Context: an optimization exercise on an open-source flow, tuned for small area and a short achievable clock period. The choices shown serve that exercise and are no tape-out recipe.
The RTL was checked by simulation tests, not by an equivalence proof against the original design.
The series may have gaps, and a smaller design here may also do less where the tests do not look.

--- config.mk ---
export PLATFORM = sky130hd
export DESIGN_NAME = mult64_top
export DESIGN_NICKNAME = mult64_top
export VERILOG_FILES = /design/flow/design.v
export SDC_FILE = /design/flow/constraint.sdc
export NUM_CORES = 4
export LEC_CHECK = 0
export CAP_MARGIN = 20
export CORE_MARGIN = 2
export CORE_UTILIZATION = 40
export SLEW_MARGIN = 20
--- constraint.sdc ---
create_clock -name core_clock -period 16.0 [get_ports {clk}]
set_input_delay 3.2000 -clock core_clock [delete_from_list [all_inputs] [get_ports {clk}]]
set_output_delay 3.2000 -clock core_clock [all_outputs]
set_load 0.01 [all_outputs]
--- design.v ---
`timescale 1ns / 1ps
module multiplier64x64(input [63:0]a,b, output [127:0]sum);
	reg[63:0] p1;
	reg[64:0] p2;
	reg[65:0] p3;
	reg[66:0] p4;
	reg[67:0] p5;
	reg[68:0] p6;
	reg[69:0] p7;
	reg[70:0] p8;
	reg[71:0] p9;
	reg[72:0] p10;
	reg[73:0] p11;
	reg[74:0] p12;
	reg[75:0] p13;
	reg[76:0] p14;
	reg[77:0] p15;
	reg[78:0] p16;
	reg[79:0] p17;
	reg[80:0] p18;
	reg[81:0] p19;
	reg[82:0] p20;
	reg[83:0] p21;
	reg[84:0] p22;
	reg[85:0] p23;
	reg[86:0] p24;
	reg[87:0] p25;
	reg[88:0] p26;
	reg[89:0] p27;
	reg[90:0] p28;
	reg[91:0] p29;
	reg[92:0] p30;
	reg[93:0] p31;
	reg[94:0] p32;
	reg[95:0] p33;
	reg[96:0] p34;
	reg[97:0] p35;
	reg[98:0] p36;
	reg[99:0] p37;
	reg[100:0] p38;
	reg[101:0] p39;
	reg[102:0] p40;
	reg[103:0] p41;
	reg[104:0] p42;
	reg[105:0] p43;
	reg[106:0] p44;
	reg[107:0] p45;
	reg[108:0] p46;
	reg[109:0] p47;
	reg[110:0] p48;
	reg[111:0] p49;
	reg[112:0] p50;
	reg[113:0] p51;
	reg[114:0] p52;
	reg[115:0] p53;
	reg[116:0] p54;
	reg[117:0] p55;
	reg[118:0] p56;
	reg[119:0] p57;
	reg[120:0] p58;
	reg[121:0] p59;
	reg[122:0] p60;
	reg[123:0] p61;
	reg[124:0] p62;
	reg[125:0] p63;
	reg[126:0] p64;
always @(a or b) begin
	if(b[0]==1'b0)
		p1[63:0] <= 0;
	else 
		p1[63:0] <= a;
	if(b[1]==1'b0)
		p2[64:0] <= 0;
	else begin
		p2[0] <= 0;
		p2[64:1] <= a;
	end
	if(b[2]==1'b0)
		p3[65:0] <= 0;
	else begin
		p3[1:0] <= 0;
		p3[65:2] <= a;
	end	
	if(b[3]==1'b0)
		p4[66:0] <= 0;
	else begin
		p4[2:0] <= 0;
		p4[66:3] <= a;
	end	
	if(b[4]==1'b0)
		p5[67:0] <= 0;
	else begin
		p5[3:0] <= 0;
		p5[67:4] <= a;
	end
	if(b[5]==1'b0)
		p6[68:0] <= 0;
	else begin
		p6[4:0] <= 0;
		p6[68:5] <= a;
	end
	if(b[6]==1'b0)
		p7[69:0] <= 0;
	else begin
		p7[5:0] <= 0;
		p7[69:6] <= a;
	end
	if(b[7]==1'b0)
		p8[70:0] <= 0;
	else begin
		p8[6:0] <= 0;
		p8[70:7] <= a;
	end
	if(b[8]==1'b0)
		p9[71:0] <= 0;
	else begin
		p9[7:0] <= 0;
		p9[71:8] <= a;
	end
	if(b[9]==1'b0)
		p10[72:0] <= 0;
	else begin
		p10[8:0] <= 0;
		p10[72:9] <= a;
	end
	if(b[10]==1'b0)
		p11[73:0] <= 0;
	else begin
		p11[9:0] <= 0;
		p11[73:10] <= a;
	end
	if(b[11]==1'b0)
		p12[74:0] <= 0;
	else begin
		p12[10:0] <= 0;
		p12[74:11] <= a;
	end
	if(b[12]==1'b0)
		p13[75:0] <= 0;
	else begin
		p13[11:0] <= 0;
		p13[75:12] <= a;
	end
	if(b[13]==1'b0)
		p14[76:0] <= 0;
	else begin
		p14[12:0] <= 0;
		p14[76:13] <= a;
	end
	if(b[14]==1'b0)
		p15[77:0] <= 0;
	else begin
		p15[13:0] <= 0;
		p15[77:14] <= a;
	end
	if(b[15]==1'b0)
		p16[78:0] <= 0;
	else begin
		p16[14:0] <= 0;
		p16[78:15] <= a;
	end
	if(b[16]==1'b0)
		p17[79:0] <= 0;
	else begin
		p17[15:0] <= 0;
		p17[79:16] <= a;
	end
	if(b[17]==1'b0)
		p18[80:0] <= 0;
	else begin
		p18[16:0] <= 0;
		p18[80:17] <= a;
	end
	if(b[18]==1'b0)
		p19[81:0] <= 0;
	else begin
		p19[17:0] <= 0;
		p19[81:18] <= a;
	end
	if(b[19]==1'b0)
		p20[82:0] <= 0;
	else begin
		p20[18:0] <= 0;
		p20[82:19] <= a;
	end	
	if(b[20]==1'b0)
		p21[83:0] <= 0;
	else begin
		p21[19:0] <= 0;
		p21[83:20] <= a;
	end	
	if(b[21]==1'b0)
		p22[84:0] <= 0;
	else begin
		p22[20:0] <= 0;
		p22[84:21] <= a;
	end	
	if(b[22]==1'b0)
		p23[85:0] <= 0;
	else begin
		p23[21:0] <= 0;
		p23[85:22] <= a;
	end
	if(b[23]==1'b0)
		p24[86:0] <= 0;
	else begin
		p24[22:0] <= 0;
		p24[86:23] <= a;
	end	
	if(b[24]==1'b0)
		p25[87:0] <= 0;
	else begin
		p25[23:0] <= 0;
		p25[87:24] <= a;
	end	
	if(b[25]==1'b0)
		p26[88:0] <= 0;
	else begin
		p26[24:0] <= 0;
		p26[88:25] <= a;
	end
	if(b[26]==1'b0)
		p27[89:0] <= 0;
	else begin
		p27[25:0] <= 0;
		p27[89:26] <= a;
	end
	if(b[27]==1'b0)
		p28[90:0] <= 0;
	else begin
		p28[26:0] <= 0;
		p28[90:27] <= a;
	end	
	if(b[28]==1'b0)
		p29[91:0] <= 0;
	else begin
		p29[27:0] <= 0;
		p29[91:28] <= a;
	end	
	if(b[29]==1'b0)
		p30[92:0] <= 0;
	else begin
		p30[28:0] <= 0;
		p30[92:29] <= a;
	end	
	if(b[30]==1'b0)
		p31[93:0] <= 0;
	else begin
		p31[29:0] <= 0;
		p31[93:30] <= a;
	end		
	if(b[31]==1'b0)
		p32[94:0] <= 0;
	else begin
		p32[30:0] <= 0;
		p32[94:31] <= a;
	end		
	if(b[32]==1'b0)
		p33[95:0] <= 0;
	else begin
		p33[31:0] <= 0;
		p33[95:32] <= a;
	end		
	if(b[33]==1'b0)
		p34[96:0] <= 0;
	else begin
		p34[32:0] <= 0;
		p34[96:33] <= a;
	end		
	if(b[34]==1'b0)
		p35[97:0] <= 0;
	else begin
		p35[33:0] <= 0;
		p35[97:34] <= a;
	end		
	if(b[35]==1'b0)
		p36[98:0] <= 0;
	else begin
		p36[34:0] <= 0;
		p36[98:35] <= a;
	end		
	if(b[36]==1'b0)
		p37[99:0] <= 0;
	else begin
		p37[35:0] <= 0;
		p37[99:36] <= a;
	end		
	if(b[37]==1'b0)
		p38[100:0] <= 0;
	else begin
		p38[36:0] <= 0;
		p38[100:37] <= a;
	end		
	if(b[38]==1'b0)
		p39[101:0] <= 0;
	else begin
		p39[37:0] <= 0;
		p39[101:38] <= a;
	end		
	if(b[39]==1'b0)
		p40[102:0] <= 0;
	else begin
		p40[38:0] <= 0;
		p40[102:39] <= a;
	end		
	if(b[40]==1'b0)
		p41[103:0] <= 0;
	else begin
		p41[39:0] <= 0;
		p41[103:40] <= a;
	end		
	if(b[41]==1'b0)
		p42[104:0] <= 0;
	else begin
		p42[40:0] <= 0;
		p42[104:41] <= a;
	end		
	if(b[42]==1'b0)
		p43[105:0] <= 0;
	else begin
		p43[41:0] <= 0;
		p43[105:42] <= a;
	end		
	if(b[43]==1'b0)
		p44[106:0] <= 0;
	else begin
		p44[42:0] <= 0;
		p44[106:43] <= a;
	end		
	if(b[44]==1'b0)
		p45[107:0] <= 0;
	else begin
		p45[43:0] <= 0;
		p45[107:44] <= a;
	end		
	if(b[45]==1'b0)
		p46[108:0] <= 0;
	else begin
		p46[44:0] <= 0;
		p46[108:45] <= a;
	end		
	if(b[46]==1'b0)
		p47[109:0] <= 0;
	else begin
		p47[45:0] <= 0;
		p47[109:46] <= a;
	end		
	if(b[47]==1'b0)
		p48[110:0] <= 0;
	else begin
		p48[46:0] <= 0;
		p48[110:47] <= a;
	end		
	if(b[48]==1'b0)
		p49[111:0] <= 0;
	else begin
		p49[47:0] <= 0;
		p49[111:48] <= a;
	end		
	if(b[49]==1'b0)
		p50[112:0] <= 0;
	else begin
		p50[48:0] <= 0;
		p50[112:49] <= a;
	end		
	if(b[50]==1'b0)
		p51[113:0] <= 0;
	else begin
		p51[49:0] <= 0;
		p51[113:50] <= a;
	end		
	if(b[51]==1'b0)
		p52[114:0] <= 0;
	else begin
		p52[50:0] <= 0;
		p52[114:51] <= a;
	end		
	if(b[52]==1'b0)
		p53[115:0] <= 0;
	else begin
		p53[51:0] <= 0;
		p53[115:52] <= a;
	end			
	if(b[53]==1'b0)
		p54[116:0] <= 0;
	else begin
		p54[52:0] <= 0;
		p54[116:53] <= a;
	end			
	if(b[54]==1'b0)
		p55[117:0] <= 0;
	else begin
		p55[53:0] <= 0;
		p55[117:54] <= a;
	end			
	if(b[55]==1'b0)
		p56[118:0] <= 0;
	else begin
		p56[54:0] <= 0;
		p56[118:55] <= a;
	end			
	if(b[56]==1'b0)
		p57[119:0] <= 0;
	else begin
		p57[55:0] <= 0;
		p57[119:56] <= a;
	end			
	if(b[57]==1'b0)
		p58[120:0] <= 0;
	else begin
		p58[56:0] <= 0;
		p58[120:57] <= a;
	end			
	if(b[58]==1'b0)
		p59[121:0] <= 0;
	else begin
		p59[57:0] <= 0;
		p59[121:58] <= a;
	end			
	if(b[59]==1'b0)
		p60[122:0] <= 0;
	else begin
		p60[58:0] <= 0;
		p60[122:59] <= a;
	end			
	if(b[60]==1'b0)
		p61[123:0] <= 0;
	else begin
		p61[59:0] <= 0;
		p61[123:60] <= a;
	end			
	if(b[61]==1'b0)
		p62[124:0] <= 0;
	else begin
		p62[60:0] <= 0;
		p62[124:61] <= a;
	end		
	if(b[62]==1'b0)
		p63[125:0] <= 0;
	else begin
		p63[61:0] <= 0;
		p63[125:62] <= a;
	end
	if(b[63]==1'b0)
		p64[126:0] <= 0;
	else begin
		p64[62:0] <= 0;
		p64[126:63] <= a;
	end
end
	assign sum=p1+p2+p3+p4+p5+p6+p7+p8+p9+p10+p11+p12+p13+p14+p15+p16+p17+p18+p19+p20+p21+p22+p23+p24+p25+p26+p27+p28+p29+p30+p31+p32+p33+p34+p35+p36+p37+p38+p39+p40+p41+p42+p43+p44+p45+p46+p47+p48+p49+p50+p51+p52+p53+p54+p55+p56+p57+p58+p59+p60+p61+p62+p63+p64;
endmodule
`timescale 1ns / 1ps
module mult64_top(
    input              clk,
    input      [63:0]  a,
    input      [63:0]  b,
    output reg [127:0] prod
    );
    wire [127:0] sum;
    multiplier64x64 u_mult(.a(a), .b(b), .sum(sum));
    always @(posedge clk) begin
        prod <= sum;
    end
endmodule
--- run.sh ---
#!/bin/bash
# synth_recipe.tcl (not shown) runs the flow's synth.tcl, then flattens the netlist and writes it again
# the make line also repeats each setting of config.mk as NAME=value (left out here)
make -C /OpenROAD-flow-scripts/flow DESIGN_CONFIG=/design/flow/config.mk WORK_HOME=/design/flow/orfs CLKGATE_MAP_FILE= SYNTH_SCRIPT=/design/flow/synth_recipe.tcl finish
Run 1, pin map:
Pins as bars across the die edge, other pins in grey.
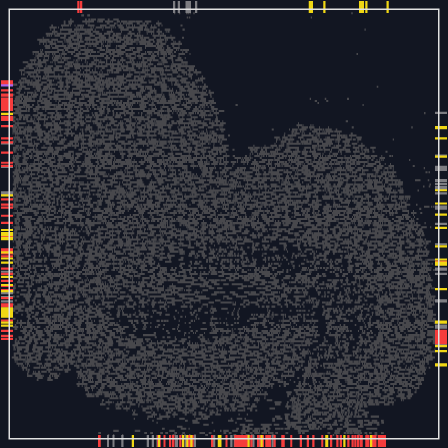
a -> yellow  # pins 64, direction input, edge 22 left, 19 right, 14 bottom, 9 top
prod -> red  # pins 128, direction output, edge 62 bottom, 52 left, 12 right, 2 top
clk -> purple  # pins 1, direction input, edge left
die width: 571.6 µm
die height: 571.6 µm
port buffer count: 256

Run 1, clock wiring as the flow saved it:
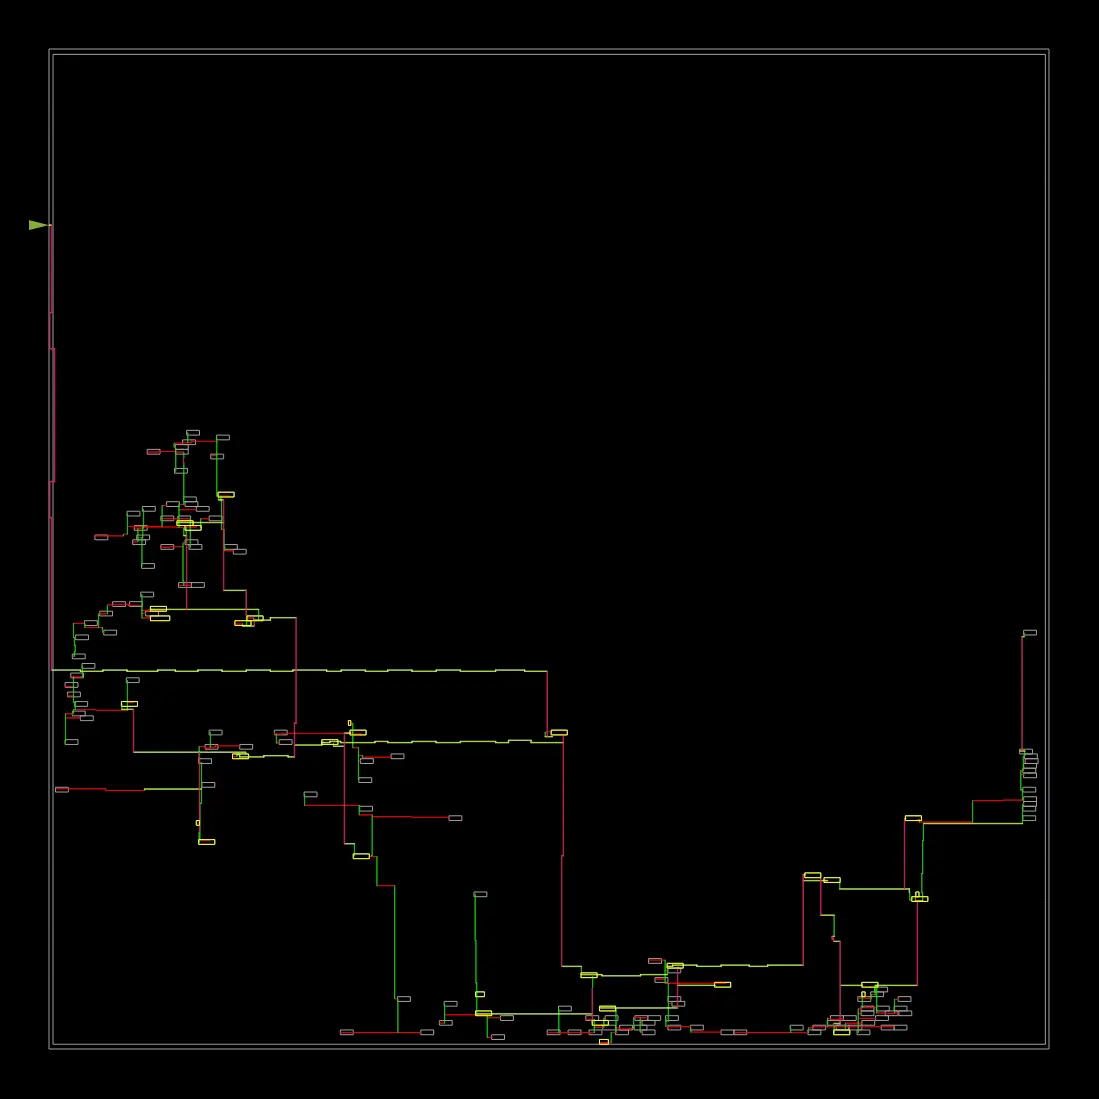
clock sink count: 128
CTS Buf Count: 25
sequential cells: 128
CLK BUF: 28

Run 1, nets reached from selected ports:
The bar under the picture is 200 µm long.
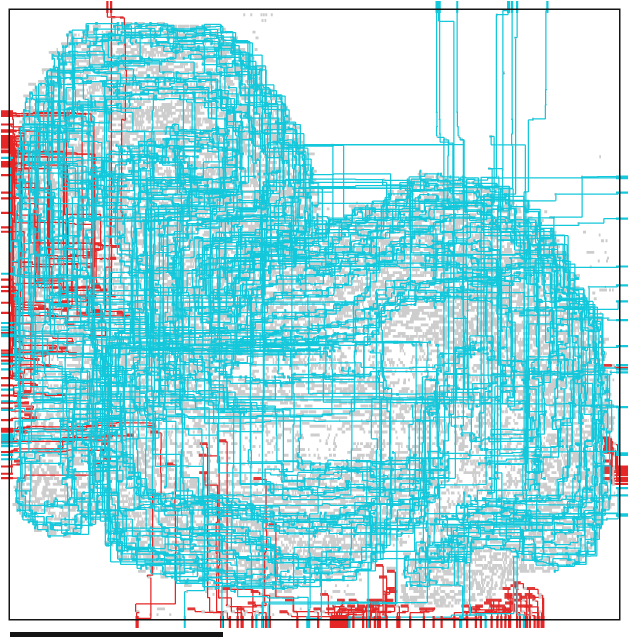
prod -> red  # direction output, edge 62 bottom, 52 left, 12 right, 2 top, end cells 128, buffers 128, wire 11800 µm
a -> cyan  # direction input, edge 22 left, 19 right, 14 bottom, 9 top, end cells 4096, buffers 196, wire 122 mm
Ports: 257

==> flow_summary.yaml, run 1 <==
timing:
  slew-limit-headroom_pct: 16.52
  finalSetupViolations: 0
  layout_setup_ws_ns: 1.501
  period_needed_ns: 14.50
  rsz0062_at_grt: "false"
  hold_viol_final: 0
  finalCritPeriodShare_pct: 90.62
  fmax_mhz: 68.97
  setup_tns_ns: 0
  tightest_slew_ns: 1.252
  final_max_slew_viol_count: 0
grt:
  grt_remaining_overflow: 0
  met2_usage_pct: 49.94
  use_met1_pct: 34.47
  grt_max_degree: 65
  grt_pass1_wl_um: 706700
  busiest_layer: "met2"
  grt_use_total_pct: 29.96
  grt_pass1_vias: 106400
  use_met3_pct: 6.719
  antenna_found_initial: 56
clocking:
  cts-resized-gates: 0
  htree_levels: 4
  ctsHoldBuffers: 0
  clk_pin_slew_ns: 0.06
  clock-root-buffer: "clkbuf_16"
  post_cts_buffers: 0
  clockBufferDepth: 3
  cts_tree: "yes"
yosys:
  synth_flop_cell: "dfxtp_1"
  ys_top_cells_by_area: "fa_1 59%, inv_1 10%, nand2_1 9.6%"
  seq_area_frac_synth_pct: 1.989
  synth_top_area_share_pct: 58.82
  synth-edff-count: 0
  synthesis.area_um2: 128800
  synthDistinctLibCells: 87
  synth_top_area_cell: "fa_1"
  synthMostInstantiatedCell: "fa_1"
  netlist_instances: 14420
  synth_area_per_cell_um2: 8.933
  ys_ff_latch: 128
  ys_warn_count: 2
  synth-async-reset-ratio_pct: 0
  synthTopCellsByCount: "3786 x fa_1, 3455 x inv_1, 3308 x nand2_1"
place:
  hpwlAfterDp_um: 391300
  dp_slack_ns: 1.120
  place.gp.congestion: 1.005
detailed_routing:
  antenna_left: 0
  vias_per_cell: 5.347
  avgRoutedWirePerCell_um: 25.88
  drtIter0Drc: 7440
  drc: 0
  wl_um: 474700
  vias: 98060
  dr.pass1.iters: 6
worst_setup_path:
  arrival_ns: 14.99
  worstSetupPathType: "primary input to register"
  slowest_stage: "o31ai_1"
  crit_required_ns: 16.49
  crit_path_start_kind: "primary input"
  cp_common_cell: "fa_1"
  critPathMaxStageDelay_ns: 0.80
  end_kind: "register"
  path_max_fanout: 54
run_status:
  status: "finished clean"
cells_and_area:
  drive_above_1_share_pct: 3.250
  fillCellCount: 32050
  area_growth_pct: 5.180
  largest_register_ffs: 128
  nets: 18510
  regMostFlops: "prod"
  reg_top3: "prod (128)"
die:
  start_util_pct: 40.15
  core.rowCount: 208
  core_um2: 320900
  dieArea_um2: 326700
worst_hold_path:
  min_path_cells: 3
  hold_class: "primary input to register"
job:
  maxCapViolations: 0
## run 1: logic make-up (layout without fill, tap and decap cells)
family / after synthesis / in the layout / synth area share (%)
flops: 128 / 128 / 1.989
compound gates: 679 / 679 / 3.385
mux: 3 / 3 / 0.02428
other cells: 0 / 37 / 0
simple gates: 4622 / 4622 / 15.81
fa+ha+maj: 4388 / 4388 / 64.67
xor+xnor: 174 / 174 / 1.183
buf+inv: 4429 / 4004 / 12.94
## run 1: cell usage in the layout (no fill, tap or decap), drive strengths merged, types with 128 or more instances in the layout
cell type	instances
a21oi	244
and2	961
buf	389
clkdlybuf4s50	128
dfxtp	128
fa	3786
ha	602
inv	3455
nand2	3310
o21ai	133
## run 1: metal layers
layer  vias to the layer above  wire length (µm)
met3                      1416             40610
met2                      4568            227800
met1                     52180            166400
li1                      39860                 -
met5                         -               206
met4                        30             39640
## run 1: critical path: cells and delay by family
kind	cells	cell delay, ns
XOR/XNOR	1	0.10
adder cells (fa/ha/maj)	11	5.23
AND/OR/NAND/NOR	4	0.86
buffers and inverters	5	0.86
AO/OA/AOI/OAI	16	4.67
## run 1: final cells by class
cell class / instances / area, µm² / share of cell area, %
inverters: 3455 / 12970 / 9.570
well taps: 4305 / 5386 / 3.975
clock inverters: 4 / 45.04 / 0.03324
multi-input cells: 9866 / 109600 / 80.89
clock buffers: 28 / 656.9 / 0.4847
diodes: 37 / 92.59 / 0.06832
repair buffers: 517 / 4184 / 3.087
flip-flops and latches: 128 / 2562 / 1.891
## run 1: final timing paths
check,startpoint,endpoint,slack [ns]
setup / recovery,b[0],prod[125],1.50
hold / removal,b[1],prod[1],3.24
## run 1: metrics by stage
step / cell area, µm² / std cells / utilization, % / hold slack [ns]
after global placement: 134700 / 18270 / 41.98 / 3.817
after floorplan: 128800 / 14420 / - / 3.504
after CTS: 135400 / 18300 / 42.20 / 3.194
after detailed placement: 134700 / 18270 / 41.98 / 3.784
after global routing: 135400 / 18310 / 42.21 / 3.220
final: 135500 / 18340 / 42.23 / 3.238
Run 1, supply network:
The bar under the picture is 200 µm long. Pins as bars on the die edge. Tap cells in grey.
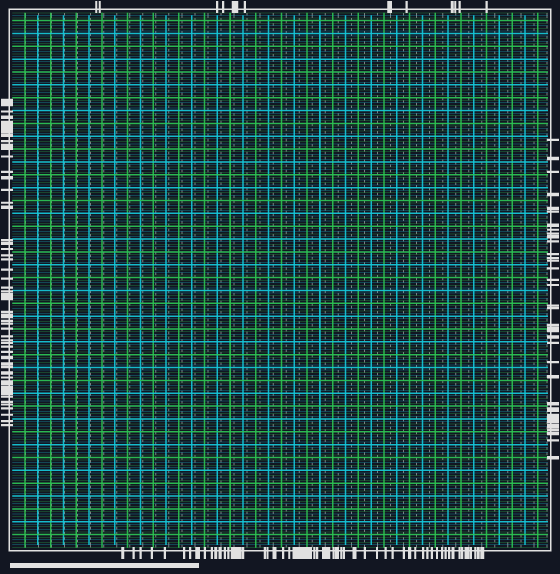

## Run 2: large edit since run 1, in outline
design.v: 465 -> 6703 lines; modules unchanged: 1
  multiplier64x64: edited, 451 -> 6682 lines
  fa_cell: new, 4 lines
  ha_cell: new, 4 lines
==> module ha_cell as of run 2 <==
module ha_cell(input x, input y, output s, output c);
assign s = x ^ y;
assign c = x & y;
endmodule
==> module fa_cell as of run 2 <==
module fa_cell(input x, input y, input z, output s, output c);
assign s = x ^ y ^ z;
assign c = (x & y) | (x & z) | (y & z);
endmodule
--- a/config.mk
+++ b/config.mk
@@ -6,6 +6,8 @@
 export NUM_CORES = 4
 export LEC_CHECK = 0
+export ABC_AREA = 1
 export CAP_MARGIN = 20
 export CORE_MARGIN = 2
 export CORE_UTILIZATION = 40
 export SLEW_MARGIN = 20
+export SYNTH_HIERARCHICAL = 1
Run 2, supply network:
The bar under the picture is 100 µm long. Pins as bars on the die edge. Tap cells in grey.
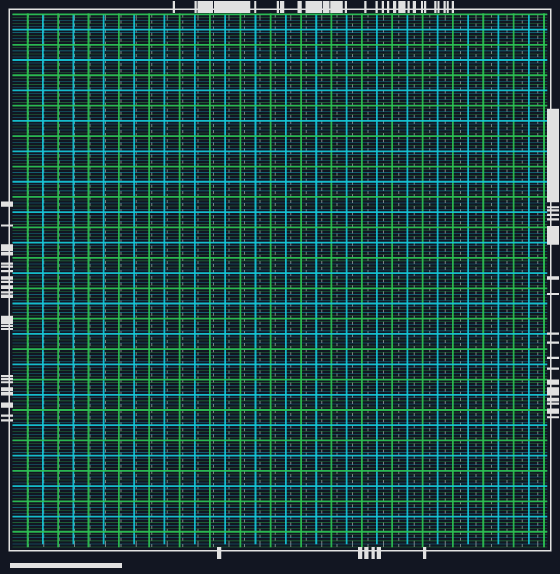
VSS -> green
VDD -> cyan
rows = 175
met1 rails = 176
signal pins = 257
die height: 482.6 µm
core box area: 227500 µm²

==> run 2 against run 1 <==
Against the previous run: still clean; critical path depth decreased by 14; global-route usage increased by 16 points; core utilization increased by 0.58 points; first-iteration DRC count increased by 130%; flip-flop and latch count unchanged; fmax increased by 14%; final area decreased by 28%; via count decreased by 3.2%; sequential share of layout area increased by 0.74 points; count of clock-buffer cells in the layout decreased by 11; critical endpoint is now prod[78]; largest cell class unchanged.
==> flow_summary.yaml, run 2 <==
run_status:
  status: "finished clean"
clocking:
  cts.sinks: 128
  post_cts_buffers: 0
  clockBufferDepth: 2
  cts_tree: "yes"
  cts-resized-gates: 0
  numCtsBuffers: 17
  htree_levels: 4
  clock-root-buffer: "clkbuf_16"
  ctsHoldBuffers: 0
cells_and_area:
  fillCellCount: 22310
  area_growth_pct: 6.282
  nets: 12010
  reg_top3: "prod (128)"
  final_util_pct: 42.81
  final_cell_mix: "2109 x xor2_1, 2015 x o22ai_1, 1961 x fa_1"
  mostFrequentLayoutCell: "xor2_1"
  largest_register_ffs: 128
  regMostFlops: "prod"
  drive_above_1_share_pct: 7.629
yosys:
  synth_top_area_share_pct: 42.84
  synth_flop_cell: "dfxtp_1"
  ys_ff_latch: 128
  ys_warn_count: 7
  ys_top_cells_by_area: "fa_1 43%, xor2_1 20%, o22ai_1 14%"
  synthTopCellsByCount: "2111 x xor2_1, 2015 x o22ai_1, 1961 x fa_1"
  synth_area_per_cell_um2: 9.019
  synth-edff-count: 0
  synthDistinctLibCells: 42
  synth-async-reset-ratio_pct: 0
detailed_routing:
  drc: 0
  wl_um: 552300
  drtIter0Drc: 16960
  dr.pass1.iters: 11
  antenna_left: 0
  vias: 94920
  avgRoutedWirePerCell_um: 43.35
  vias_per_cell: 7.450
worst_setup_path:
  crit_required_ns: 16.30
  startpoint: "b[3]"
  critPathMaxStageDelay_ns: 0.79
  cp_common_cell: "fa_1"
  cpLargestDelayFamily: "adder cells"
  slowest_stage: "buf_4"
  arrival_ns: 12.98
  crit_path_end: "prod[78]"
  worstSetupPathType: "primary input to register"
  worstPathBufferInverterCount: 3
  crit_path_start_kind: "primary input"
  cp.depth: 23
timing:
  rsz0062_at_grt: "false"
  finalCritPeriodShare_pct: 79.30
  slew-limit-headroom_pct: 11.39
  final_max_slew_viol_count: 0
  hold_viol_final: 0
  setup_tns_ns: 0
  period_needed_ns: 12.69
  finalSetupViolations: 0
  layout_setup_ws_ns: 3.312
  fmax_mhz: 78.82
die:
  dieArea_um2: 232900
  ioPinCount: 257
  core.rowCount: 175
  start_util_pct: 40.28
  chipWidth_um: 482.6
grt:
  grt_use_total_pct: 46.16
  grt_max_degree: 65
  grt_pass1_wl_um: 754400
  grt_remaining_overflow: 0
  grt_pass1_vias: 96830
place:
  hpwlAfterDp_um: 370400
  place.gp.congestion: 1.104
  dp_slack_ns: 3.378
worst_hold_path:
  hold_class: "primary input to register"
Run 2, nets reached from selected ports:
The bar under the picture is 100 µm long.
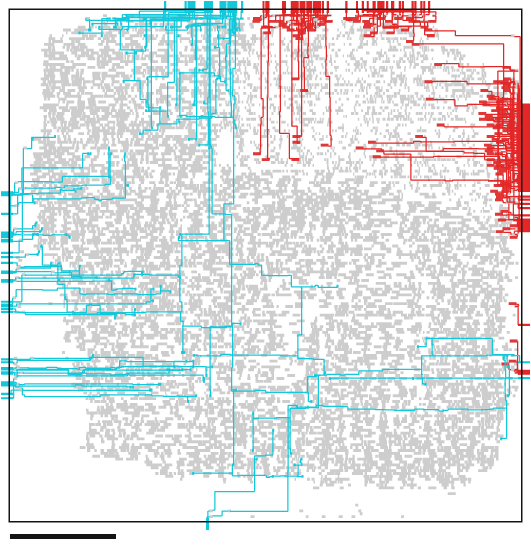
a -> cyan  # direction input, edge 33 left, 27 top, 2 right, 2 bottom, end cells 179, buffers 68, wire 10500 µm
prod -> red  # direction output, edge 79 right, 49 top, end cells 128, buffers 128, wire 6120 µm

run 2: logic make-up (layout without fill, tap and decap cells):
logic type | Yosys count | in the layout | synth area share, %
other | 0 | 31 | 0
DFF | 128 | 128 | 2.796
xor gates and xnor gates | 2115 | 2115 | 20.22
and+or+nand+nor | 1464 | 1464 | 6.868
buffers and inverters | 1693 | 1233 | 7.055
AOI/OAI and AO/OA | 2564 | 2564 | 17.01
adders and majority gates | 2196 | 2196 | 46.05
run 2: metrics by stage:
| stage | hold WS (ns) | area (µm²) | instances |
|---|---|---|---|
| after floorplan | 3.425 | 91630 | 10160 |
| after global placement | 3.723 | 96730 | 12680 |
| after global routing | 3.274 | 97340 | 12720 |
| after detailed placement | 3.757 | 96750 | 12680 |
| after CTS | 3.224 | 97300 | 12710 |
| final | 3.291 | 97390 | 12740 |
run 2: Yosys stat by module (local to each module, per instance):
module | times used | cells inside | cell area (µm²)
fa_cell | 1961 | 1 | 20.02
mult64_top | 1 | 128 | 2562
multiplier64x64 | 1 | 7986 | 48750
ha_cell | 85 | 1 | 12.51
run 2: worst min-delay path by stage:
stage                     slack (ns)  endpoint  cells after the start
after floorplan                 3.42   prod[0]                      2
after global placement          3.72   prod[0]                      2
after detailed placement        3.76   prod[0]                      2
after CTS                       3.22   prod[0]                      2
after global routing            3.27   prod[0]                      2
final                           3.29   prod[0]                      2
run 2: per-layer routing:
layer	vias to the layer above	global-route usage, %	wire length, µm
met1	46740	54.26	187900
met2	11270	62.19	211100
li1	33150	-	-
met3	3727	24.80	95020
met4	33	35.43	57310
met5	-	3.002	1040
run 2: area by class of cell:
class | instances | area (µm²) | share of cell area [%]
Multi-Input combinational cell | 8339 | 82900 | 85.13
Timing Repair Buffer | 543 | 5049 | 5.184
Tap cell | 3009 | 3765 | 3.866
Sequential cell | 128 | 2562 | 2.631
Inverter | 659 | 2475 | 2.541
Clock buffer | 17 | 425.4 | 0.4368
Clock inverter | 14 | 131.4 | 0.1349
Antenna cell | 31 | 77.57 | 0.07965
## Run 3: what changed since run 2
--- a/config.mk
+++ b/config.mk
@@ -9,5 +9,6 @@
 export CAP_MARGIN = 20
 export CORE_MARGIN = 2
 export CORE_UTILIZATION = 40
+export SETUP_SLACK_MARGIN = 4.5
 export SLEW_MARGIN = 20
 export SYNTH_HIERARCHICAL = 1
==> run 3 against run 2 <==
Against the previous run: setup slack gained 1.0 ns; still clean on timing, DRC and antenna; die area stayed put; fmax increased by 8.7%; final area up 0.60%; first-iteration DRC count grew 1.8%; synthesized cell count unchanged; highest routed layer unchanged; worst hold slack better by 0.00060 ns; flip-flop and latch count stayed put; global-route usage about the same.
==> flow_summary.yaml, run 3 <==
die:
  core.rowCount: 175
  start_util_pct: 40.28
  dieArea_um2: 232900
  core_um2: 227500
  ioPinCount: 257
worst_setup_path:
  cp_common_cell: "fa_1"
  cpLargestDelayFamily: "adder cells"
  worstSetupPathType: "primary input to register"
  cp.depth: 28
  crit_path_start_kind: "primary input"
  critPathMaxStageDelay_ns: 0.62
  arrival_ns: 11.99
  end_kind: "register"
  path_max_fanout: 52
  slowest_stage: "ha_1"
  worstPathBufferInverterCount: 6
  crit_required_ns: 16.31
yosys:
  synth_area_per_cell_um2: 9.019
  synthesis.area_um2: 91630
  ys_warn_count: 7
  synth_flop_cell: "dfxtp_1"
  netlist_instances: 10160
  synth_top_area_cell: "fa_1"
  synthTopCellsByCount: "2111 x xor2_1, 2015 x o22ai_1, 1961 x fa_1"
  ys_top_cells_by_area: "fa_1 43%, xor2_1 20%, o22ai_1 14%"
  synthMostInstantiatedCell: "xor2_1"
  synth-adder-area-share_pct: 46.05
  synth_compound_area_share_pct: 17.01
  synthXorXnorAreaFrac_pct: 20.22
  synth_top_family_by_area: "adder cells"
  synth-async-reset-ratio_pct: 0
  synth-edff-count: 0
  ys_ff_latch: 128
  synthMuxAreaShare_pct: 0
  synthDistinctLibCells: 42
  synth_top_area_share_pct: 42.84
  synthSimpleGateAreaFrac_pct: 6.868
  seq_area_frac_synth_pct: 2.796
timing:
  setup_tns_ns: 0
  hold_viol_final: 0
  finalCritPeriodShare_pct: 72.98
  tightest_slew_ns: 1.405
  period_needed_ns: 11.68
  slew-limit-headroom_pct: 6.029
  rsz0062_at_grt: "true"
  finalSetupViolations: 0
  layout_setup_ws_ns: 4.324
  fmax_mhz: 85.64
  final_max_slew_viol_count: 0
place:
  hpwlAfterDp_um: 370400
  place.gp.congestion: 1.104
  portBuffers: 256
  placed_cell_area_um2: 96750
  dp_slack_ns: 3.378
clocking:
  cts.sinks: 128
  clock-root-buffer: "clkbuf_16"
  clockBufferDepth: 2
  clk_pin_slew_ns: 0.07
  cts_tree: "yes"
  numCtsBuffers: 17
  htree_levels: 4
detailed_routing:
  vias_per_cell: 7.447
  drc: 0
  wl_um: 551500
  avgRoutedWirePerCell_um: 43.27
  drtIter0Drc: 17260
  antenna_left: 0
  vias: 94920
  dr.pass1.iters: 12
cells_and_area:
  area_growth_pct: 6.920
  final_cell_mix: "2108 x xor2_1, 2014 x o22ai_1, 1961 x fa_1"
  mostFrequentLayoutCell: "xor2_1"
  regMostFlops: "prod"
  fillCellCount: 22260
  largest_register_ffs: 128
  postLayoutCellArea_um2: 97970
  reg_top3: "prod (128)"
  nets: 12020
  final_util_pct: 43.07
  drive_above_1_share_pct: 8.023
grt:
  grt_use_total_pct: 46.16
  grt_remaining_overflow: 0
  grt_pass1_wl_um: 754300
  grt_max_degree: 65
  antenna_found_initial: 27
  grt_pass1_vias: 96860
run_status:
  status: "finished clean"
job:
  maxCapViolations: 0
worst_hold_path:
  hp-start: "b[1]"
  hold_class: "primary input to register"
  min_path_cells: 2
  hold_end: "prod[0]"
run 3: changes by cell type in the layout (fill, tap and decap cells not counted), moves of 13 or more:
cell   change
buf_4     -58
buf_6     +51
inv_2     -20
inv_4     +20
ha_1      -13
ha_2      +13
run 3: per-stage QoR:
stage | instances | hold WS (ns)
after global placement | 12680 | 3.723
final | 12750 | 3.292
after CTS | 12710 | 3.230
after global routing | 12720 | 3.289
after detailed placement | 12680 | 3.757
after floorplan | 10160 | 3.425
run 3: per-module statistics from Yosys (local to each module, per instance):
module | area [µm²] | cells | times used
ha_cell | 12.51 | 1 | 85
mult64_top | 2562 | 128 | 1
fa_cell | 20.02 | 1 | 1961
multiplier64x64 | 48750 | 7986 | 1
run 3: kinds of logic after synthesis:
family	Yosys count
AO/OA/AOI/OAI	2564
adder cells (fa/ha/maj)	2196
XOR/XNOR	2115
buffers and inverters	1693
AND/OR/NAND/NOR	1464
flip-flops	128
run 3: cell type report:
cell class / count / area (µm²) / area share [%]
multi-input cells: 8339 / 83040 / 84.76
well taps: 3009 / 3765 / 3.843
clock buffers: 17 / 425.4 / 0.4342
clock inverters: 14 / 131.4 / 0.1341
diodes: 28 / 70.07 / 0.07152
inverters: 659 / 2525 / 2.577
flip-flops and latches: 128 / 2562 / 2.615
repair buffers: 552 / 5454 / 5.567
run 3: how the worst max path moves through the flow:
stage                     end  start
floorplan           prod[120]  b[23]
global placement     prod[78]  b[19]
detailed placement   prod[78]  b[19]
CTS                  prod[78]  b[47]
global route         prod[99]  b[36]
finish               prod[99]  b[36]
run 3: per-layer routing:
layer  part of all wire (%)  global-route usage (%)
met1                     34                   54.17
met5                   0.20                   3.084
met3                     17                   25.18
met4                     10                   35.37
met2                     38                   62.03
run 3: timing repair:
item / 4_1_cts / 5_1_grt
hold buffers: 0 / 0
resized for setup: 44 / 116
hold endpoints to repair: 0 / 0
endpoints found under the setup margin: 58 / 67
buffers inserted: 4 / 5
pin swaps: 0 / 1
Run 3, pin map:
Pins as bars across the die edge, other pins in grey.
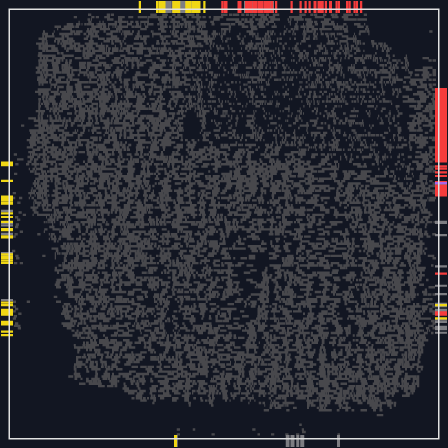
a -> yellow  # pins 64, direction input, edge 33 left, 27 top, 2 right, 2 bottom
clk -> purple  # pins 1, direction input, edge right
prod -> red  # pins 128, direction output, edge 79 right, 49 top
all pins by edge = 104 top, 99 right, 40 left, 14 bottom
die width: 482.6 µm

Run 3, clock wiring as the flow saved it:
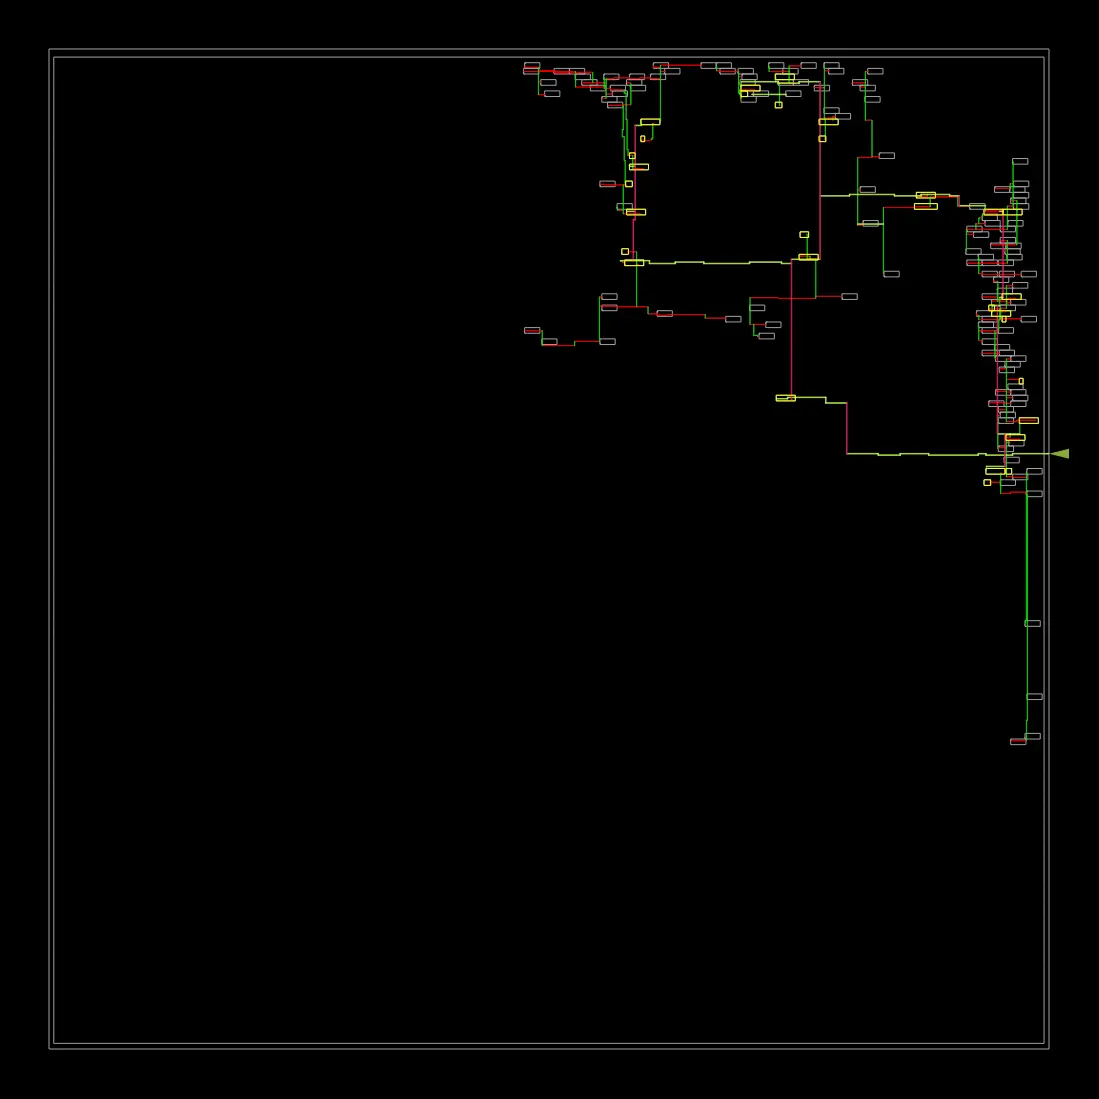
CLK BUF: 17

Run 3, M1 wires:
Supply wires on this layer in grey. Cells faint in the background.
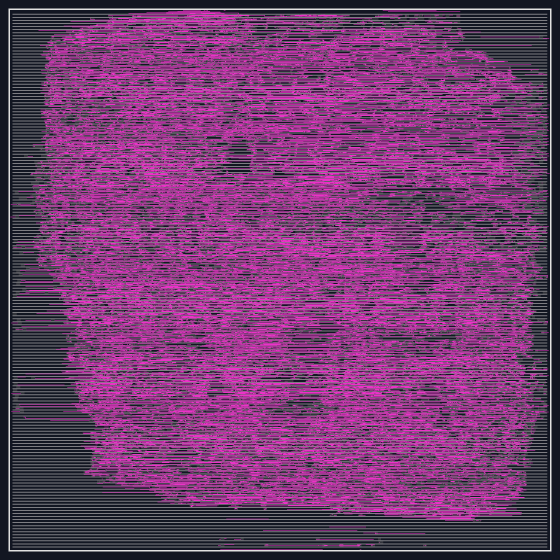

==> run 4: too many edits to list; what changed since run 3 <==
design.v: 6703 -> 8313 lines; modules unchanged: 3
  multiplier64x64: edited, 6682 -> 8287 lines
  booth_enc: new, 5 lines
==> module booth_enc as of run 4 <==
module booth_enc(input b2, input b1, input b0, output one_n, output two_n, output neg_n);
assign one_n = ~(b1 ^ b0);
assign two_n = ~((b2 & ~b1 & ~b0) | (~b2 & b1 & b0));
assign neg_n = ~b2;
endmodule
--- a/config.mk
+++ b/config.mk
@@ -10,5 +10,5 @@
 export CORE_MARGIN = 2
 export CORE_UTILIZATION = 40
-export SETUP_SLACK_MARGIN = 4.5
+export SETUP_SLACK_MARGIN = 5
 export SLEW_MARGIN = 20
 export SYNTH_HIERARCHICAL = 1
Run 4, M1 wires:
Supply wires on this layer in grey. Cells faint in the background.
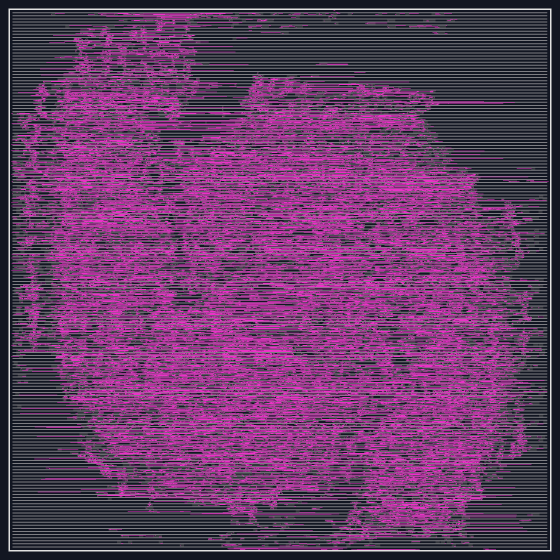
nets with wire on the layer = 10599
main direction = horizontal
wire length on this layer = 148 mm
longest straight run = 128 µm
Via Count: 85090
Total Wirelength: 439500 µm
met1 Track Usage GR: 45.31%

Run 4, nets reached from selected ports:
The bar under the picture is 100 µm long.
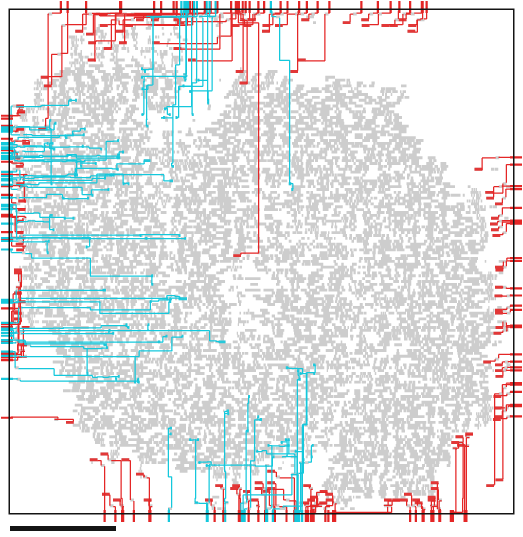
a -> cyan  # direction input, edge 38 left, 15 bottom, 11 top, end cells 128, buffers 64, wire 7500 µm
prod -> red  # direction output, edge 41 bottom, 39 top, 26 right, 22 left, end cells 128, buffers 128, wire 5000 µm

==> run 4 against run 3 <==
Against the previous run: still clean; global-route usage fell by 7.9 points; synthesized cell count fell by 5.3%; core utilization rose by 0.13 points; non-clock buffer count rose by 32; sequential share of layout area rose by 0.061 points.
==> flow_summary.yaml, run 4 <==
clocking:
  clock-root-buffer: "clkbuf_16"
  clockBufferDepth: 2
  cts.sinks: 128
  htree_levels: 4
  clk_pin_slew_ns: 0.07
  cts_tree: "yes"
  numCtsBuffers: 17
  ctsHoldBuffers: 0
cells_and_area:
  mostFrequentLayoutCell: "xor2_1"
  regMostFlops: "prod"
  nets: 11540
  largest_register_ffs: 128
  final_util_pct: 43.20
  reg_top3: "prod (128)"
  drive_above_1_share_pct: 6.959
  area_growth_pct: 7.577
  final_cell_mix: "2115 x xor2_1, 2016 x o22ai_1, 1965 x fa_1"
timing:
  finalCritPeriodShare_pct: 68.53
  rsz0062_at_grt: "true"
  hold_viol_final: 0
  slew-limit-headroom_pct: 24.60
  finalSetupViolations: 0
  final_max_slew_viol_count: 0
  setup_tns_ns: 0
  tightest_slew_ns: 1.129
  period_needed_ns: 10.97
  fmax_mhz: 91.20
yosys:
  synth_flop_cell: "dfxtp_1"
  synth-edff-count: 0
  ys_warn_count: 7
  netlist_instances: 9619
  synth_top_area_cell: "fa_1"
  synthDistinctLibCells: 42
  ys_ff_latch: 128
  synth_top_area_share_pct: 44.24
  synth-async-reset-ratio_pct: 0
  synthesis.area_um2: 89000
  synthTopCellsByCount: "2117 x xor2_1, 2016 x o22ai_1, 1967 x fa_1"
  seq_area_frac_synth_pct: 2.879
  ys_top_cells_by_area: "fa_1 44%, xor2_1 21%, o22ai_1 14%"
  synthMostInstantiatedCell: "xor2_1"
  synth_area_per_cell_um2: 9.253
place:
  place.gp.congestion: 1.033
  portBuffers: 256
  hpwlAfterDp_um: 291200
die:
  chipWidth_um: 475.7
  core_um2: 221700
  core.rowCount: 173
  dieArea_um2: 226300
  ioPinCount: 257
  die_height_um: 475.7
  start_util_pct: 40.15
worst_setup_path:
  worstPathBufferInverterCount: 2
  startpoint: "b[18]"
  crit_required_ns: 16.35
  crit_chain: "clkdlybuf4s50_1, xnor2_2, buf_4, o22ai_1, xor2_1, fa_1, fa_1, fa_1, fa_1, fa_1, fa_1, fa_1, ha_1, nand2_1, nor2_1, nand3_1, nor3_2, nand2_2, nand2_8, nand2_1, nand3_1, nand2_1"
  slowest_stage: "clkdlybuf4s50_1"
  crit_path_start_kind: "primary input"
  critPathMaxStageDelay_ns: 0.77
  worstSetupPathType: "primary input to register"
  arrival_ns: 11.31
  cpLargestDelayFamily: "adder cells"
  cp_common_cell: "fa_1"
  end_kind: "register"
  path_max_fanout: 31
grt:
  grt_remaining_overflow: 0
  busiest_layer: "met2"
  antenna_found_initial: 22
  grt_max_degree: 65
  grt_pass1_wl_um: 624700
  grt_use_total_pct: 38.23
  met2_usage_pct: 53.46
  use_met3_pct: 19.58
  grt_pass1_vias: 88110
detailed_routing:
  wl_met2_um: 177100
  topRoutingLayerUsed: "met5"
  wl_met1_um: 148200
  vias_per_cell: 6.968
  dr.pass1.iters: 9
  drc: 0
  wl_met3_um: 75080
  drtIter0Drc: 14690
  antenna_left: 0
  avgRoutedWirePerCell_um: 35.99
job:
  maxCapViolations: 0
run_status:
  status: "finished clean"
worst_hold_path:
  hold_class: "primary input to register"
  hp-start: "b[1]"
[run 4: cell count changes in the layout (fill, tap and decap cells not counted), moves of 34 or more]
cell / before / now
nor2_1: 418 / 198
o21ai_0: 192 / 6
nand2_1: 716 / 836
a21oi_1: 248 / 134
nor2_2: 74 / 6
inv_2: 160 / 95
xnor2_2: 0 / 61
buf_4: 227 / 273
o21ai_1: 18 / 64
inv_1: 478 / 444
[run 4: kinds of logic (layout without fill, tap and decap cells)]
family                     after synthesis  count (layout)  synth area share [%]
adders and majority gates             2202            2202                 47.55
other                                    1              17              0.004213
AOI/OAI and AO/OA                     2263            2263                 15.67
and+or+nand+nor                       1246            1248                 5.608
DFF                                    128             128                 2.879
xor gates and xnor gates              2188            2188                 21.53
buffers and inverters                 1591            1191                 6.763
[run 4: cell type report]
class	instances	area, µm²
clock inverters	15	195.2
inverters	575	2287
flip-flops and latches	128	2562
multi-input cells	7907	81230
diodes	11	27.53
well taps	2975	3722
repair buffers	584	5299
fillers	21490	125900
clock buffers	17	425.4
[run 4: path summary, 6_finish.rpt]
| check | endpoint | slack [ns] | cells past startpoint |
|---|---|---|---|
| setup / recovery | prod[67] | 5.03 | 22 |
| hold / removal | prod[0] | 3.72 | 3 |
[run 4: per-module statistics from Yosys (local to each module, per instance)]
module / cell area [µm²] / cells inside / times used
multiplier64x64: 44280 / 7061 / 1
mult64_top: 2562 / 128 / 1
booth_enc: 28.78 / 6 / 64
fa_cell: 20.02 / 1 / 1961
ha_cell: 12.51 / 1 / 85
[run 4: metrics by stage]
stage / hold WS [ns] / std cells / setup slack (ns) / instance area (µm²)
after floorplan: 3.330 / 9624 / 6.301 / 89020
after global routing: 3.711 / 12210 / 4.961 / 95730
after global placement: 3.936 / 12160 / 3.247 / 94410
final: 3.724 / 12210 / 5.034 / 95750
after detailed placement: 3.937 / 12160 / 3.203 / 94440
after CTS: 3.659 / 12190 / 4.990 / 95300
[run 4: repair_timing]
item,4_1_cts,5_1_grt
gates cloned,0,2
endpoints found under the setup margin,64,64
setup buffers,2,4
resized for setup,88,137
pin swaps,1,2
## Run 5: what changed since run 4
==> flow/run.sh (new file) <==
#!/bin/bash
set -euo pipefail
bash standard.sh SETUP_SLACK_MARGIN=6.2 finish > standard_flow.log 2>&1
==> standard.sh (new file) <==
#!/bin/bash
# synth_recipe.tcl (not shown) runs the flow's synth.tcl, then flattens the netlist and writes it again
# the make line also repeats each setting of config.mk as NAME=value (left out here)
make -C /OpenROAD-flow-scripts/flow DESIGN_CONFIG=/design/flow/config.mk WORK_HOME=/design/flow/orfs CLKGATE_MAP_FILE= SYNTH_SCRIPT=/design/flow/synth_recipe.tcl "${@:-finish}"
--- a/config.mk
+++ b/config.mk
@@ -9,6 +9,6 @@
 export CAP_MARGIN = 20
 export CORE_MARGIN = 2
 export CORE_UTILIZATION = 40
-export SETUP_SLACK_MARGIN = 5
 export SLEW_MARGIN = 20
 export SYNTH_HIERARCHICAL = 1
+export TNS_END_PERCENT = 0
removed: run.sh
Run 5, nets reached from selected ports:
The bar under the picture is 100 µm long.
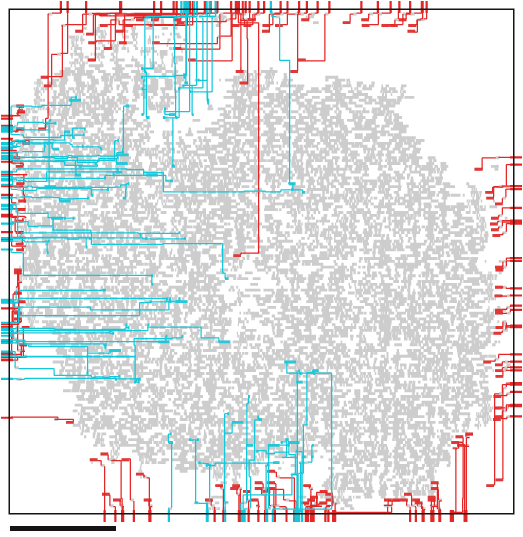
a -> cyan  # direction input, edge 38 left, 15 bottom, 11 top, end cells 131, buffers 64, wire 8030 µm
prod -> red  # direction output, edge 41 bottom, 39 top, 26 right, 22 left, end cells 128, buffers 128, wire 5000 µm

==> run 5 against run 4 <==
Against the previous run: die area unchanged; worst hold slack worse by 0.47 ns; critical path depth is the same; first-iteration DRC count rose by 4.7%; synthesized cell count stayed put; critical path type unchanged; critical endpoint is now prod[64].
==> flow_summary.yaml, run 5 <==
run_status:
  status: "finished clean"
timing:
  period_needed_ns: 10.12
  finalCritPeriodShare_pct: 63.27
  final_max_slew_viol_count: 0
  fmax_mhz: 98.78
  setup_tns_ns: 0
  finalSetupViolations: 0
  slew-limit-headroom_pct: 23.79
  hold_viol_final: 0
  rsz0062_at_grt: "true"
  tightest_slew_ns: 1.141
yosys:
  synthTopCellsByCount: "2117 x xor2_1, 2016 x o22ai_1, 1967 x fa_1"
  synth_flop_cell: "dfxtp_1"
  synth_area_per_cell_um2: 9.253
  ys_top_cells_by_area: "fa_1 44%, xor2_1 21%, o22ai_1 14%"
  synthesis.area_um2: 89000
  synth-async-reset-ratio_pct: 0
  ys_warn_count: 7
  synthDistinctLibCells: 42
  netlist_instances: 9619
  synthMostInstantiatedCell: "xor2_1"
  ys_ff_latch: 128
  synth_top_area_share_pct: 44.24
  synth-edff-count: 0
  synth_top_area_cell: "fa_1"
  seq_area_frac_synth_pct: 2.879
clocking:
  cts_tree: "yes"
  cts.sinks: 128
  clock-root-buffer: "clkbuf_16"
  clockBufferDepth: 2
  clk_pin_slew_ns: 0.07
  ctsHoldBuffers: 0
  htree_levels: 4
worst_setup_path:
  slowest_stage: "clkdlybuf4s50_1"
  cpLargestDelayFamily: "adder cells"
  crit_required_ns: 16.44
  worstPathBufferInverterCount: 4
  path_max_fanout: 18
  crit_chain: "clkdlybuf4s50_1, bufinv_16, buf_6, o22ai_1, xor2_1, ha_1, fa_1, fa_1, fa_1, fa_1, fa_1, fa_1, ha_4, nand2_1, nor2_4, inv_2, nor2_4, nand3_4, nor3_4, nand2_4, nand2_8, fa_2"
  cp_common_cell: "fa_1"
  worstSetupPathType: "primary input to register"
  critPathMaxStageDelay_ns: 0.68
  end_kind: "register"
  arrival_ns: 10.57
  startpoint: "a[2]"
  crit_path_start_kind: "primary input"
die:
  start_util_pct: 40.15
  core_um2: 221700
  chipWidth_um: 475.7
  ioPinCount: 257
  dieArea_um2: 226300
  die_height_um: 475.7
  core.rowCount: 173
place:
  portBuffers: 256
  place.gp.congestion: 1.033
  hpwlAfterDp_um: 291200
grt:
  grt_remaining_overflow: 0
  antenna_found_initial: 25
  grt_max_degree: 65
  grt_pass1_wl_um: 636200
  grt_pass1_vias: 89090
  grt_use_total_pct: 39.10
job:
  maxCapViolations: 0
detailed_routing:
  wl_um: 456200
  vias_per_cell: 7.021
  drtIter0Drc: 15380
  vias: 86560
  antenna_left: 0
  dr.pass1.iters: 14
  avgRoutedWirePerCell_um: 37.00
  drc: 0
cells_and_area:
  reg_top3: "prod (128)"
  largest_register_ffs: 128
  final_cell_mix: "2089 x xor2_1, 1971 x o22ai_1, 1890 x fa_1"
  nets: 11650
  drive_above_1_share_pct: 11.03
  regMostFlops: "prod"
  mostFrequentLayoutCell: "xor2_1"
  area_growth_pct: 13.39
  final_util_pct: 45.53
worst_hold_path:
  hold_class: "primary input to register"
  hp-start: "b[1]"
Run 5, clock wiring as the flow saved it:
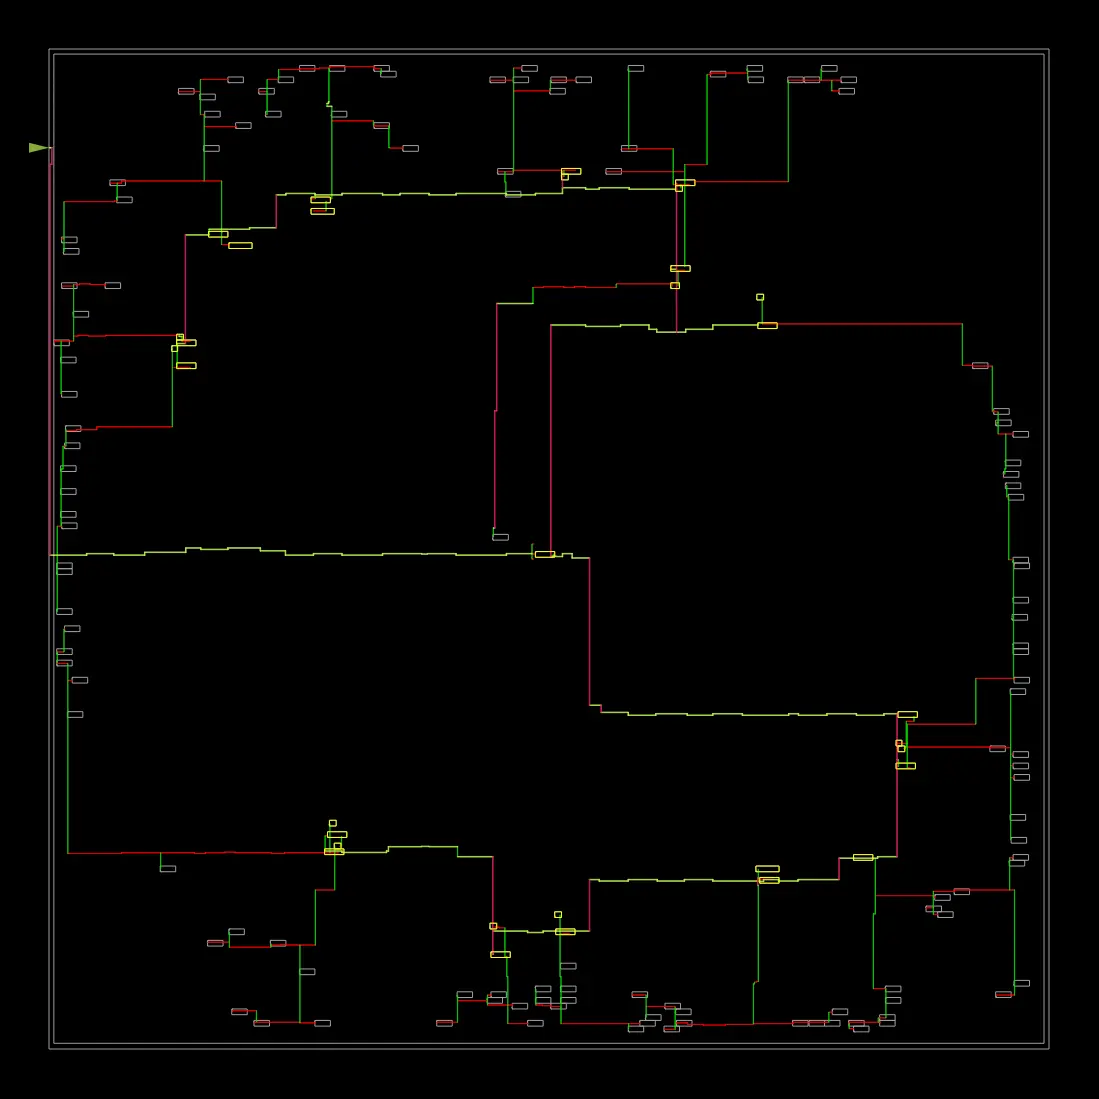
CTS Buf Count: 17

[run 5: cell counts after synthesis]
No cell type changed its count.
[run 5: cell type report]
cell class	instances	area, µm²
antenna	21	52.55
clock buffer	17	425.4
clock inverter	15	195.2
fill	20990	120700
inverter	575	2859
multi-input combinational	7918	82960
sequential	128	2562
tap	2975	3722
timing repair buffer	677	8119
timing repair inverter	3	26.28
[run 5: logic make-up after synthesis]
family                   Yosys count  share of synthesized area [%]
adder cells (fa/ha/maj)         2202                          47.55
buffers and inverters           1591                          6.763
AO/OA/AOI/OAI                   2263                          15.67
other                              1                       0.004213
AND/OR/NAND/NOR                 1246                          5.608
flip-flops                       128                          2.879
XOR/XNOR                        2188                          21.53
[run 5: worst paths after layout]
| check | end | slack [ns] | cells past startpoint |
|---|---|---|---|
| setup / recovery | prod[64] | 5.88 | 22 |
| hold / removal | prod[0] | 3.26 | 4 |
[run 5: timing repair]
action / in CTS / in global routing
pin swaps: 27 / 121
gates resized for setup: 624 / 581
buffers inserted: 38 / 40
cloned: 17 / 21
setup endpoints to repair: 96 / 93
[run 5: layer usage]
metal | vias to the layer above | part of all wire (%) | wire length, µm | track usage [%]
met2 | 9539 | 40 | 181400 | 54.42
met3 | 2970 | 17 | 79380 | 20.62
met4 | 35 | 9.6 | 43840 | 27.41
met1 | 42360 | 33 | 150500 | 45.83
met5 | - | 0.23 | 1038 | 1.151
li1 | 31660 | - | - | -
[run 5: metrics by stage]
step           setup slack [ns]  cells  hold WS, ns  instance area [µm²]
2_1_floorplan             6.301   9624        3.330                89020
3_3_place_gp              3.247  12160        3.936                94410
3_5_place_dp              3.203  12160        3.937                94440
4_1_cts                   5.920  12250        3.596                97890
5_1_grt                   5.805  12320        3.259               100900
6_report                  5.877  12330        3.258               100900
[run 5: per-module statistics from Yosys, one instance, submodules excluded]
module | cells inside | area (µm²) | flip-flops and latches
multiplier64x64 | 7061 | 44280 | 0
ha_cell | 1 | 12.51 | 0
fa_cell | 1 | 20.02 | 0
mult64_top | 128 | 2562 | 128
booth_enc | 6 | 28.78 | 0
## Run 6: what changed since run 5
==> flow/run.sh (replaced) <==
#!/bin/bash
set -euo pipefail
bash standard.sh SETUP_SLACK_MARGIN=6.0 "BUFFER_PORTS_ARGS=-buffer_cell sky130_fd_sc_hd__buf_2" finish > standard_flow.log 2>&1
Run 6, clock wiring as the flow saved it:
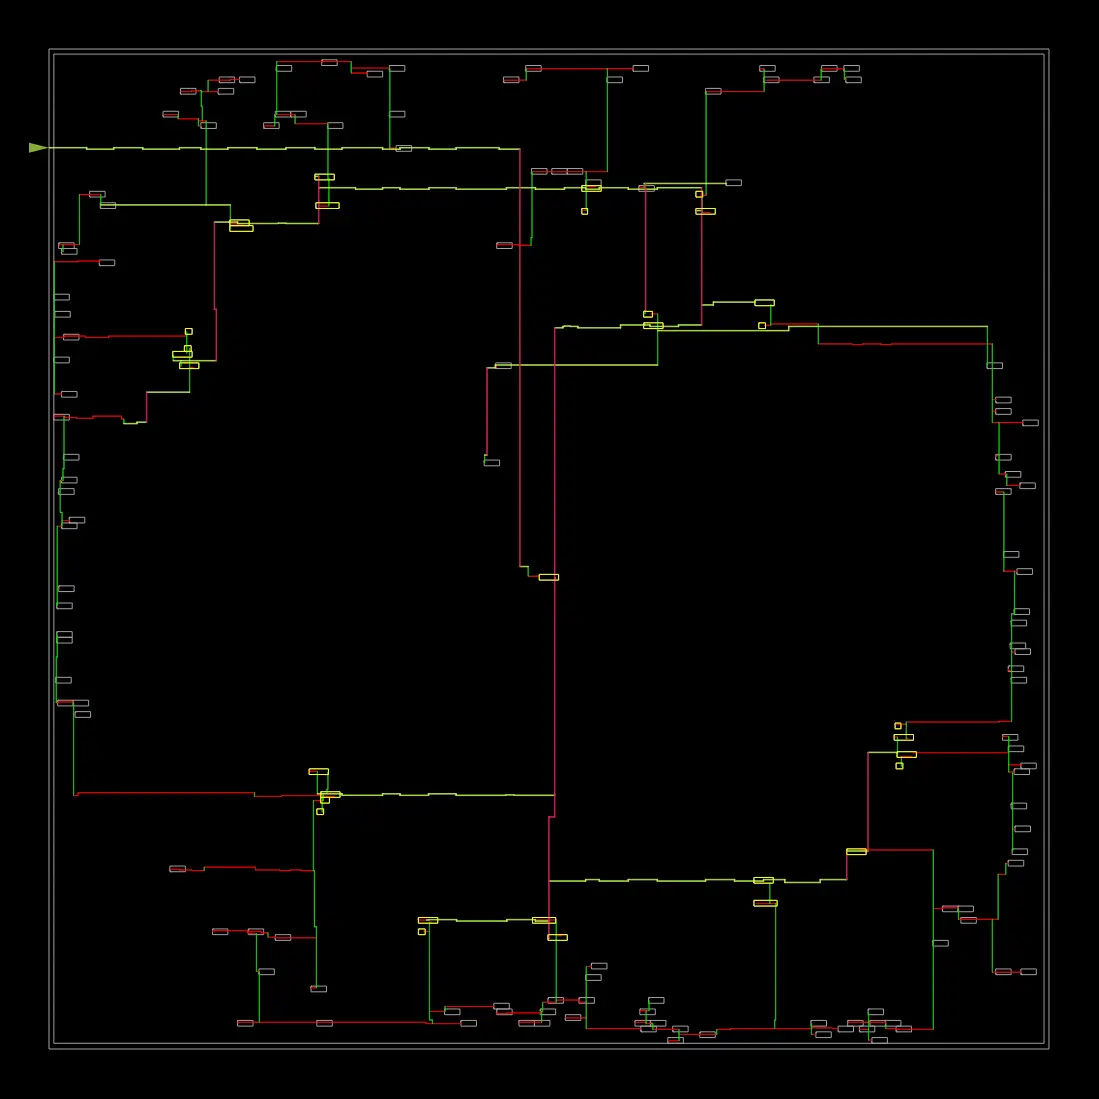

==> run 6 against run 5 <==
Against the previous run: core utilization down 2.1 points; worst hold slack worse by 0.19 ns; critical endpoint is now prod[67].
==> flow_summary.yaml, run 6 <==
run_status:
  status: "finished clean"
detailed_routing:
  antenna_left: 0
  avgRoutedWirePerCell_um: 36.82
  vias: 85990
  vias_per_cell: 7.027
  topRoutingLayerUsed: "met5"
  wl_met3_um: 76910
  wl_met2_um: 180400
  wl_met1_um: 150800
  dr.pass1.iters: 13
  drc: 0
  drtIter0Drc: 15520
timing:
  fmax_mhz: 99.50
  finalSetupViolations: 0
  holdWs_ns: 3.071
  slew-limit-headroom_pct: 28.57
  setup_tns_ns: 0
  rsz0062_at_grt: "true"
  finalCritPeriodShare_pct: 62.81
  final_max_slew_viol_count: 0
  tightest_slew_ns: 1.068
cells_and_area:
  reg_top3: "prod (128)"
  final_cell_mix: "2109 x xor2_1, 2010 x o22ai_1, 1963 x fa_1"
  regMostFlops: "prod"
  final_util_pct: 43.47
  mostFrequentLayoutCell: "xor2_1"
  area_growth_pct: 8.255
  largest_register_ffs: 128
  drive_above_1_share_pct: 10.33
die:
  core_um2: 221700
  dieArea_um2: 226300
  core.rowCount: 173
  start_util_pct: 40.15
  ioPinCount: 257
yosys:
  synth_top_area_cell: "fa_1"
  synth_flop_cell: "dfxtp_1"
  synthesis.area_um2: 89000
  ys_warn_count: 7
  ys_top_cells_by_area: "fa_1 44%, xor2_1 21%, o22ai_1 14%"
  synthMostInstantiatedCell: "xor2_1"
  seq_area_frac_synth_pct: 2.879
  ys_ff_latch: 128
  synthDistinctLibCells: 42
  synth_top_area_share_pct: 44.24
  synth-edff-count: 0
  synth-async-reset-ratio_pct: 0
  netlist_instances: 9619
  synthTopCellsByCount: "2117 x xor2_1, 2016 x o22ai_1, 1967 x fa_1"
grt:
  antenna_found_initial: 37
  grt_pass1_vias: 88460
  grt_max_degree: 65
  grt_remaining_overflow: 0
  grt_pass1_wl_um: 633200
  grt_use_total_pct: 38.92
place:
  hpwlAfterDp_um: 293000
  portBuffers: 256
worst_setup_path:
  worstSetupPathType: "primary input to register"
  slowest_stage: "buf_4"
  path_max_fanout: 34
  crit_path_start_kind: "primary input"
  end_kind: "register"
clocking:
  cts_tree: "yes"
  cts.sinks: 128
  clock-root-buffer: "clkbuf_16"
  clk_pin_slew_ns: 0.08
  htree_levels: 4
  numCtsBuffers: 17
worst_hold_path:
  hold_class: "primary input to register"
job:
  maxCapViolations: 0
Run 6, pin map:
Pins as bars across the die edge, other pins in grey.
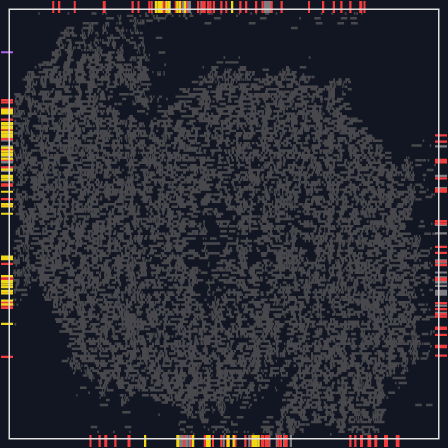
prod -> red  # pins 128, direction output, edge 41 bottom, 39 top, 26 right, 22 left
clk -> purple  # pins 1, direction input, edge left
a -> yellow  # pins 64, direction input, edge 38 left, 15 bottom, 11 top
die height: 475.7 µm
die width: 475.7 µm

-- run 6: worst paths after layout --
path	startpoint	end	depth (start not counted)
worst max-delay path	a[6]	prod[67]	26
worst min-delay path	b[1]	prod[0]	2
-- run 6: per-module statistics from Yosys, one instance, submodules excluded --
module / copies in the design / flops+latches
multiplier64x64: 1 / 0
mult64_top: 1 / 128
booth_enc: 64 / 0
fa_cell: 1961 / 0
ha_cell: 85 / 0
-- run 6: routing by layer --
layer	GRT usage [%]	vias to the layer above
met4	26.62	42
met1	46.05	41960
met5	1.237	-
met2	54.35	9523
li1	-	31470
met3	20.00	3000
-- run 6: area by class of cell --
cell class / instances / area (µm²)
timing repair buffer: 594 / 5255
multi-input combinational: 7913 / 81780
sequential: 128 / 2562
clock inverter: 15 / 219.0
tap: 2975 / 3722
inverter: 575 / 2336
fill: 21310 / 125300
antenna: 20 / 50.05
clock buffer: 17 / 425.4
-- run 6: per-stage QoR --
stage / setup slack, ns / std cells / cell area (µm²)
2_1_floorplan: 6.301 / 9624 / 89020
3_3_place_gp: 4.001 / 12150 / 93030
3_5_place_dp: 3.901 / 12150 / 93030
4_1_cts: 5.949 / 12200 / 94870
5_1_grt: 5.860 / 12230 / 96320
6_report: 5.950 / 12240 / 96350
-- run 6: worst max-delay path: cells and delay by family --
family | cells | cell delay [ns]
XOR/XNOR | 1 | 0.19
AO/OA/AOI/OAI | 1 | 0.19
adder cells (fa/ha/maj) | 7 | 3.33
buffers and inverters | 6 | 1.54
AND/OR/NAND/NOR | 11 | 1.84
-- run 6: what timing repair did --
action / CTS / global route
resized for setup: 265 / 301
setup buffers: 15 / 11
endpoints found under the setup margin: 91 / 74
cloned: 3 / 9
pin swaps: 5 / 16
-- run 6: kinds of logic (layout without fill, tap and decap cells) --
group / after synthesis / count (layout) / share of synthesized area, %
compound gates: 2263 / 2263 / 15.67
xor+xnor: 2188 / 2188 / 21.53
fa+ha+maj: 2202 / 2202 / 47.55
buf+inv: 1591 / 1201 / 6.763
flops: 128 / 128 / 2.879
other cells: 1 / 26 / 0.004213
simple gates: 1246 / 1254 / 5.608
## Run 7: what changed since run 6
--- a/config.mk
+++ b/config.mk
@@ -8,7 +8,9 @@
 export ABC_AREA = 1
 export CAP_MARGIN = 20
 export CORE_MARGIN = 2
-export CORE_UTILIZATION = 40
+export CORE_UTILIZATION = 50
+export CTS_CLUSTER_DIAMETER = 40
+export CTS_CLUSTER_SIZE = 10
 export SLEW_MARGIN = 20
 export SYNTH_HIERARCHICAL = 1
 export TNS_END_PERCENT = 0
Run 7, nets reached from selected ports:
The bar under the picture is 100 µm long.
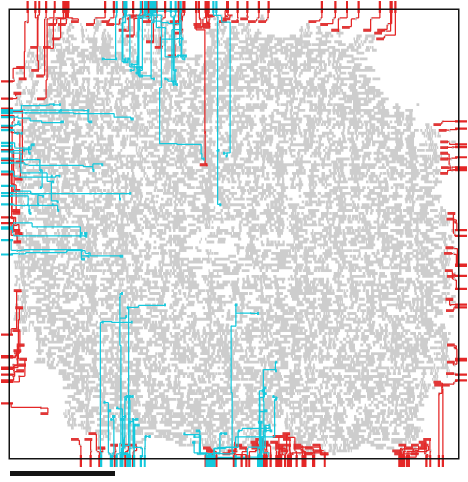
a -> cyan  # direction input, edge 26 bottom, 20 left, 18 top, end cells 128, buffers 64, wire 4970 µm
prod -> red  # direction output, edge 47 bottom, 42 top, 20 right, 19 left, end cells 128, buffers 128, wire 3280 µm

==> run 7 against run 6 <==
Against the previous run: still clean on timing, DRC and antenna; fmax hardly changed; synthesized cell count stayed put; core utilization is 11 points higher; via count is 0.64% lower; flip-flop and latch count stayed put; setup slack worse by 0.0083 ns; cell count is 5.1% lower; non-clock buffer count is 3 higher; wire length is 4.8% lower; global-route usage is 7.8 points higher.
==> flow_summary.yaml, run 7 <==
run_status:
  status: "finished clean"
die:
  dieArea_um2: 181400
  core.rowCount: 154
  chipWidth_um: 425.9
  core_um2: 176500
  ioPinCount: 257
  die_height_um: 425.9
  start_util_pct: 50.43
clocking:
  numCtsBuffers: 17
  cts_tree: "yes"
  cts.sinks: 128
  clock-root-buffer: "clkbuf_16"
  htree_levels: 4
detailed_routing:
  drtIter0Drc: 15200
  dr.pass1.iters: 12
  drc: 0
  vias_per_cell: 7.359
  antenna_left: 0
  avgRoutedWirePerCell_um: 36.95
grt:
  grt_pass1_wl_um: 611700
  grt_remaining_overflow: 0
  antenna_found_initial: 22
  grt_pass1_vias: 87220
  grt_use_total_pct: 46.70
  grt_max_degree: 65
yosys:
  synth_flop_cell: "dfxtp_1"
  ys_ff_latch: 128
  synth-edff-count: 0
  synthesis.area_um2: 89000
  synthMostInstantiatedCell: "xor2_1"
  synthTopCellsByCount: "2117 x xor2_1, 2016 x o22ai_1, 1967 x fa_1"
  netlist_instances: 9619
  synth_top_area_cell: "fa_1"
  ys_warn_count: 7
  synthDistinctLibCells: 42
  seq_area_frac_synth_pct: 2.879
  synth-async-reset-ratio_pct: 0
  ys_top_cells_by_area: "fa_1 44%, xor2_1 21%, o22ai_1 14%"
timing:
  finalSetupViolations: 0
  tightest_slew_ns: 1.098
  fmax_mhz: 99.42
  final_max_slew_viol_count: 0
  slew-limit-headroom_pct: 26.78
  finalCritPeriodShare_pct: 62.87
  setup_tns_ns: 0
worst_setup_path:
  crit_required_ns: 16.48
  slowest_stage: "fa_2"
  cp_common_cell: "fa_1"
  end_kind: "register"
  worstPathBufferInverterCount: 3
  cp.depth: 22
  worstSetupPathType: "primary input to register"
  cpLargestDelayFamily: "adder cells"
  path_max_fanout: 12
  crit_path_start_kind: "primary input"
cells_and_area:
  final_cell_mix: "2110 x xor2_1, 2006 x o22ai_1, 1957 x fa_1"
  mostFrequentLayoutCell: "xor2_1"
  fillCellCount: 15900
  largest_register_ffs: 128
  area_growth_pct: 7.518
  regMostFlops: "prod"
  reg_top3: "prod (128)"
worst_hold_path:
  hold_class: "primary input to register"
  min_path_cells: 2
place:
  hpwlAfterDp_um: 276300
job:
  maxCapViolations: 0
Run 7, M1 wires:
Supply wires on this layer in grey. Cells faint in the background.
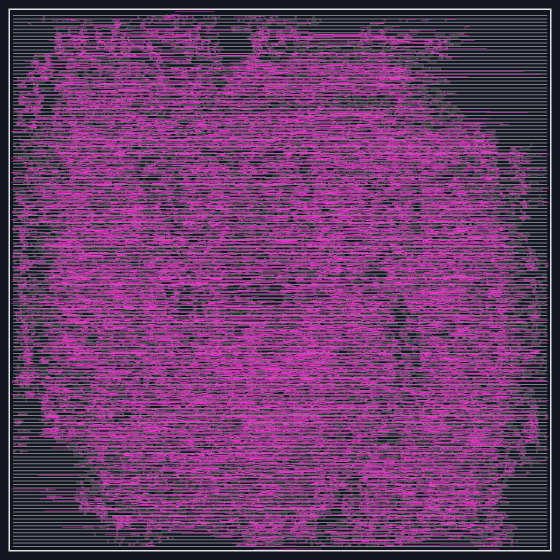
wire length on this layer = 143 mm
nets with wire on the layer = 10664
share of all routed wire = 33%
main direction = horizontal
longest straight run = 123 µm
met1 Track Usage GR: 55.16%
Total Wirelength: 429000 µm
Via Count: 85440

run 7: what timing repair did:
| action | in CTS | in global routing |
|---|---|---|
| setup buffers | 12 | 29 |
| pin swaps | 8 | 16 |
| gates cloned | 2 | 9 |
| resized for setup | 207 | 457 |
| endpoints found under the setup margin | 80 | 80 |
run 7: kinds of logic (layout without fill, tap and decap cells):
family	Yosys count	count (layout)	share of synthesized area [%]
AOI/OAI and AO/OA	2263	2263	15.67
adders and majority gates	2202	2202	47.55
xor gates and xnor gates	2188	2188	21.53
buffers and inverters	1591	1204	6.763
and+or+nand+nor	1246	1252	5.608
DFF	128	128	2.879
other	1	33	0.004213
run 7: path summary, 6_finish.rpt:
kind	from	end	slack (ns)
setup / recovery	b[9]	prod[64]	5.94
hold / removal	b[1]	prod[0]	3.02
run 7: routing by layer:
| layer | share of wire [%] | track usage [%] |
|---|---|---|
| met5 | 0.19 | 3.175 |
| met4 | 9.5 | 32.50 |
| met3 | 17 | 23.65 |
| met2 | 40 | 65.37 |
| met1 | 33 | 55.16 |
run 7: metrics by stage:
stage | instance area, µm² | hold slack, ns | util [%] | worst slack (ns) | std cells
floorplan | 89020 | 3.330 | - | 6.301 | 9624
global placement | 92110 | 3.593 | 52.19 | 3.978 | 11500
detailed placement | 92120 | 3.592 | 52.20 | 3.754 | 11500
finish | 95690 | 3.023 | 54.22 | 5.941 | 11610
global route | 95660 | 3.005 | 54.20 | 5.831 | 11600
CTS | 93690 | 3.113 | 53.08 | 5.951 | 11550
run 7: layout make-up:
class | count | area [µm²] | share of cell area, %
Antenna cell | 27 | 67.56 | 0.07060
Tap cell | 2340 | 2928 | 3.060
Clock buffer | 17 | 425.4 | 0.4445
Multi-Input combinational cell | 7911 | 81710 | 85.39
Sequential cell | 128 | 2562 | 2.678
Clock inverter | 15 | 175.2 | 0.1830
Timing Repair Buffer | 597 | 5497 | 5.744
Inverter | 575 | 2325 | 2.429
run 7: Yosys stat by module (local to each module, per instance):
| module | cells | copies in the design |
|---|---|---|
| multiplier64x64 | 7061 | 1 |
| mult64_top | 128 | 1 |
| booth_enc | 6 | 64 |
| fa_cell | 1 | 1961 |
| ha_cell | 1 | 85 |
## Run 8: what changed since run 7
==> flow/run.sh (replaced) <==
#!/bin/bash
set -euo pipefail
bash standard.sh SETUP_SLACK_MARGIN=6.2 "BUFFER_PORTS_ARGS=-buffer_cell sky130_fd_sc_hd__buf_2" finish > standard_flow.log 2>&1
==> run 8 against run 7 <==
Against the previous run: still clean; non-clock buffer count is 28 higher; critical path depth is 5 higher; count of clock-buffer cells in the layout stayed put; highest routed layer unchanged.
==> flow_summary.yaml, run 8 <==
run_status:
  status: "finished clean"
cells_and_area:
  final_cell_mix: "2100 x xor2_1, 1980 x o22ai_1, 1931 x fa_1"
  mostFrequentLayoutCell: "xor2_1"
  largest_register_ffs: 128
  regMostFlops: "prod"
timing:
  tightest_slew_ns: 0.8207
  slew-limit-headroom_pct: 45.28
  fmax_mhz: 101.7
  layout_setup_ws_ns: 6.165
  setup_tns_ns: 0
worst_setup_path:
  end_kind: "register"
  crit_required_ns: 16.50
  crit_path_start_kind: "primary input"
  path_max_fanout: 17
  cp_common_cell: "fa_1"
  worstSetupPathType: "primary input to register"
detailed_routing:
  antenna_left: 0
  vias_per_cell: 7.432
  wl_met1_um: 143400
  dr.pass1.iters: 16
  wl_um: 437100
  wl_met2_um: 174900
  avgRoutedWirePerCell_um: 37.56
clocking:
  numCtsBuffers: 17
  clock-root-buffer: "clkbuf_16"
  htree_levels: 4
  cts_tree: "yes"
grt:
  met2_usage_pct: 65.76
  grt_max_degree: 65
  grt_pass1_wl_um: 612800
  antenna_found_initial: 26
  grt_pass1_vias: 87430
  grt_remaining_overflow: 0
  grt_use_total_pct: 46.83
  use_met3_pct: 23.46
  busiest_layer: "met2"
job:
  maxCapViolations: 0
yosys:
  synthesis.area_um2: 89000
  netlist_instances: 9619
  synth_flop_cell: "dfxtp_1"
  synth-async-reset-ratio_pct: 0
  synth_top_area_cell: "fa_1"
  ys_top_cells_by_area: "fa_1 44%, xor2_1 21%, o22ai_1 14%"
  synthTopCellsByCount: "2117 x xor2_1, 2016 x o22ai_1, 1967 x fa_1"
  synthMostInstantiatedCell: "xor2_1"
  ys_warn_count: 7
  synthDistinctLibCells: 42
place:
  hpwlAfterDp_um: 276300
  dp_slack_ns: 3.754
die:
  start_util_pct: 50.43
  core.rowCount: 154
  dieArea_um2: 181400
worst_hold_path:
  hold_end: "prod[0]"
  hp-start: "b[1]"
  min_path_cells: 2
## run 8: worst max path at each step
| stage | depth (start not counted) | endpoint | start | slack [ns] |
|---|---|---|---|---|
| 4_1_cts | 26 | prod[125] | b[3] | 6.17 |
| 3_5_place_dp | 26 | prod[127] | b[35] | 3.75 |
| 6_report | 27 | prod[109] | b[40] | 6.16 |
| 3_3_place_gp | 24 | prod[125] | b[41] | 3.98 |
| 5_1_grt | 31 | prod[85] | b[22] | 6.07 |
| 2_1_floorplan | 23 | prod[65] | b[21] | 6.30 |
## run 8: metrics by stage
step,utilization [%],cells,hold slack (ns),area (µm²)
after global routing,55.32,11620,2.967,97650
after global placement,52.19,11500,3.593,92110
after detailed placement,52.20,11500,3.592,92120
after floorplan,-,9624,3.330,89020
final,55.36,11640,2.988,97700
after CTS,53.36,11550,3.113,94180
## run 8: layout make-up
cell class	instances	area (µm²)	area share (%)
Antenna cell	28	70.07	0.07171
Multi-Input combinational cell	7910	82380	84.31
Timing Repair Buffer	625	6805	6.965
Tap cell	2340	2928	2.997
Sequential cell	128	2562	2.623
Inverter	575	2359	2.414
Clock buffer	17	425.4	0.4354
Clock inverter	15	175.2	0.1793
## run 8: critical path: cells and delay by family
kind	cells	cell delay [ns]
AO/OA/AOI/OAI	3	0.50
XOR/XNOR	2	0.51
adder cells (fa/ha/maj)	9	4.34
buffers and inverters	4	0.71
AND/OR/NAND/NOR	9	0.98
## run 8: modules after synthesis, one instance, submodules excluded
module	area (µm²)	cells inside	times used	flip-flops and latches
mult64_top	2562	128	1	128
multiplier64x64	44280	7061	1	0
ha_cell	12.51	1	85	0
booth_enc	28.78	6	64	0
fa_cell	20.02	1	1961	0
## run 8: logic make-up (layout without fill, tap and decap cells)
group | count (synthesis) | count (layout) | synth area share (%)
fa+ha+maj | 2202 | 2202 | 47.55
buf+inv | 1591 | 1232 | 6.763
other cells | 1 | 34 | 0.004213
xor+xnor | 2188 | 2188 | 21.53
simple gates | 1246 | 1251 | 5.608
compound gates | 2263 | 2263 | 15.67
flops | 128 | 128 | 2.879
## run 8: repair_timing
item                       CTS  global route
gates resized for setup    315           651
cloned                       2            30
setup endpoints to repair   80            85
setup buffers               20            27
pin swaps                   12            69
Run 8, pin map:
Pins as bars across the die edge, other pins in grey.
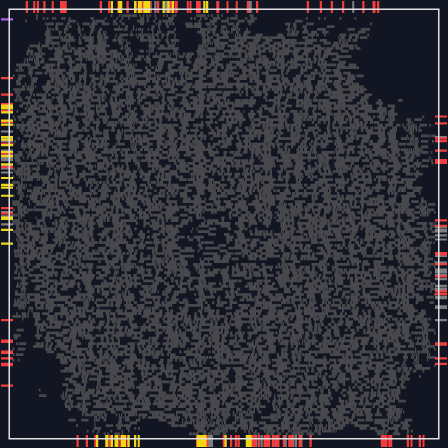
clk -> purple  # pins 1, direction input, edge left
prod -> red  # pins 128, direction output, edge 47 bottom, 42 top, 20 right, 19 left
a -> yellow  # pins 64, direction input, edge 26 bottom, 20 left, 18 top
die height: 425.9 µm
die width: 425.9 µm

Run 8, M1 wires:
Supply wires on this layer in grey. Cells faint in the background.
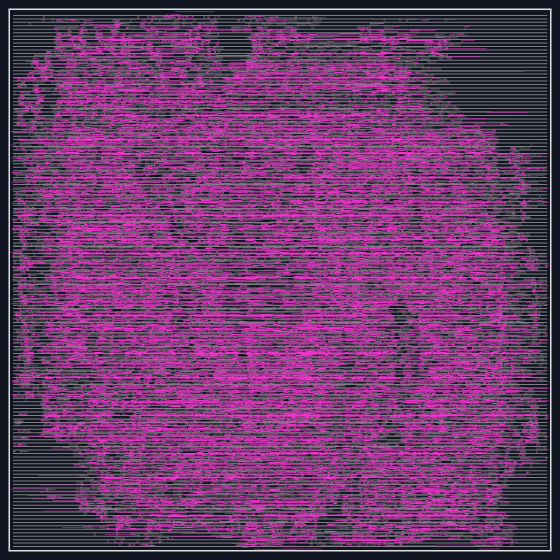
longest straight run = 123 µm
nets with wire on the layer = 10712
share of all routed wire = 33%
wire length on this layer = 143 mm
Via Count: 86500
met1 Track Usage GR: 55.55%


==> screenshots <==
Nets reached from selected ports.
The bar under the picture is 100 µm long.
image #1
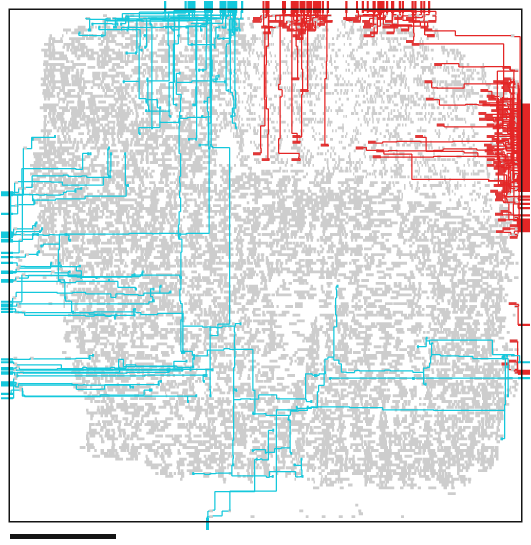
image #2
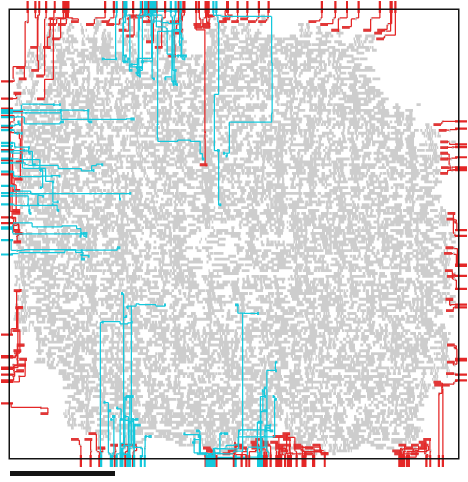
image #3
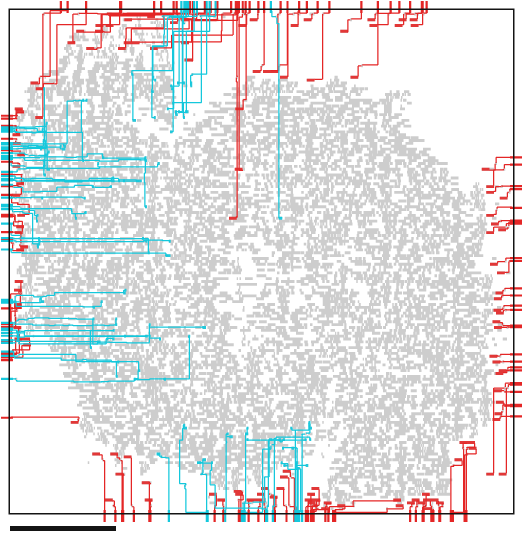
Of these, smallest die: image #2
- image #2 = run 8
- image #3 = run 6
- image #1 = run 3


==> notes/layouts.md <==
Pictures saved along the way, in no particular order.

M1 wires.
Supply wires on this layer in grey. Cells faint in the background.
picture 1
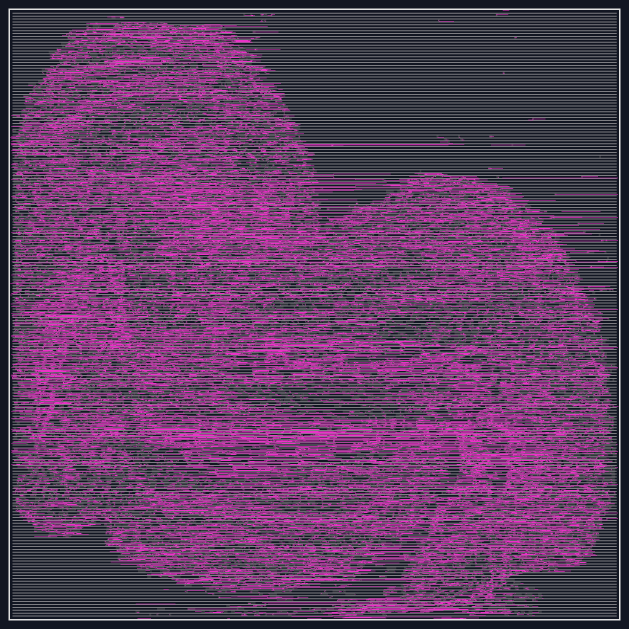
picture 2
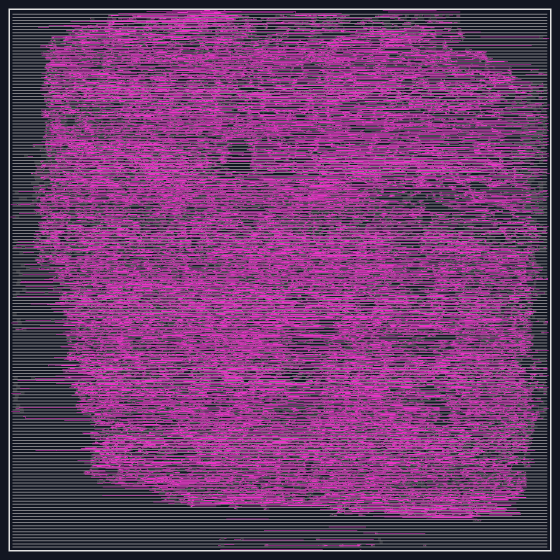
picture 3
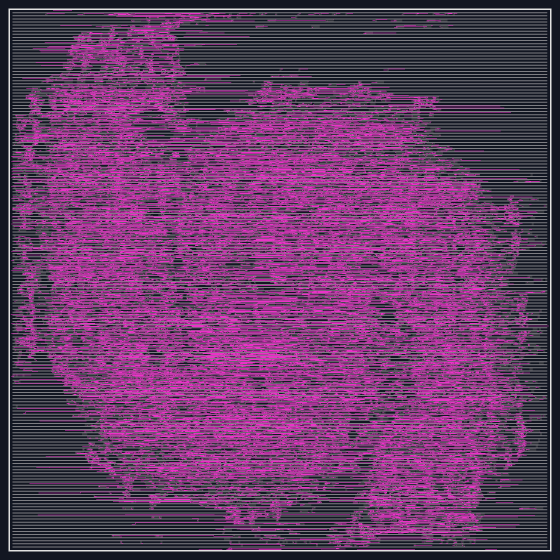
| from | picture |
|---|---|
| run 1 | picture 1 |
| run 6 | picture 3 |
| run 2 | picture 2 |

Key to picture 3:
wire length on this layer = 151 mm
main direction = horizontal

## what the ideal ports hide
In the flow no input, the clock included, has a driving cell. The finished layouts below were timed again as built, in two steps.
Step 1 sets driving cells, clkbuf_16 on the clock port and buf_2 on the other inputs (assumed; they add their load-dependent delay and slew).
Step 2 also shifts input and output timing later by t, the mid clock arrival at the registers, as if the neighbouring blocks saw the same clock.
Three values: ideal, step 1, step 2; two values: the first two.
run | shift t [ns] | slack for setup (ns) | worst setup path at the end | slew at the worst register clock pin (ns) | worst data-port slew with drivers (ns)
run 1 | 0.695 | 1.501 / 1.528 / 0.833 | input to register | 0.08 / 0.08 | 0.28
run 2 | 0.525 | 3.312 / 3.278 / 2.753 | input to register | 0.08 / 0.08 | 0.18
run 3 | 0.528 | 4.324 / 4.341 / 3.813 | input to register | 0.08 / 0.08 | 0.19
run 4 | 0.683 | 5.034 / 5.028 / 4.344 | input to register | 0.11 / 0.11 | 0.27
run 5 | 0.712 | 5.877 / 5.801 / 5.088 | input to register | 0.11 / 0.11 | 0.27
run 6 | 0.701 | 5.950 / 5.870 / 5.170 | input to register | 0.12 / 0.12 | 0.33
run 7 | 0.690 | 5.941 / 5.952 / 5.262 | input to register | 0.11 / 0.11 | 0.34
run 8 | 0.690 | 6.165 / 6.034 / 5.344 | input to register | 0.11 / 0.11 | 0.33
After both steps every run listed still meets setup and hold. For run 8, which loses most, drivers alone change the setup slack by -0.131 ns; drivers and shift together by -0.821 ns.
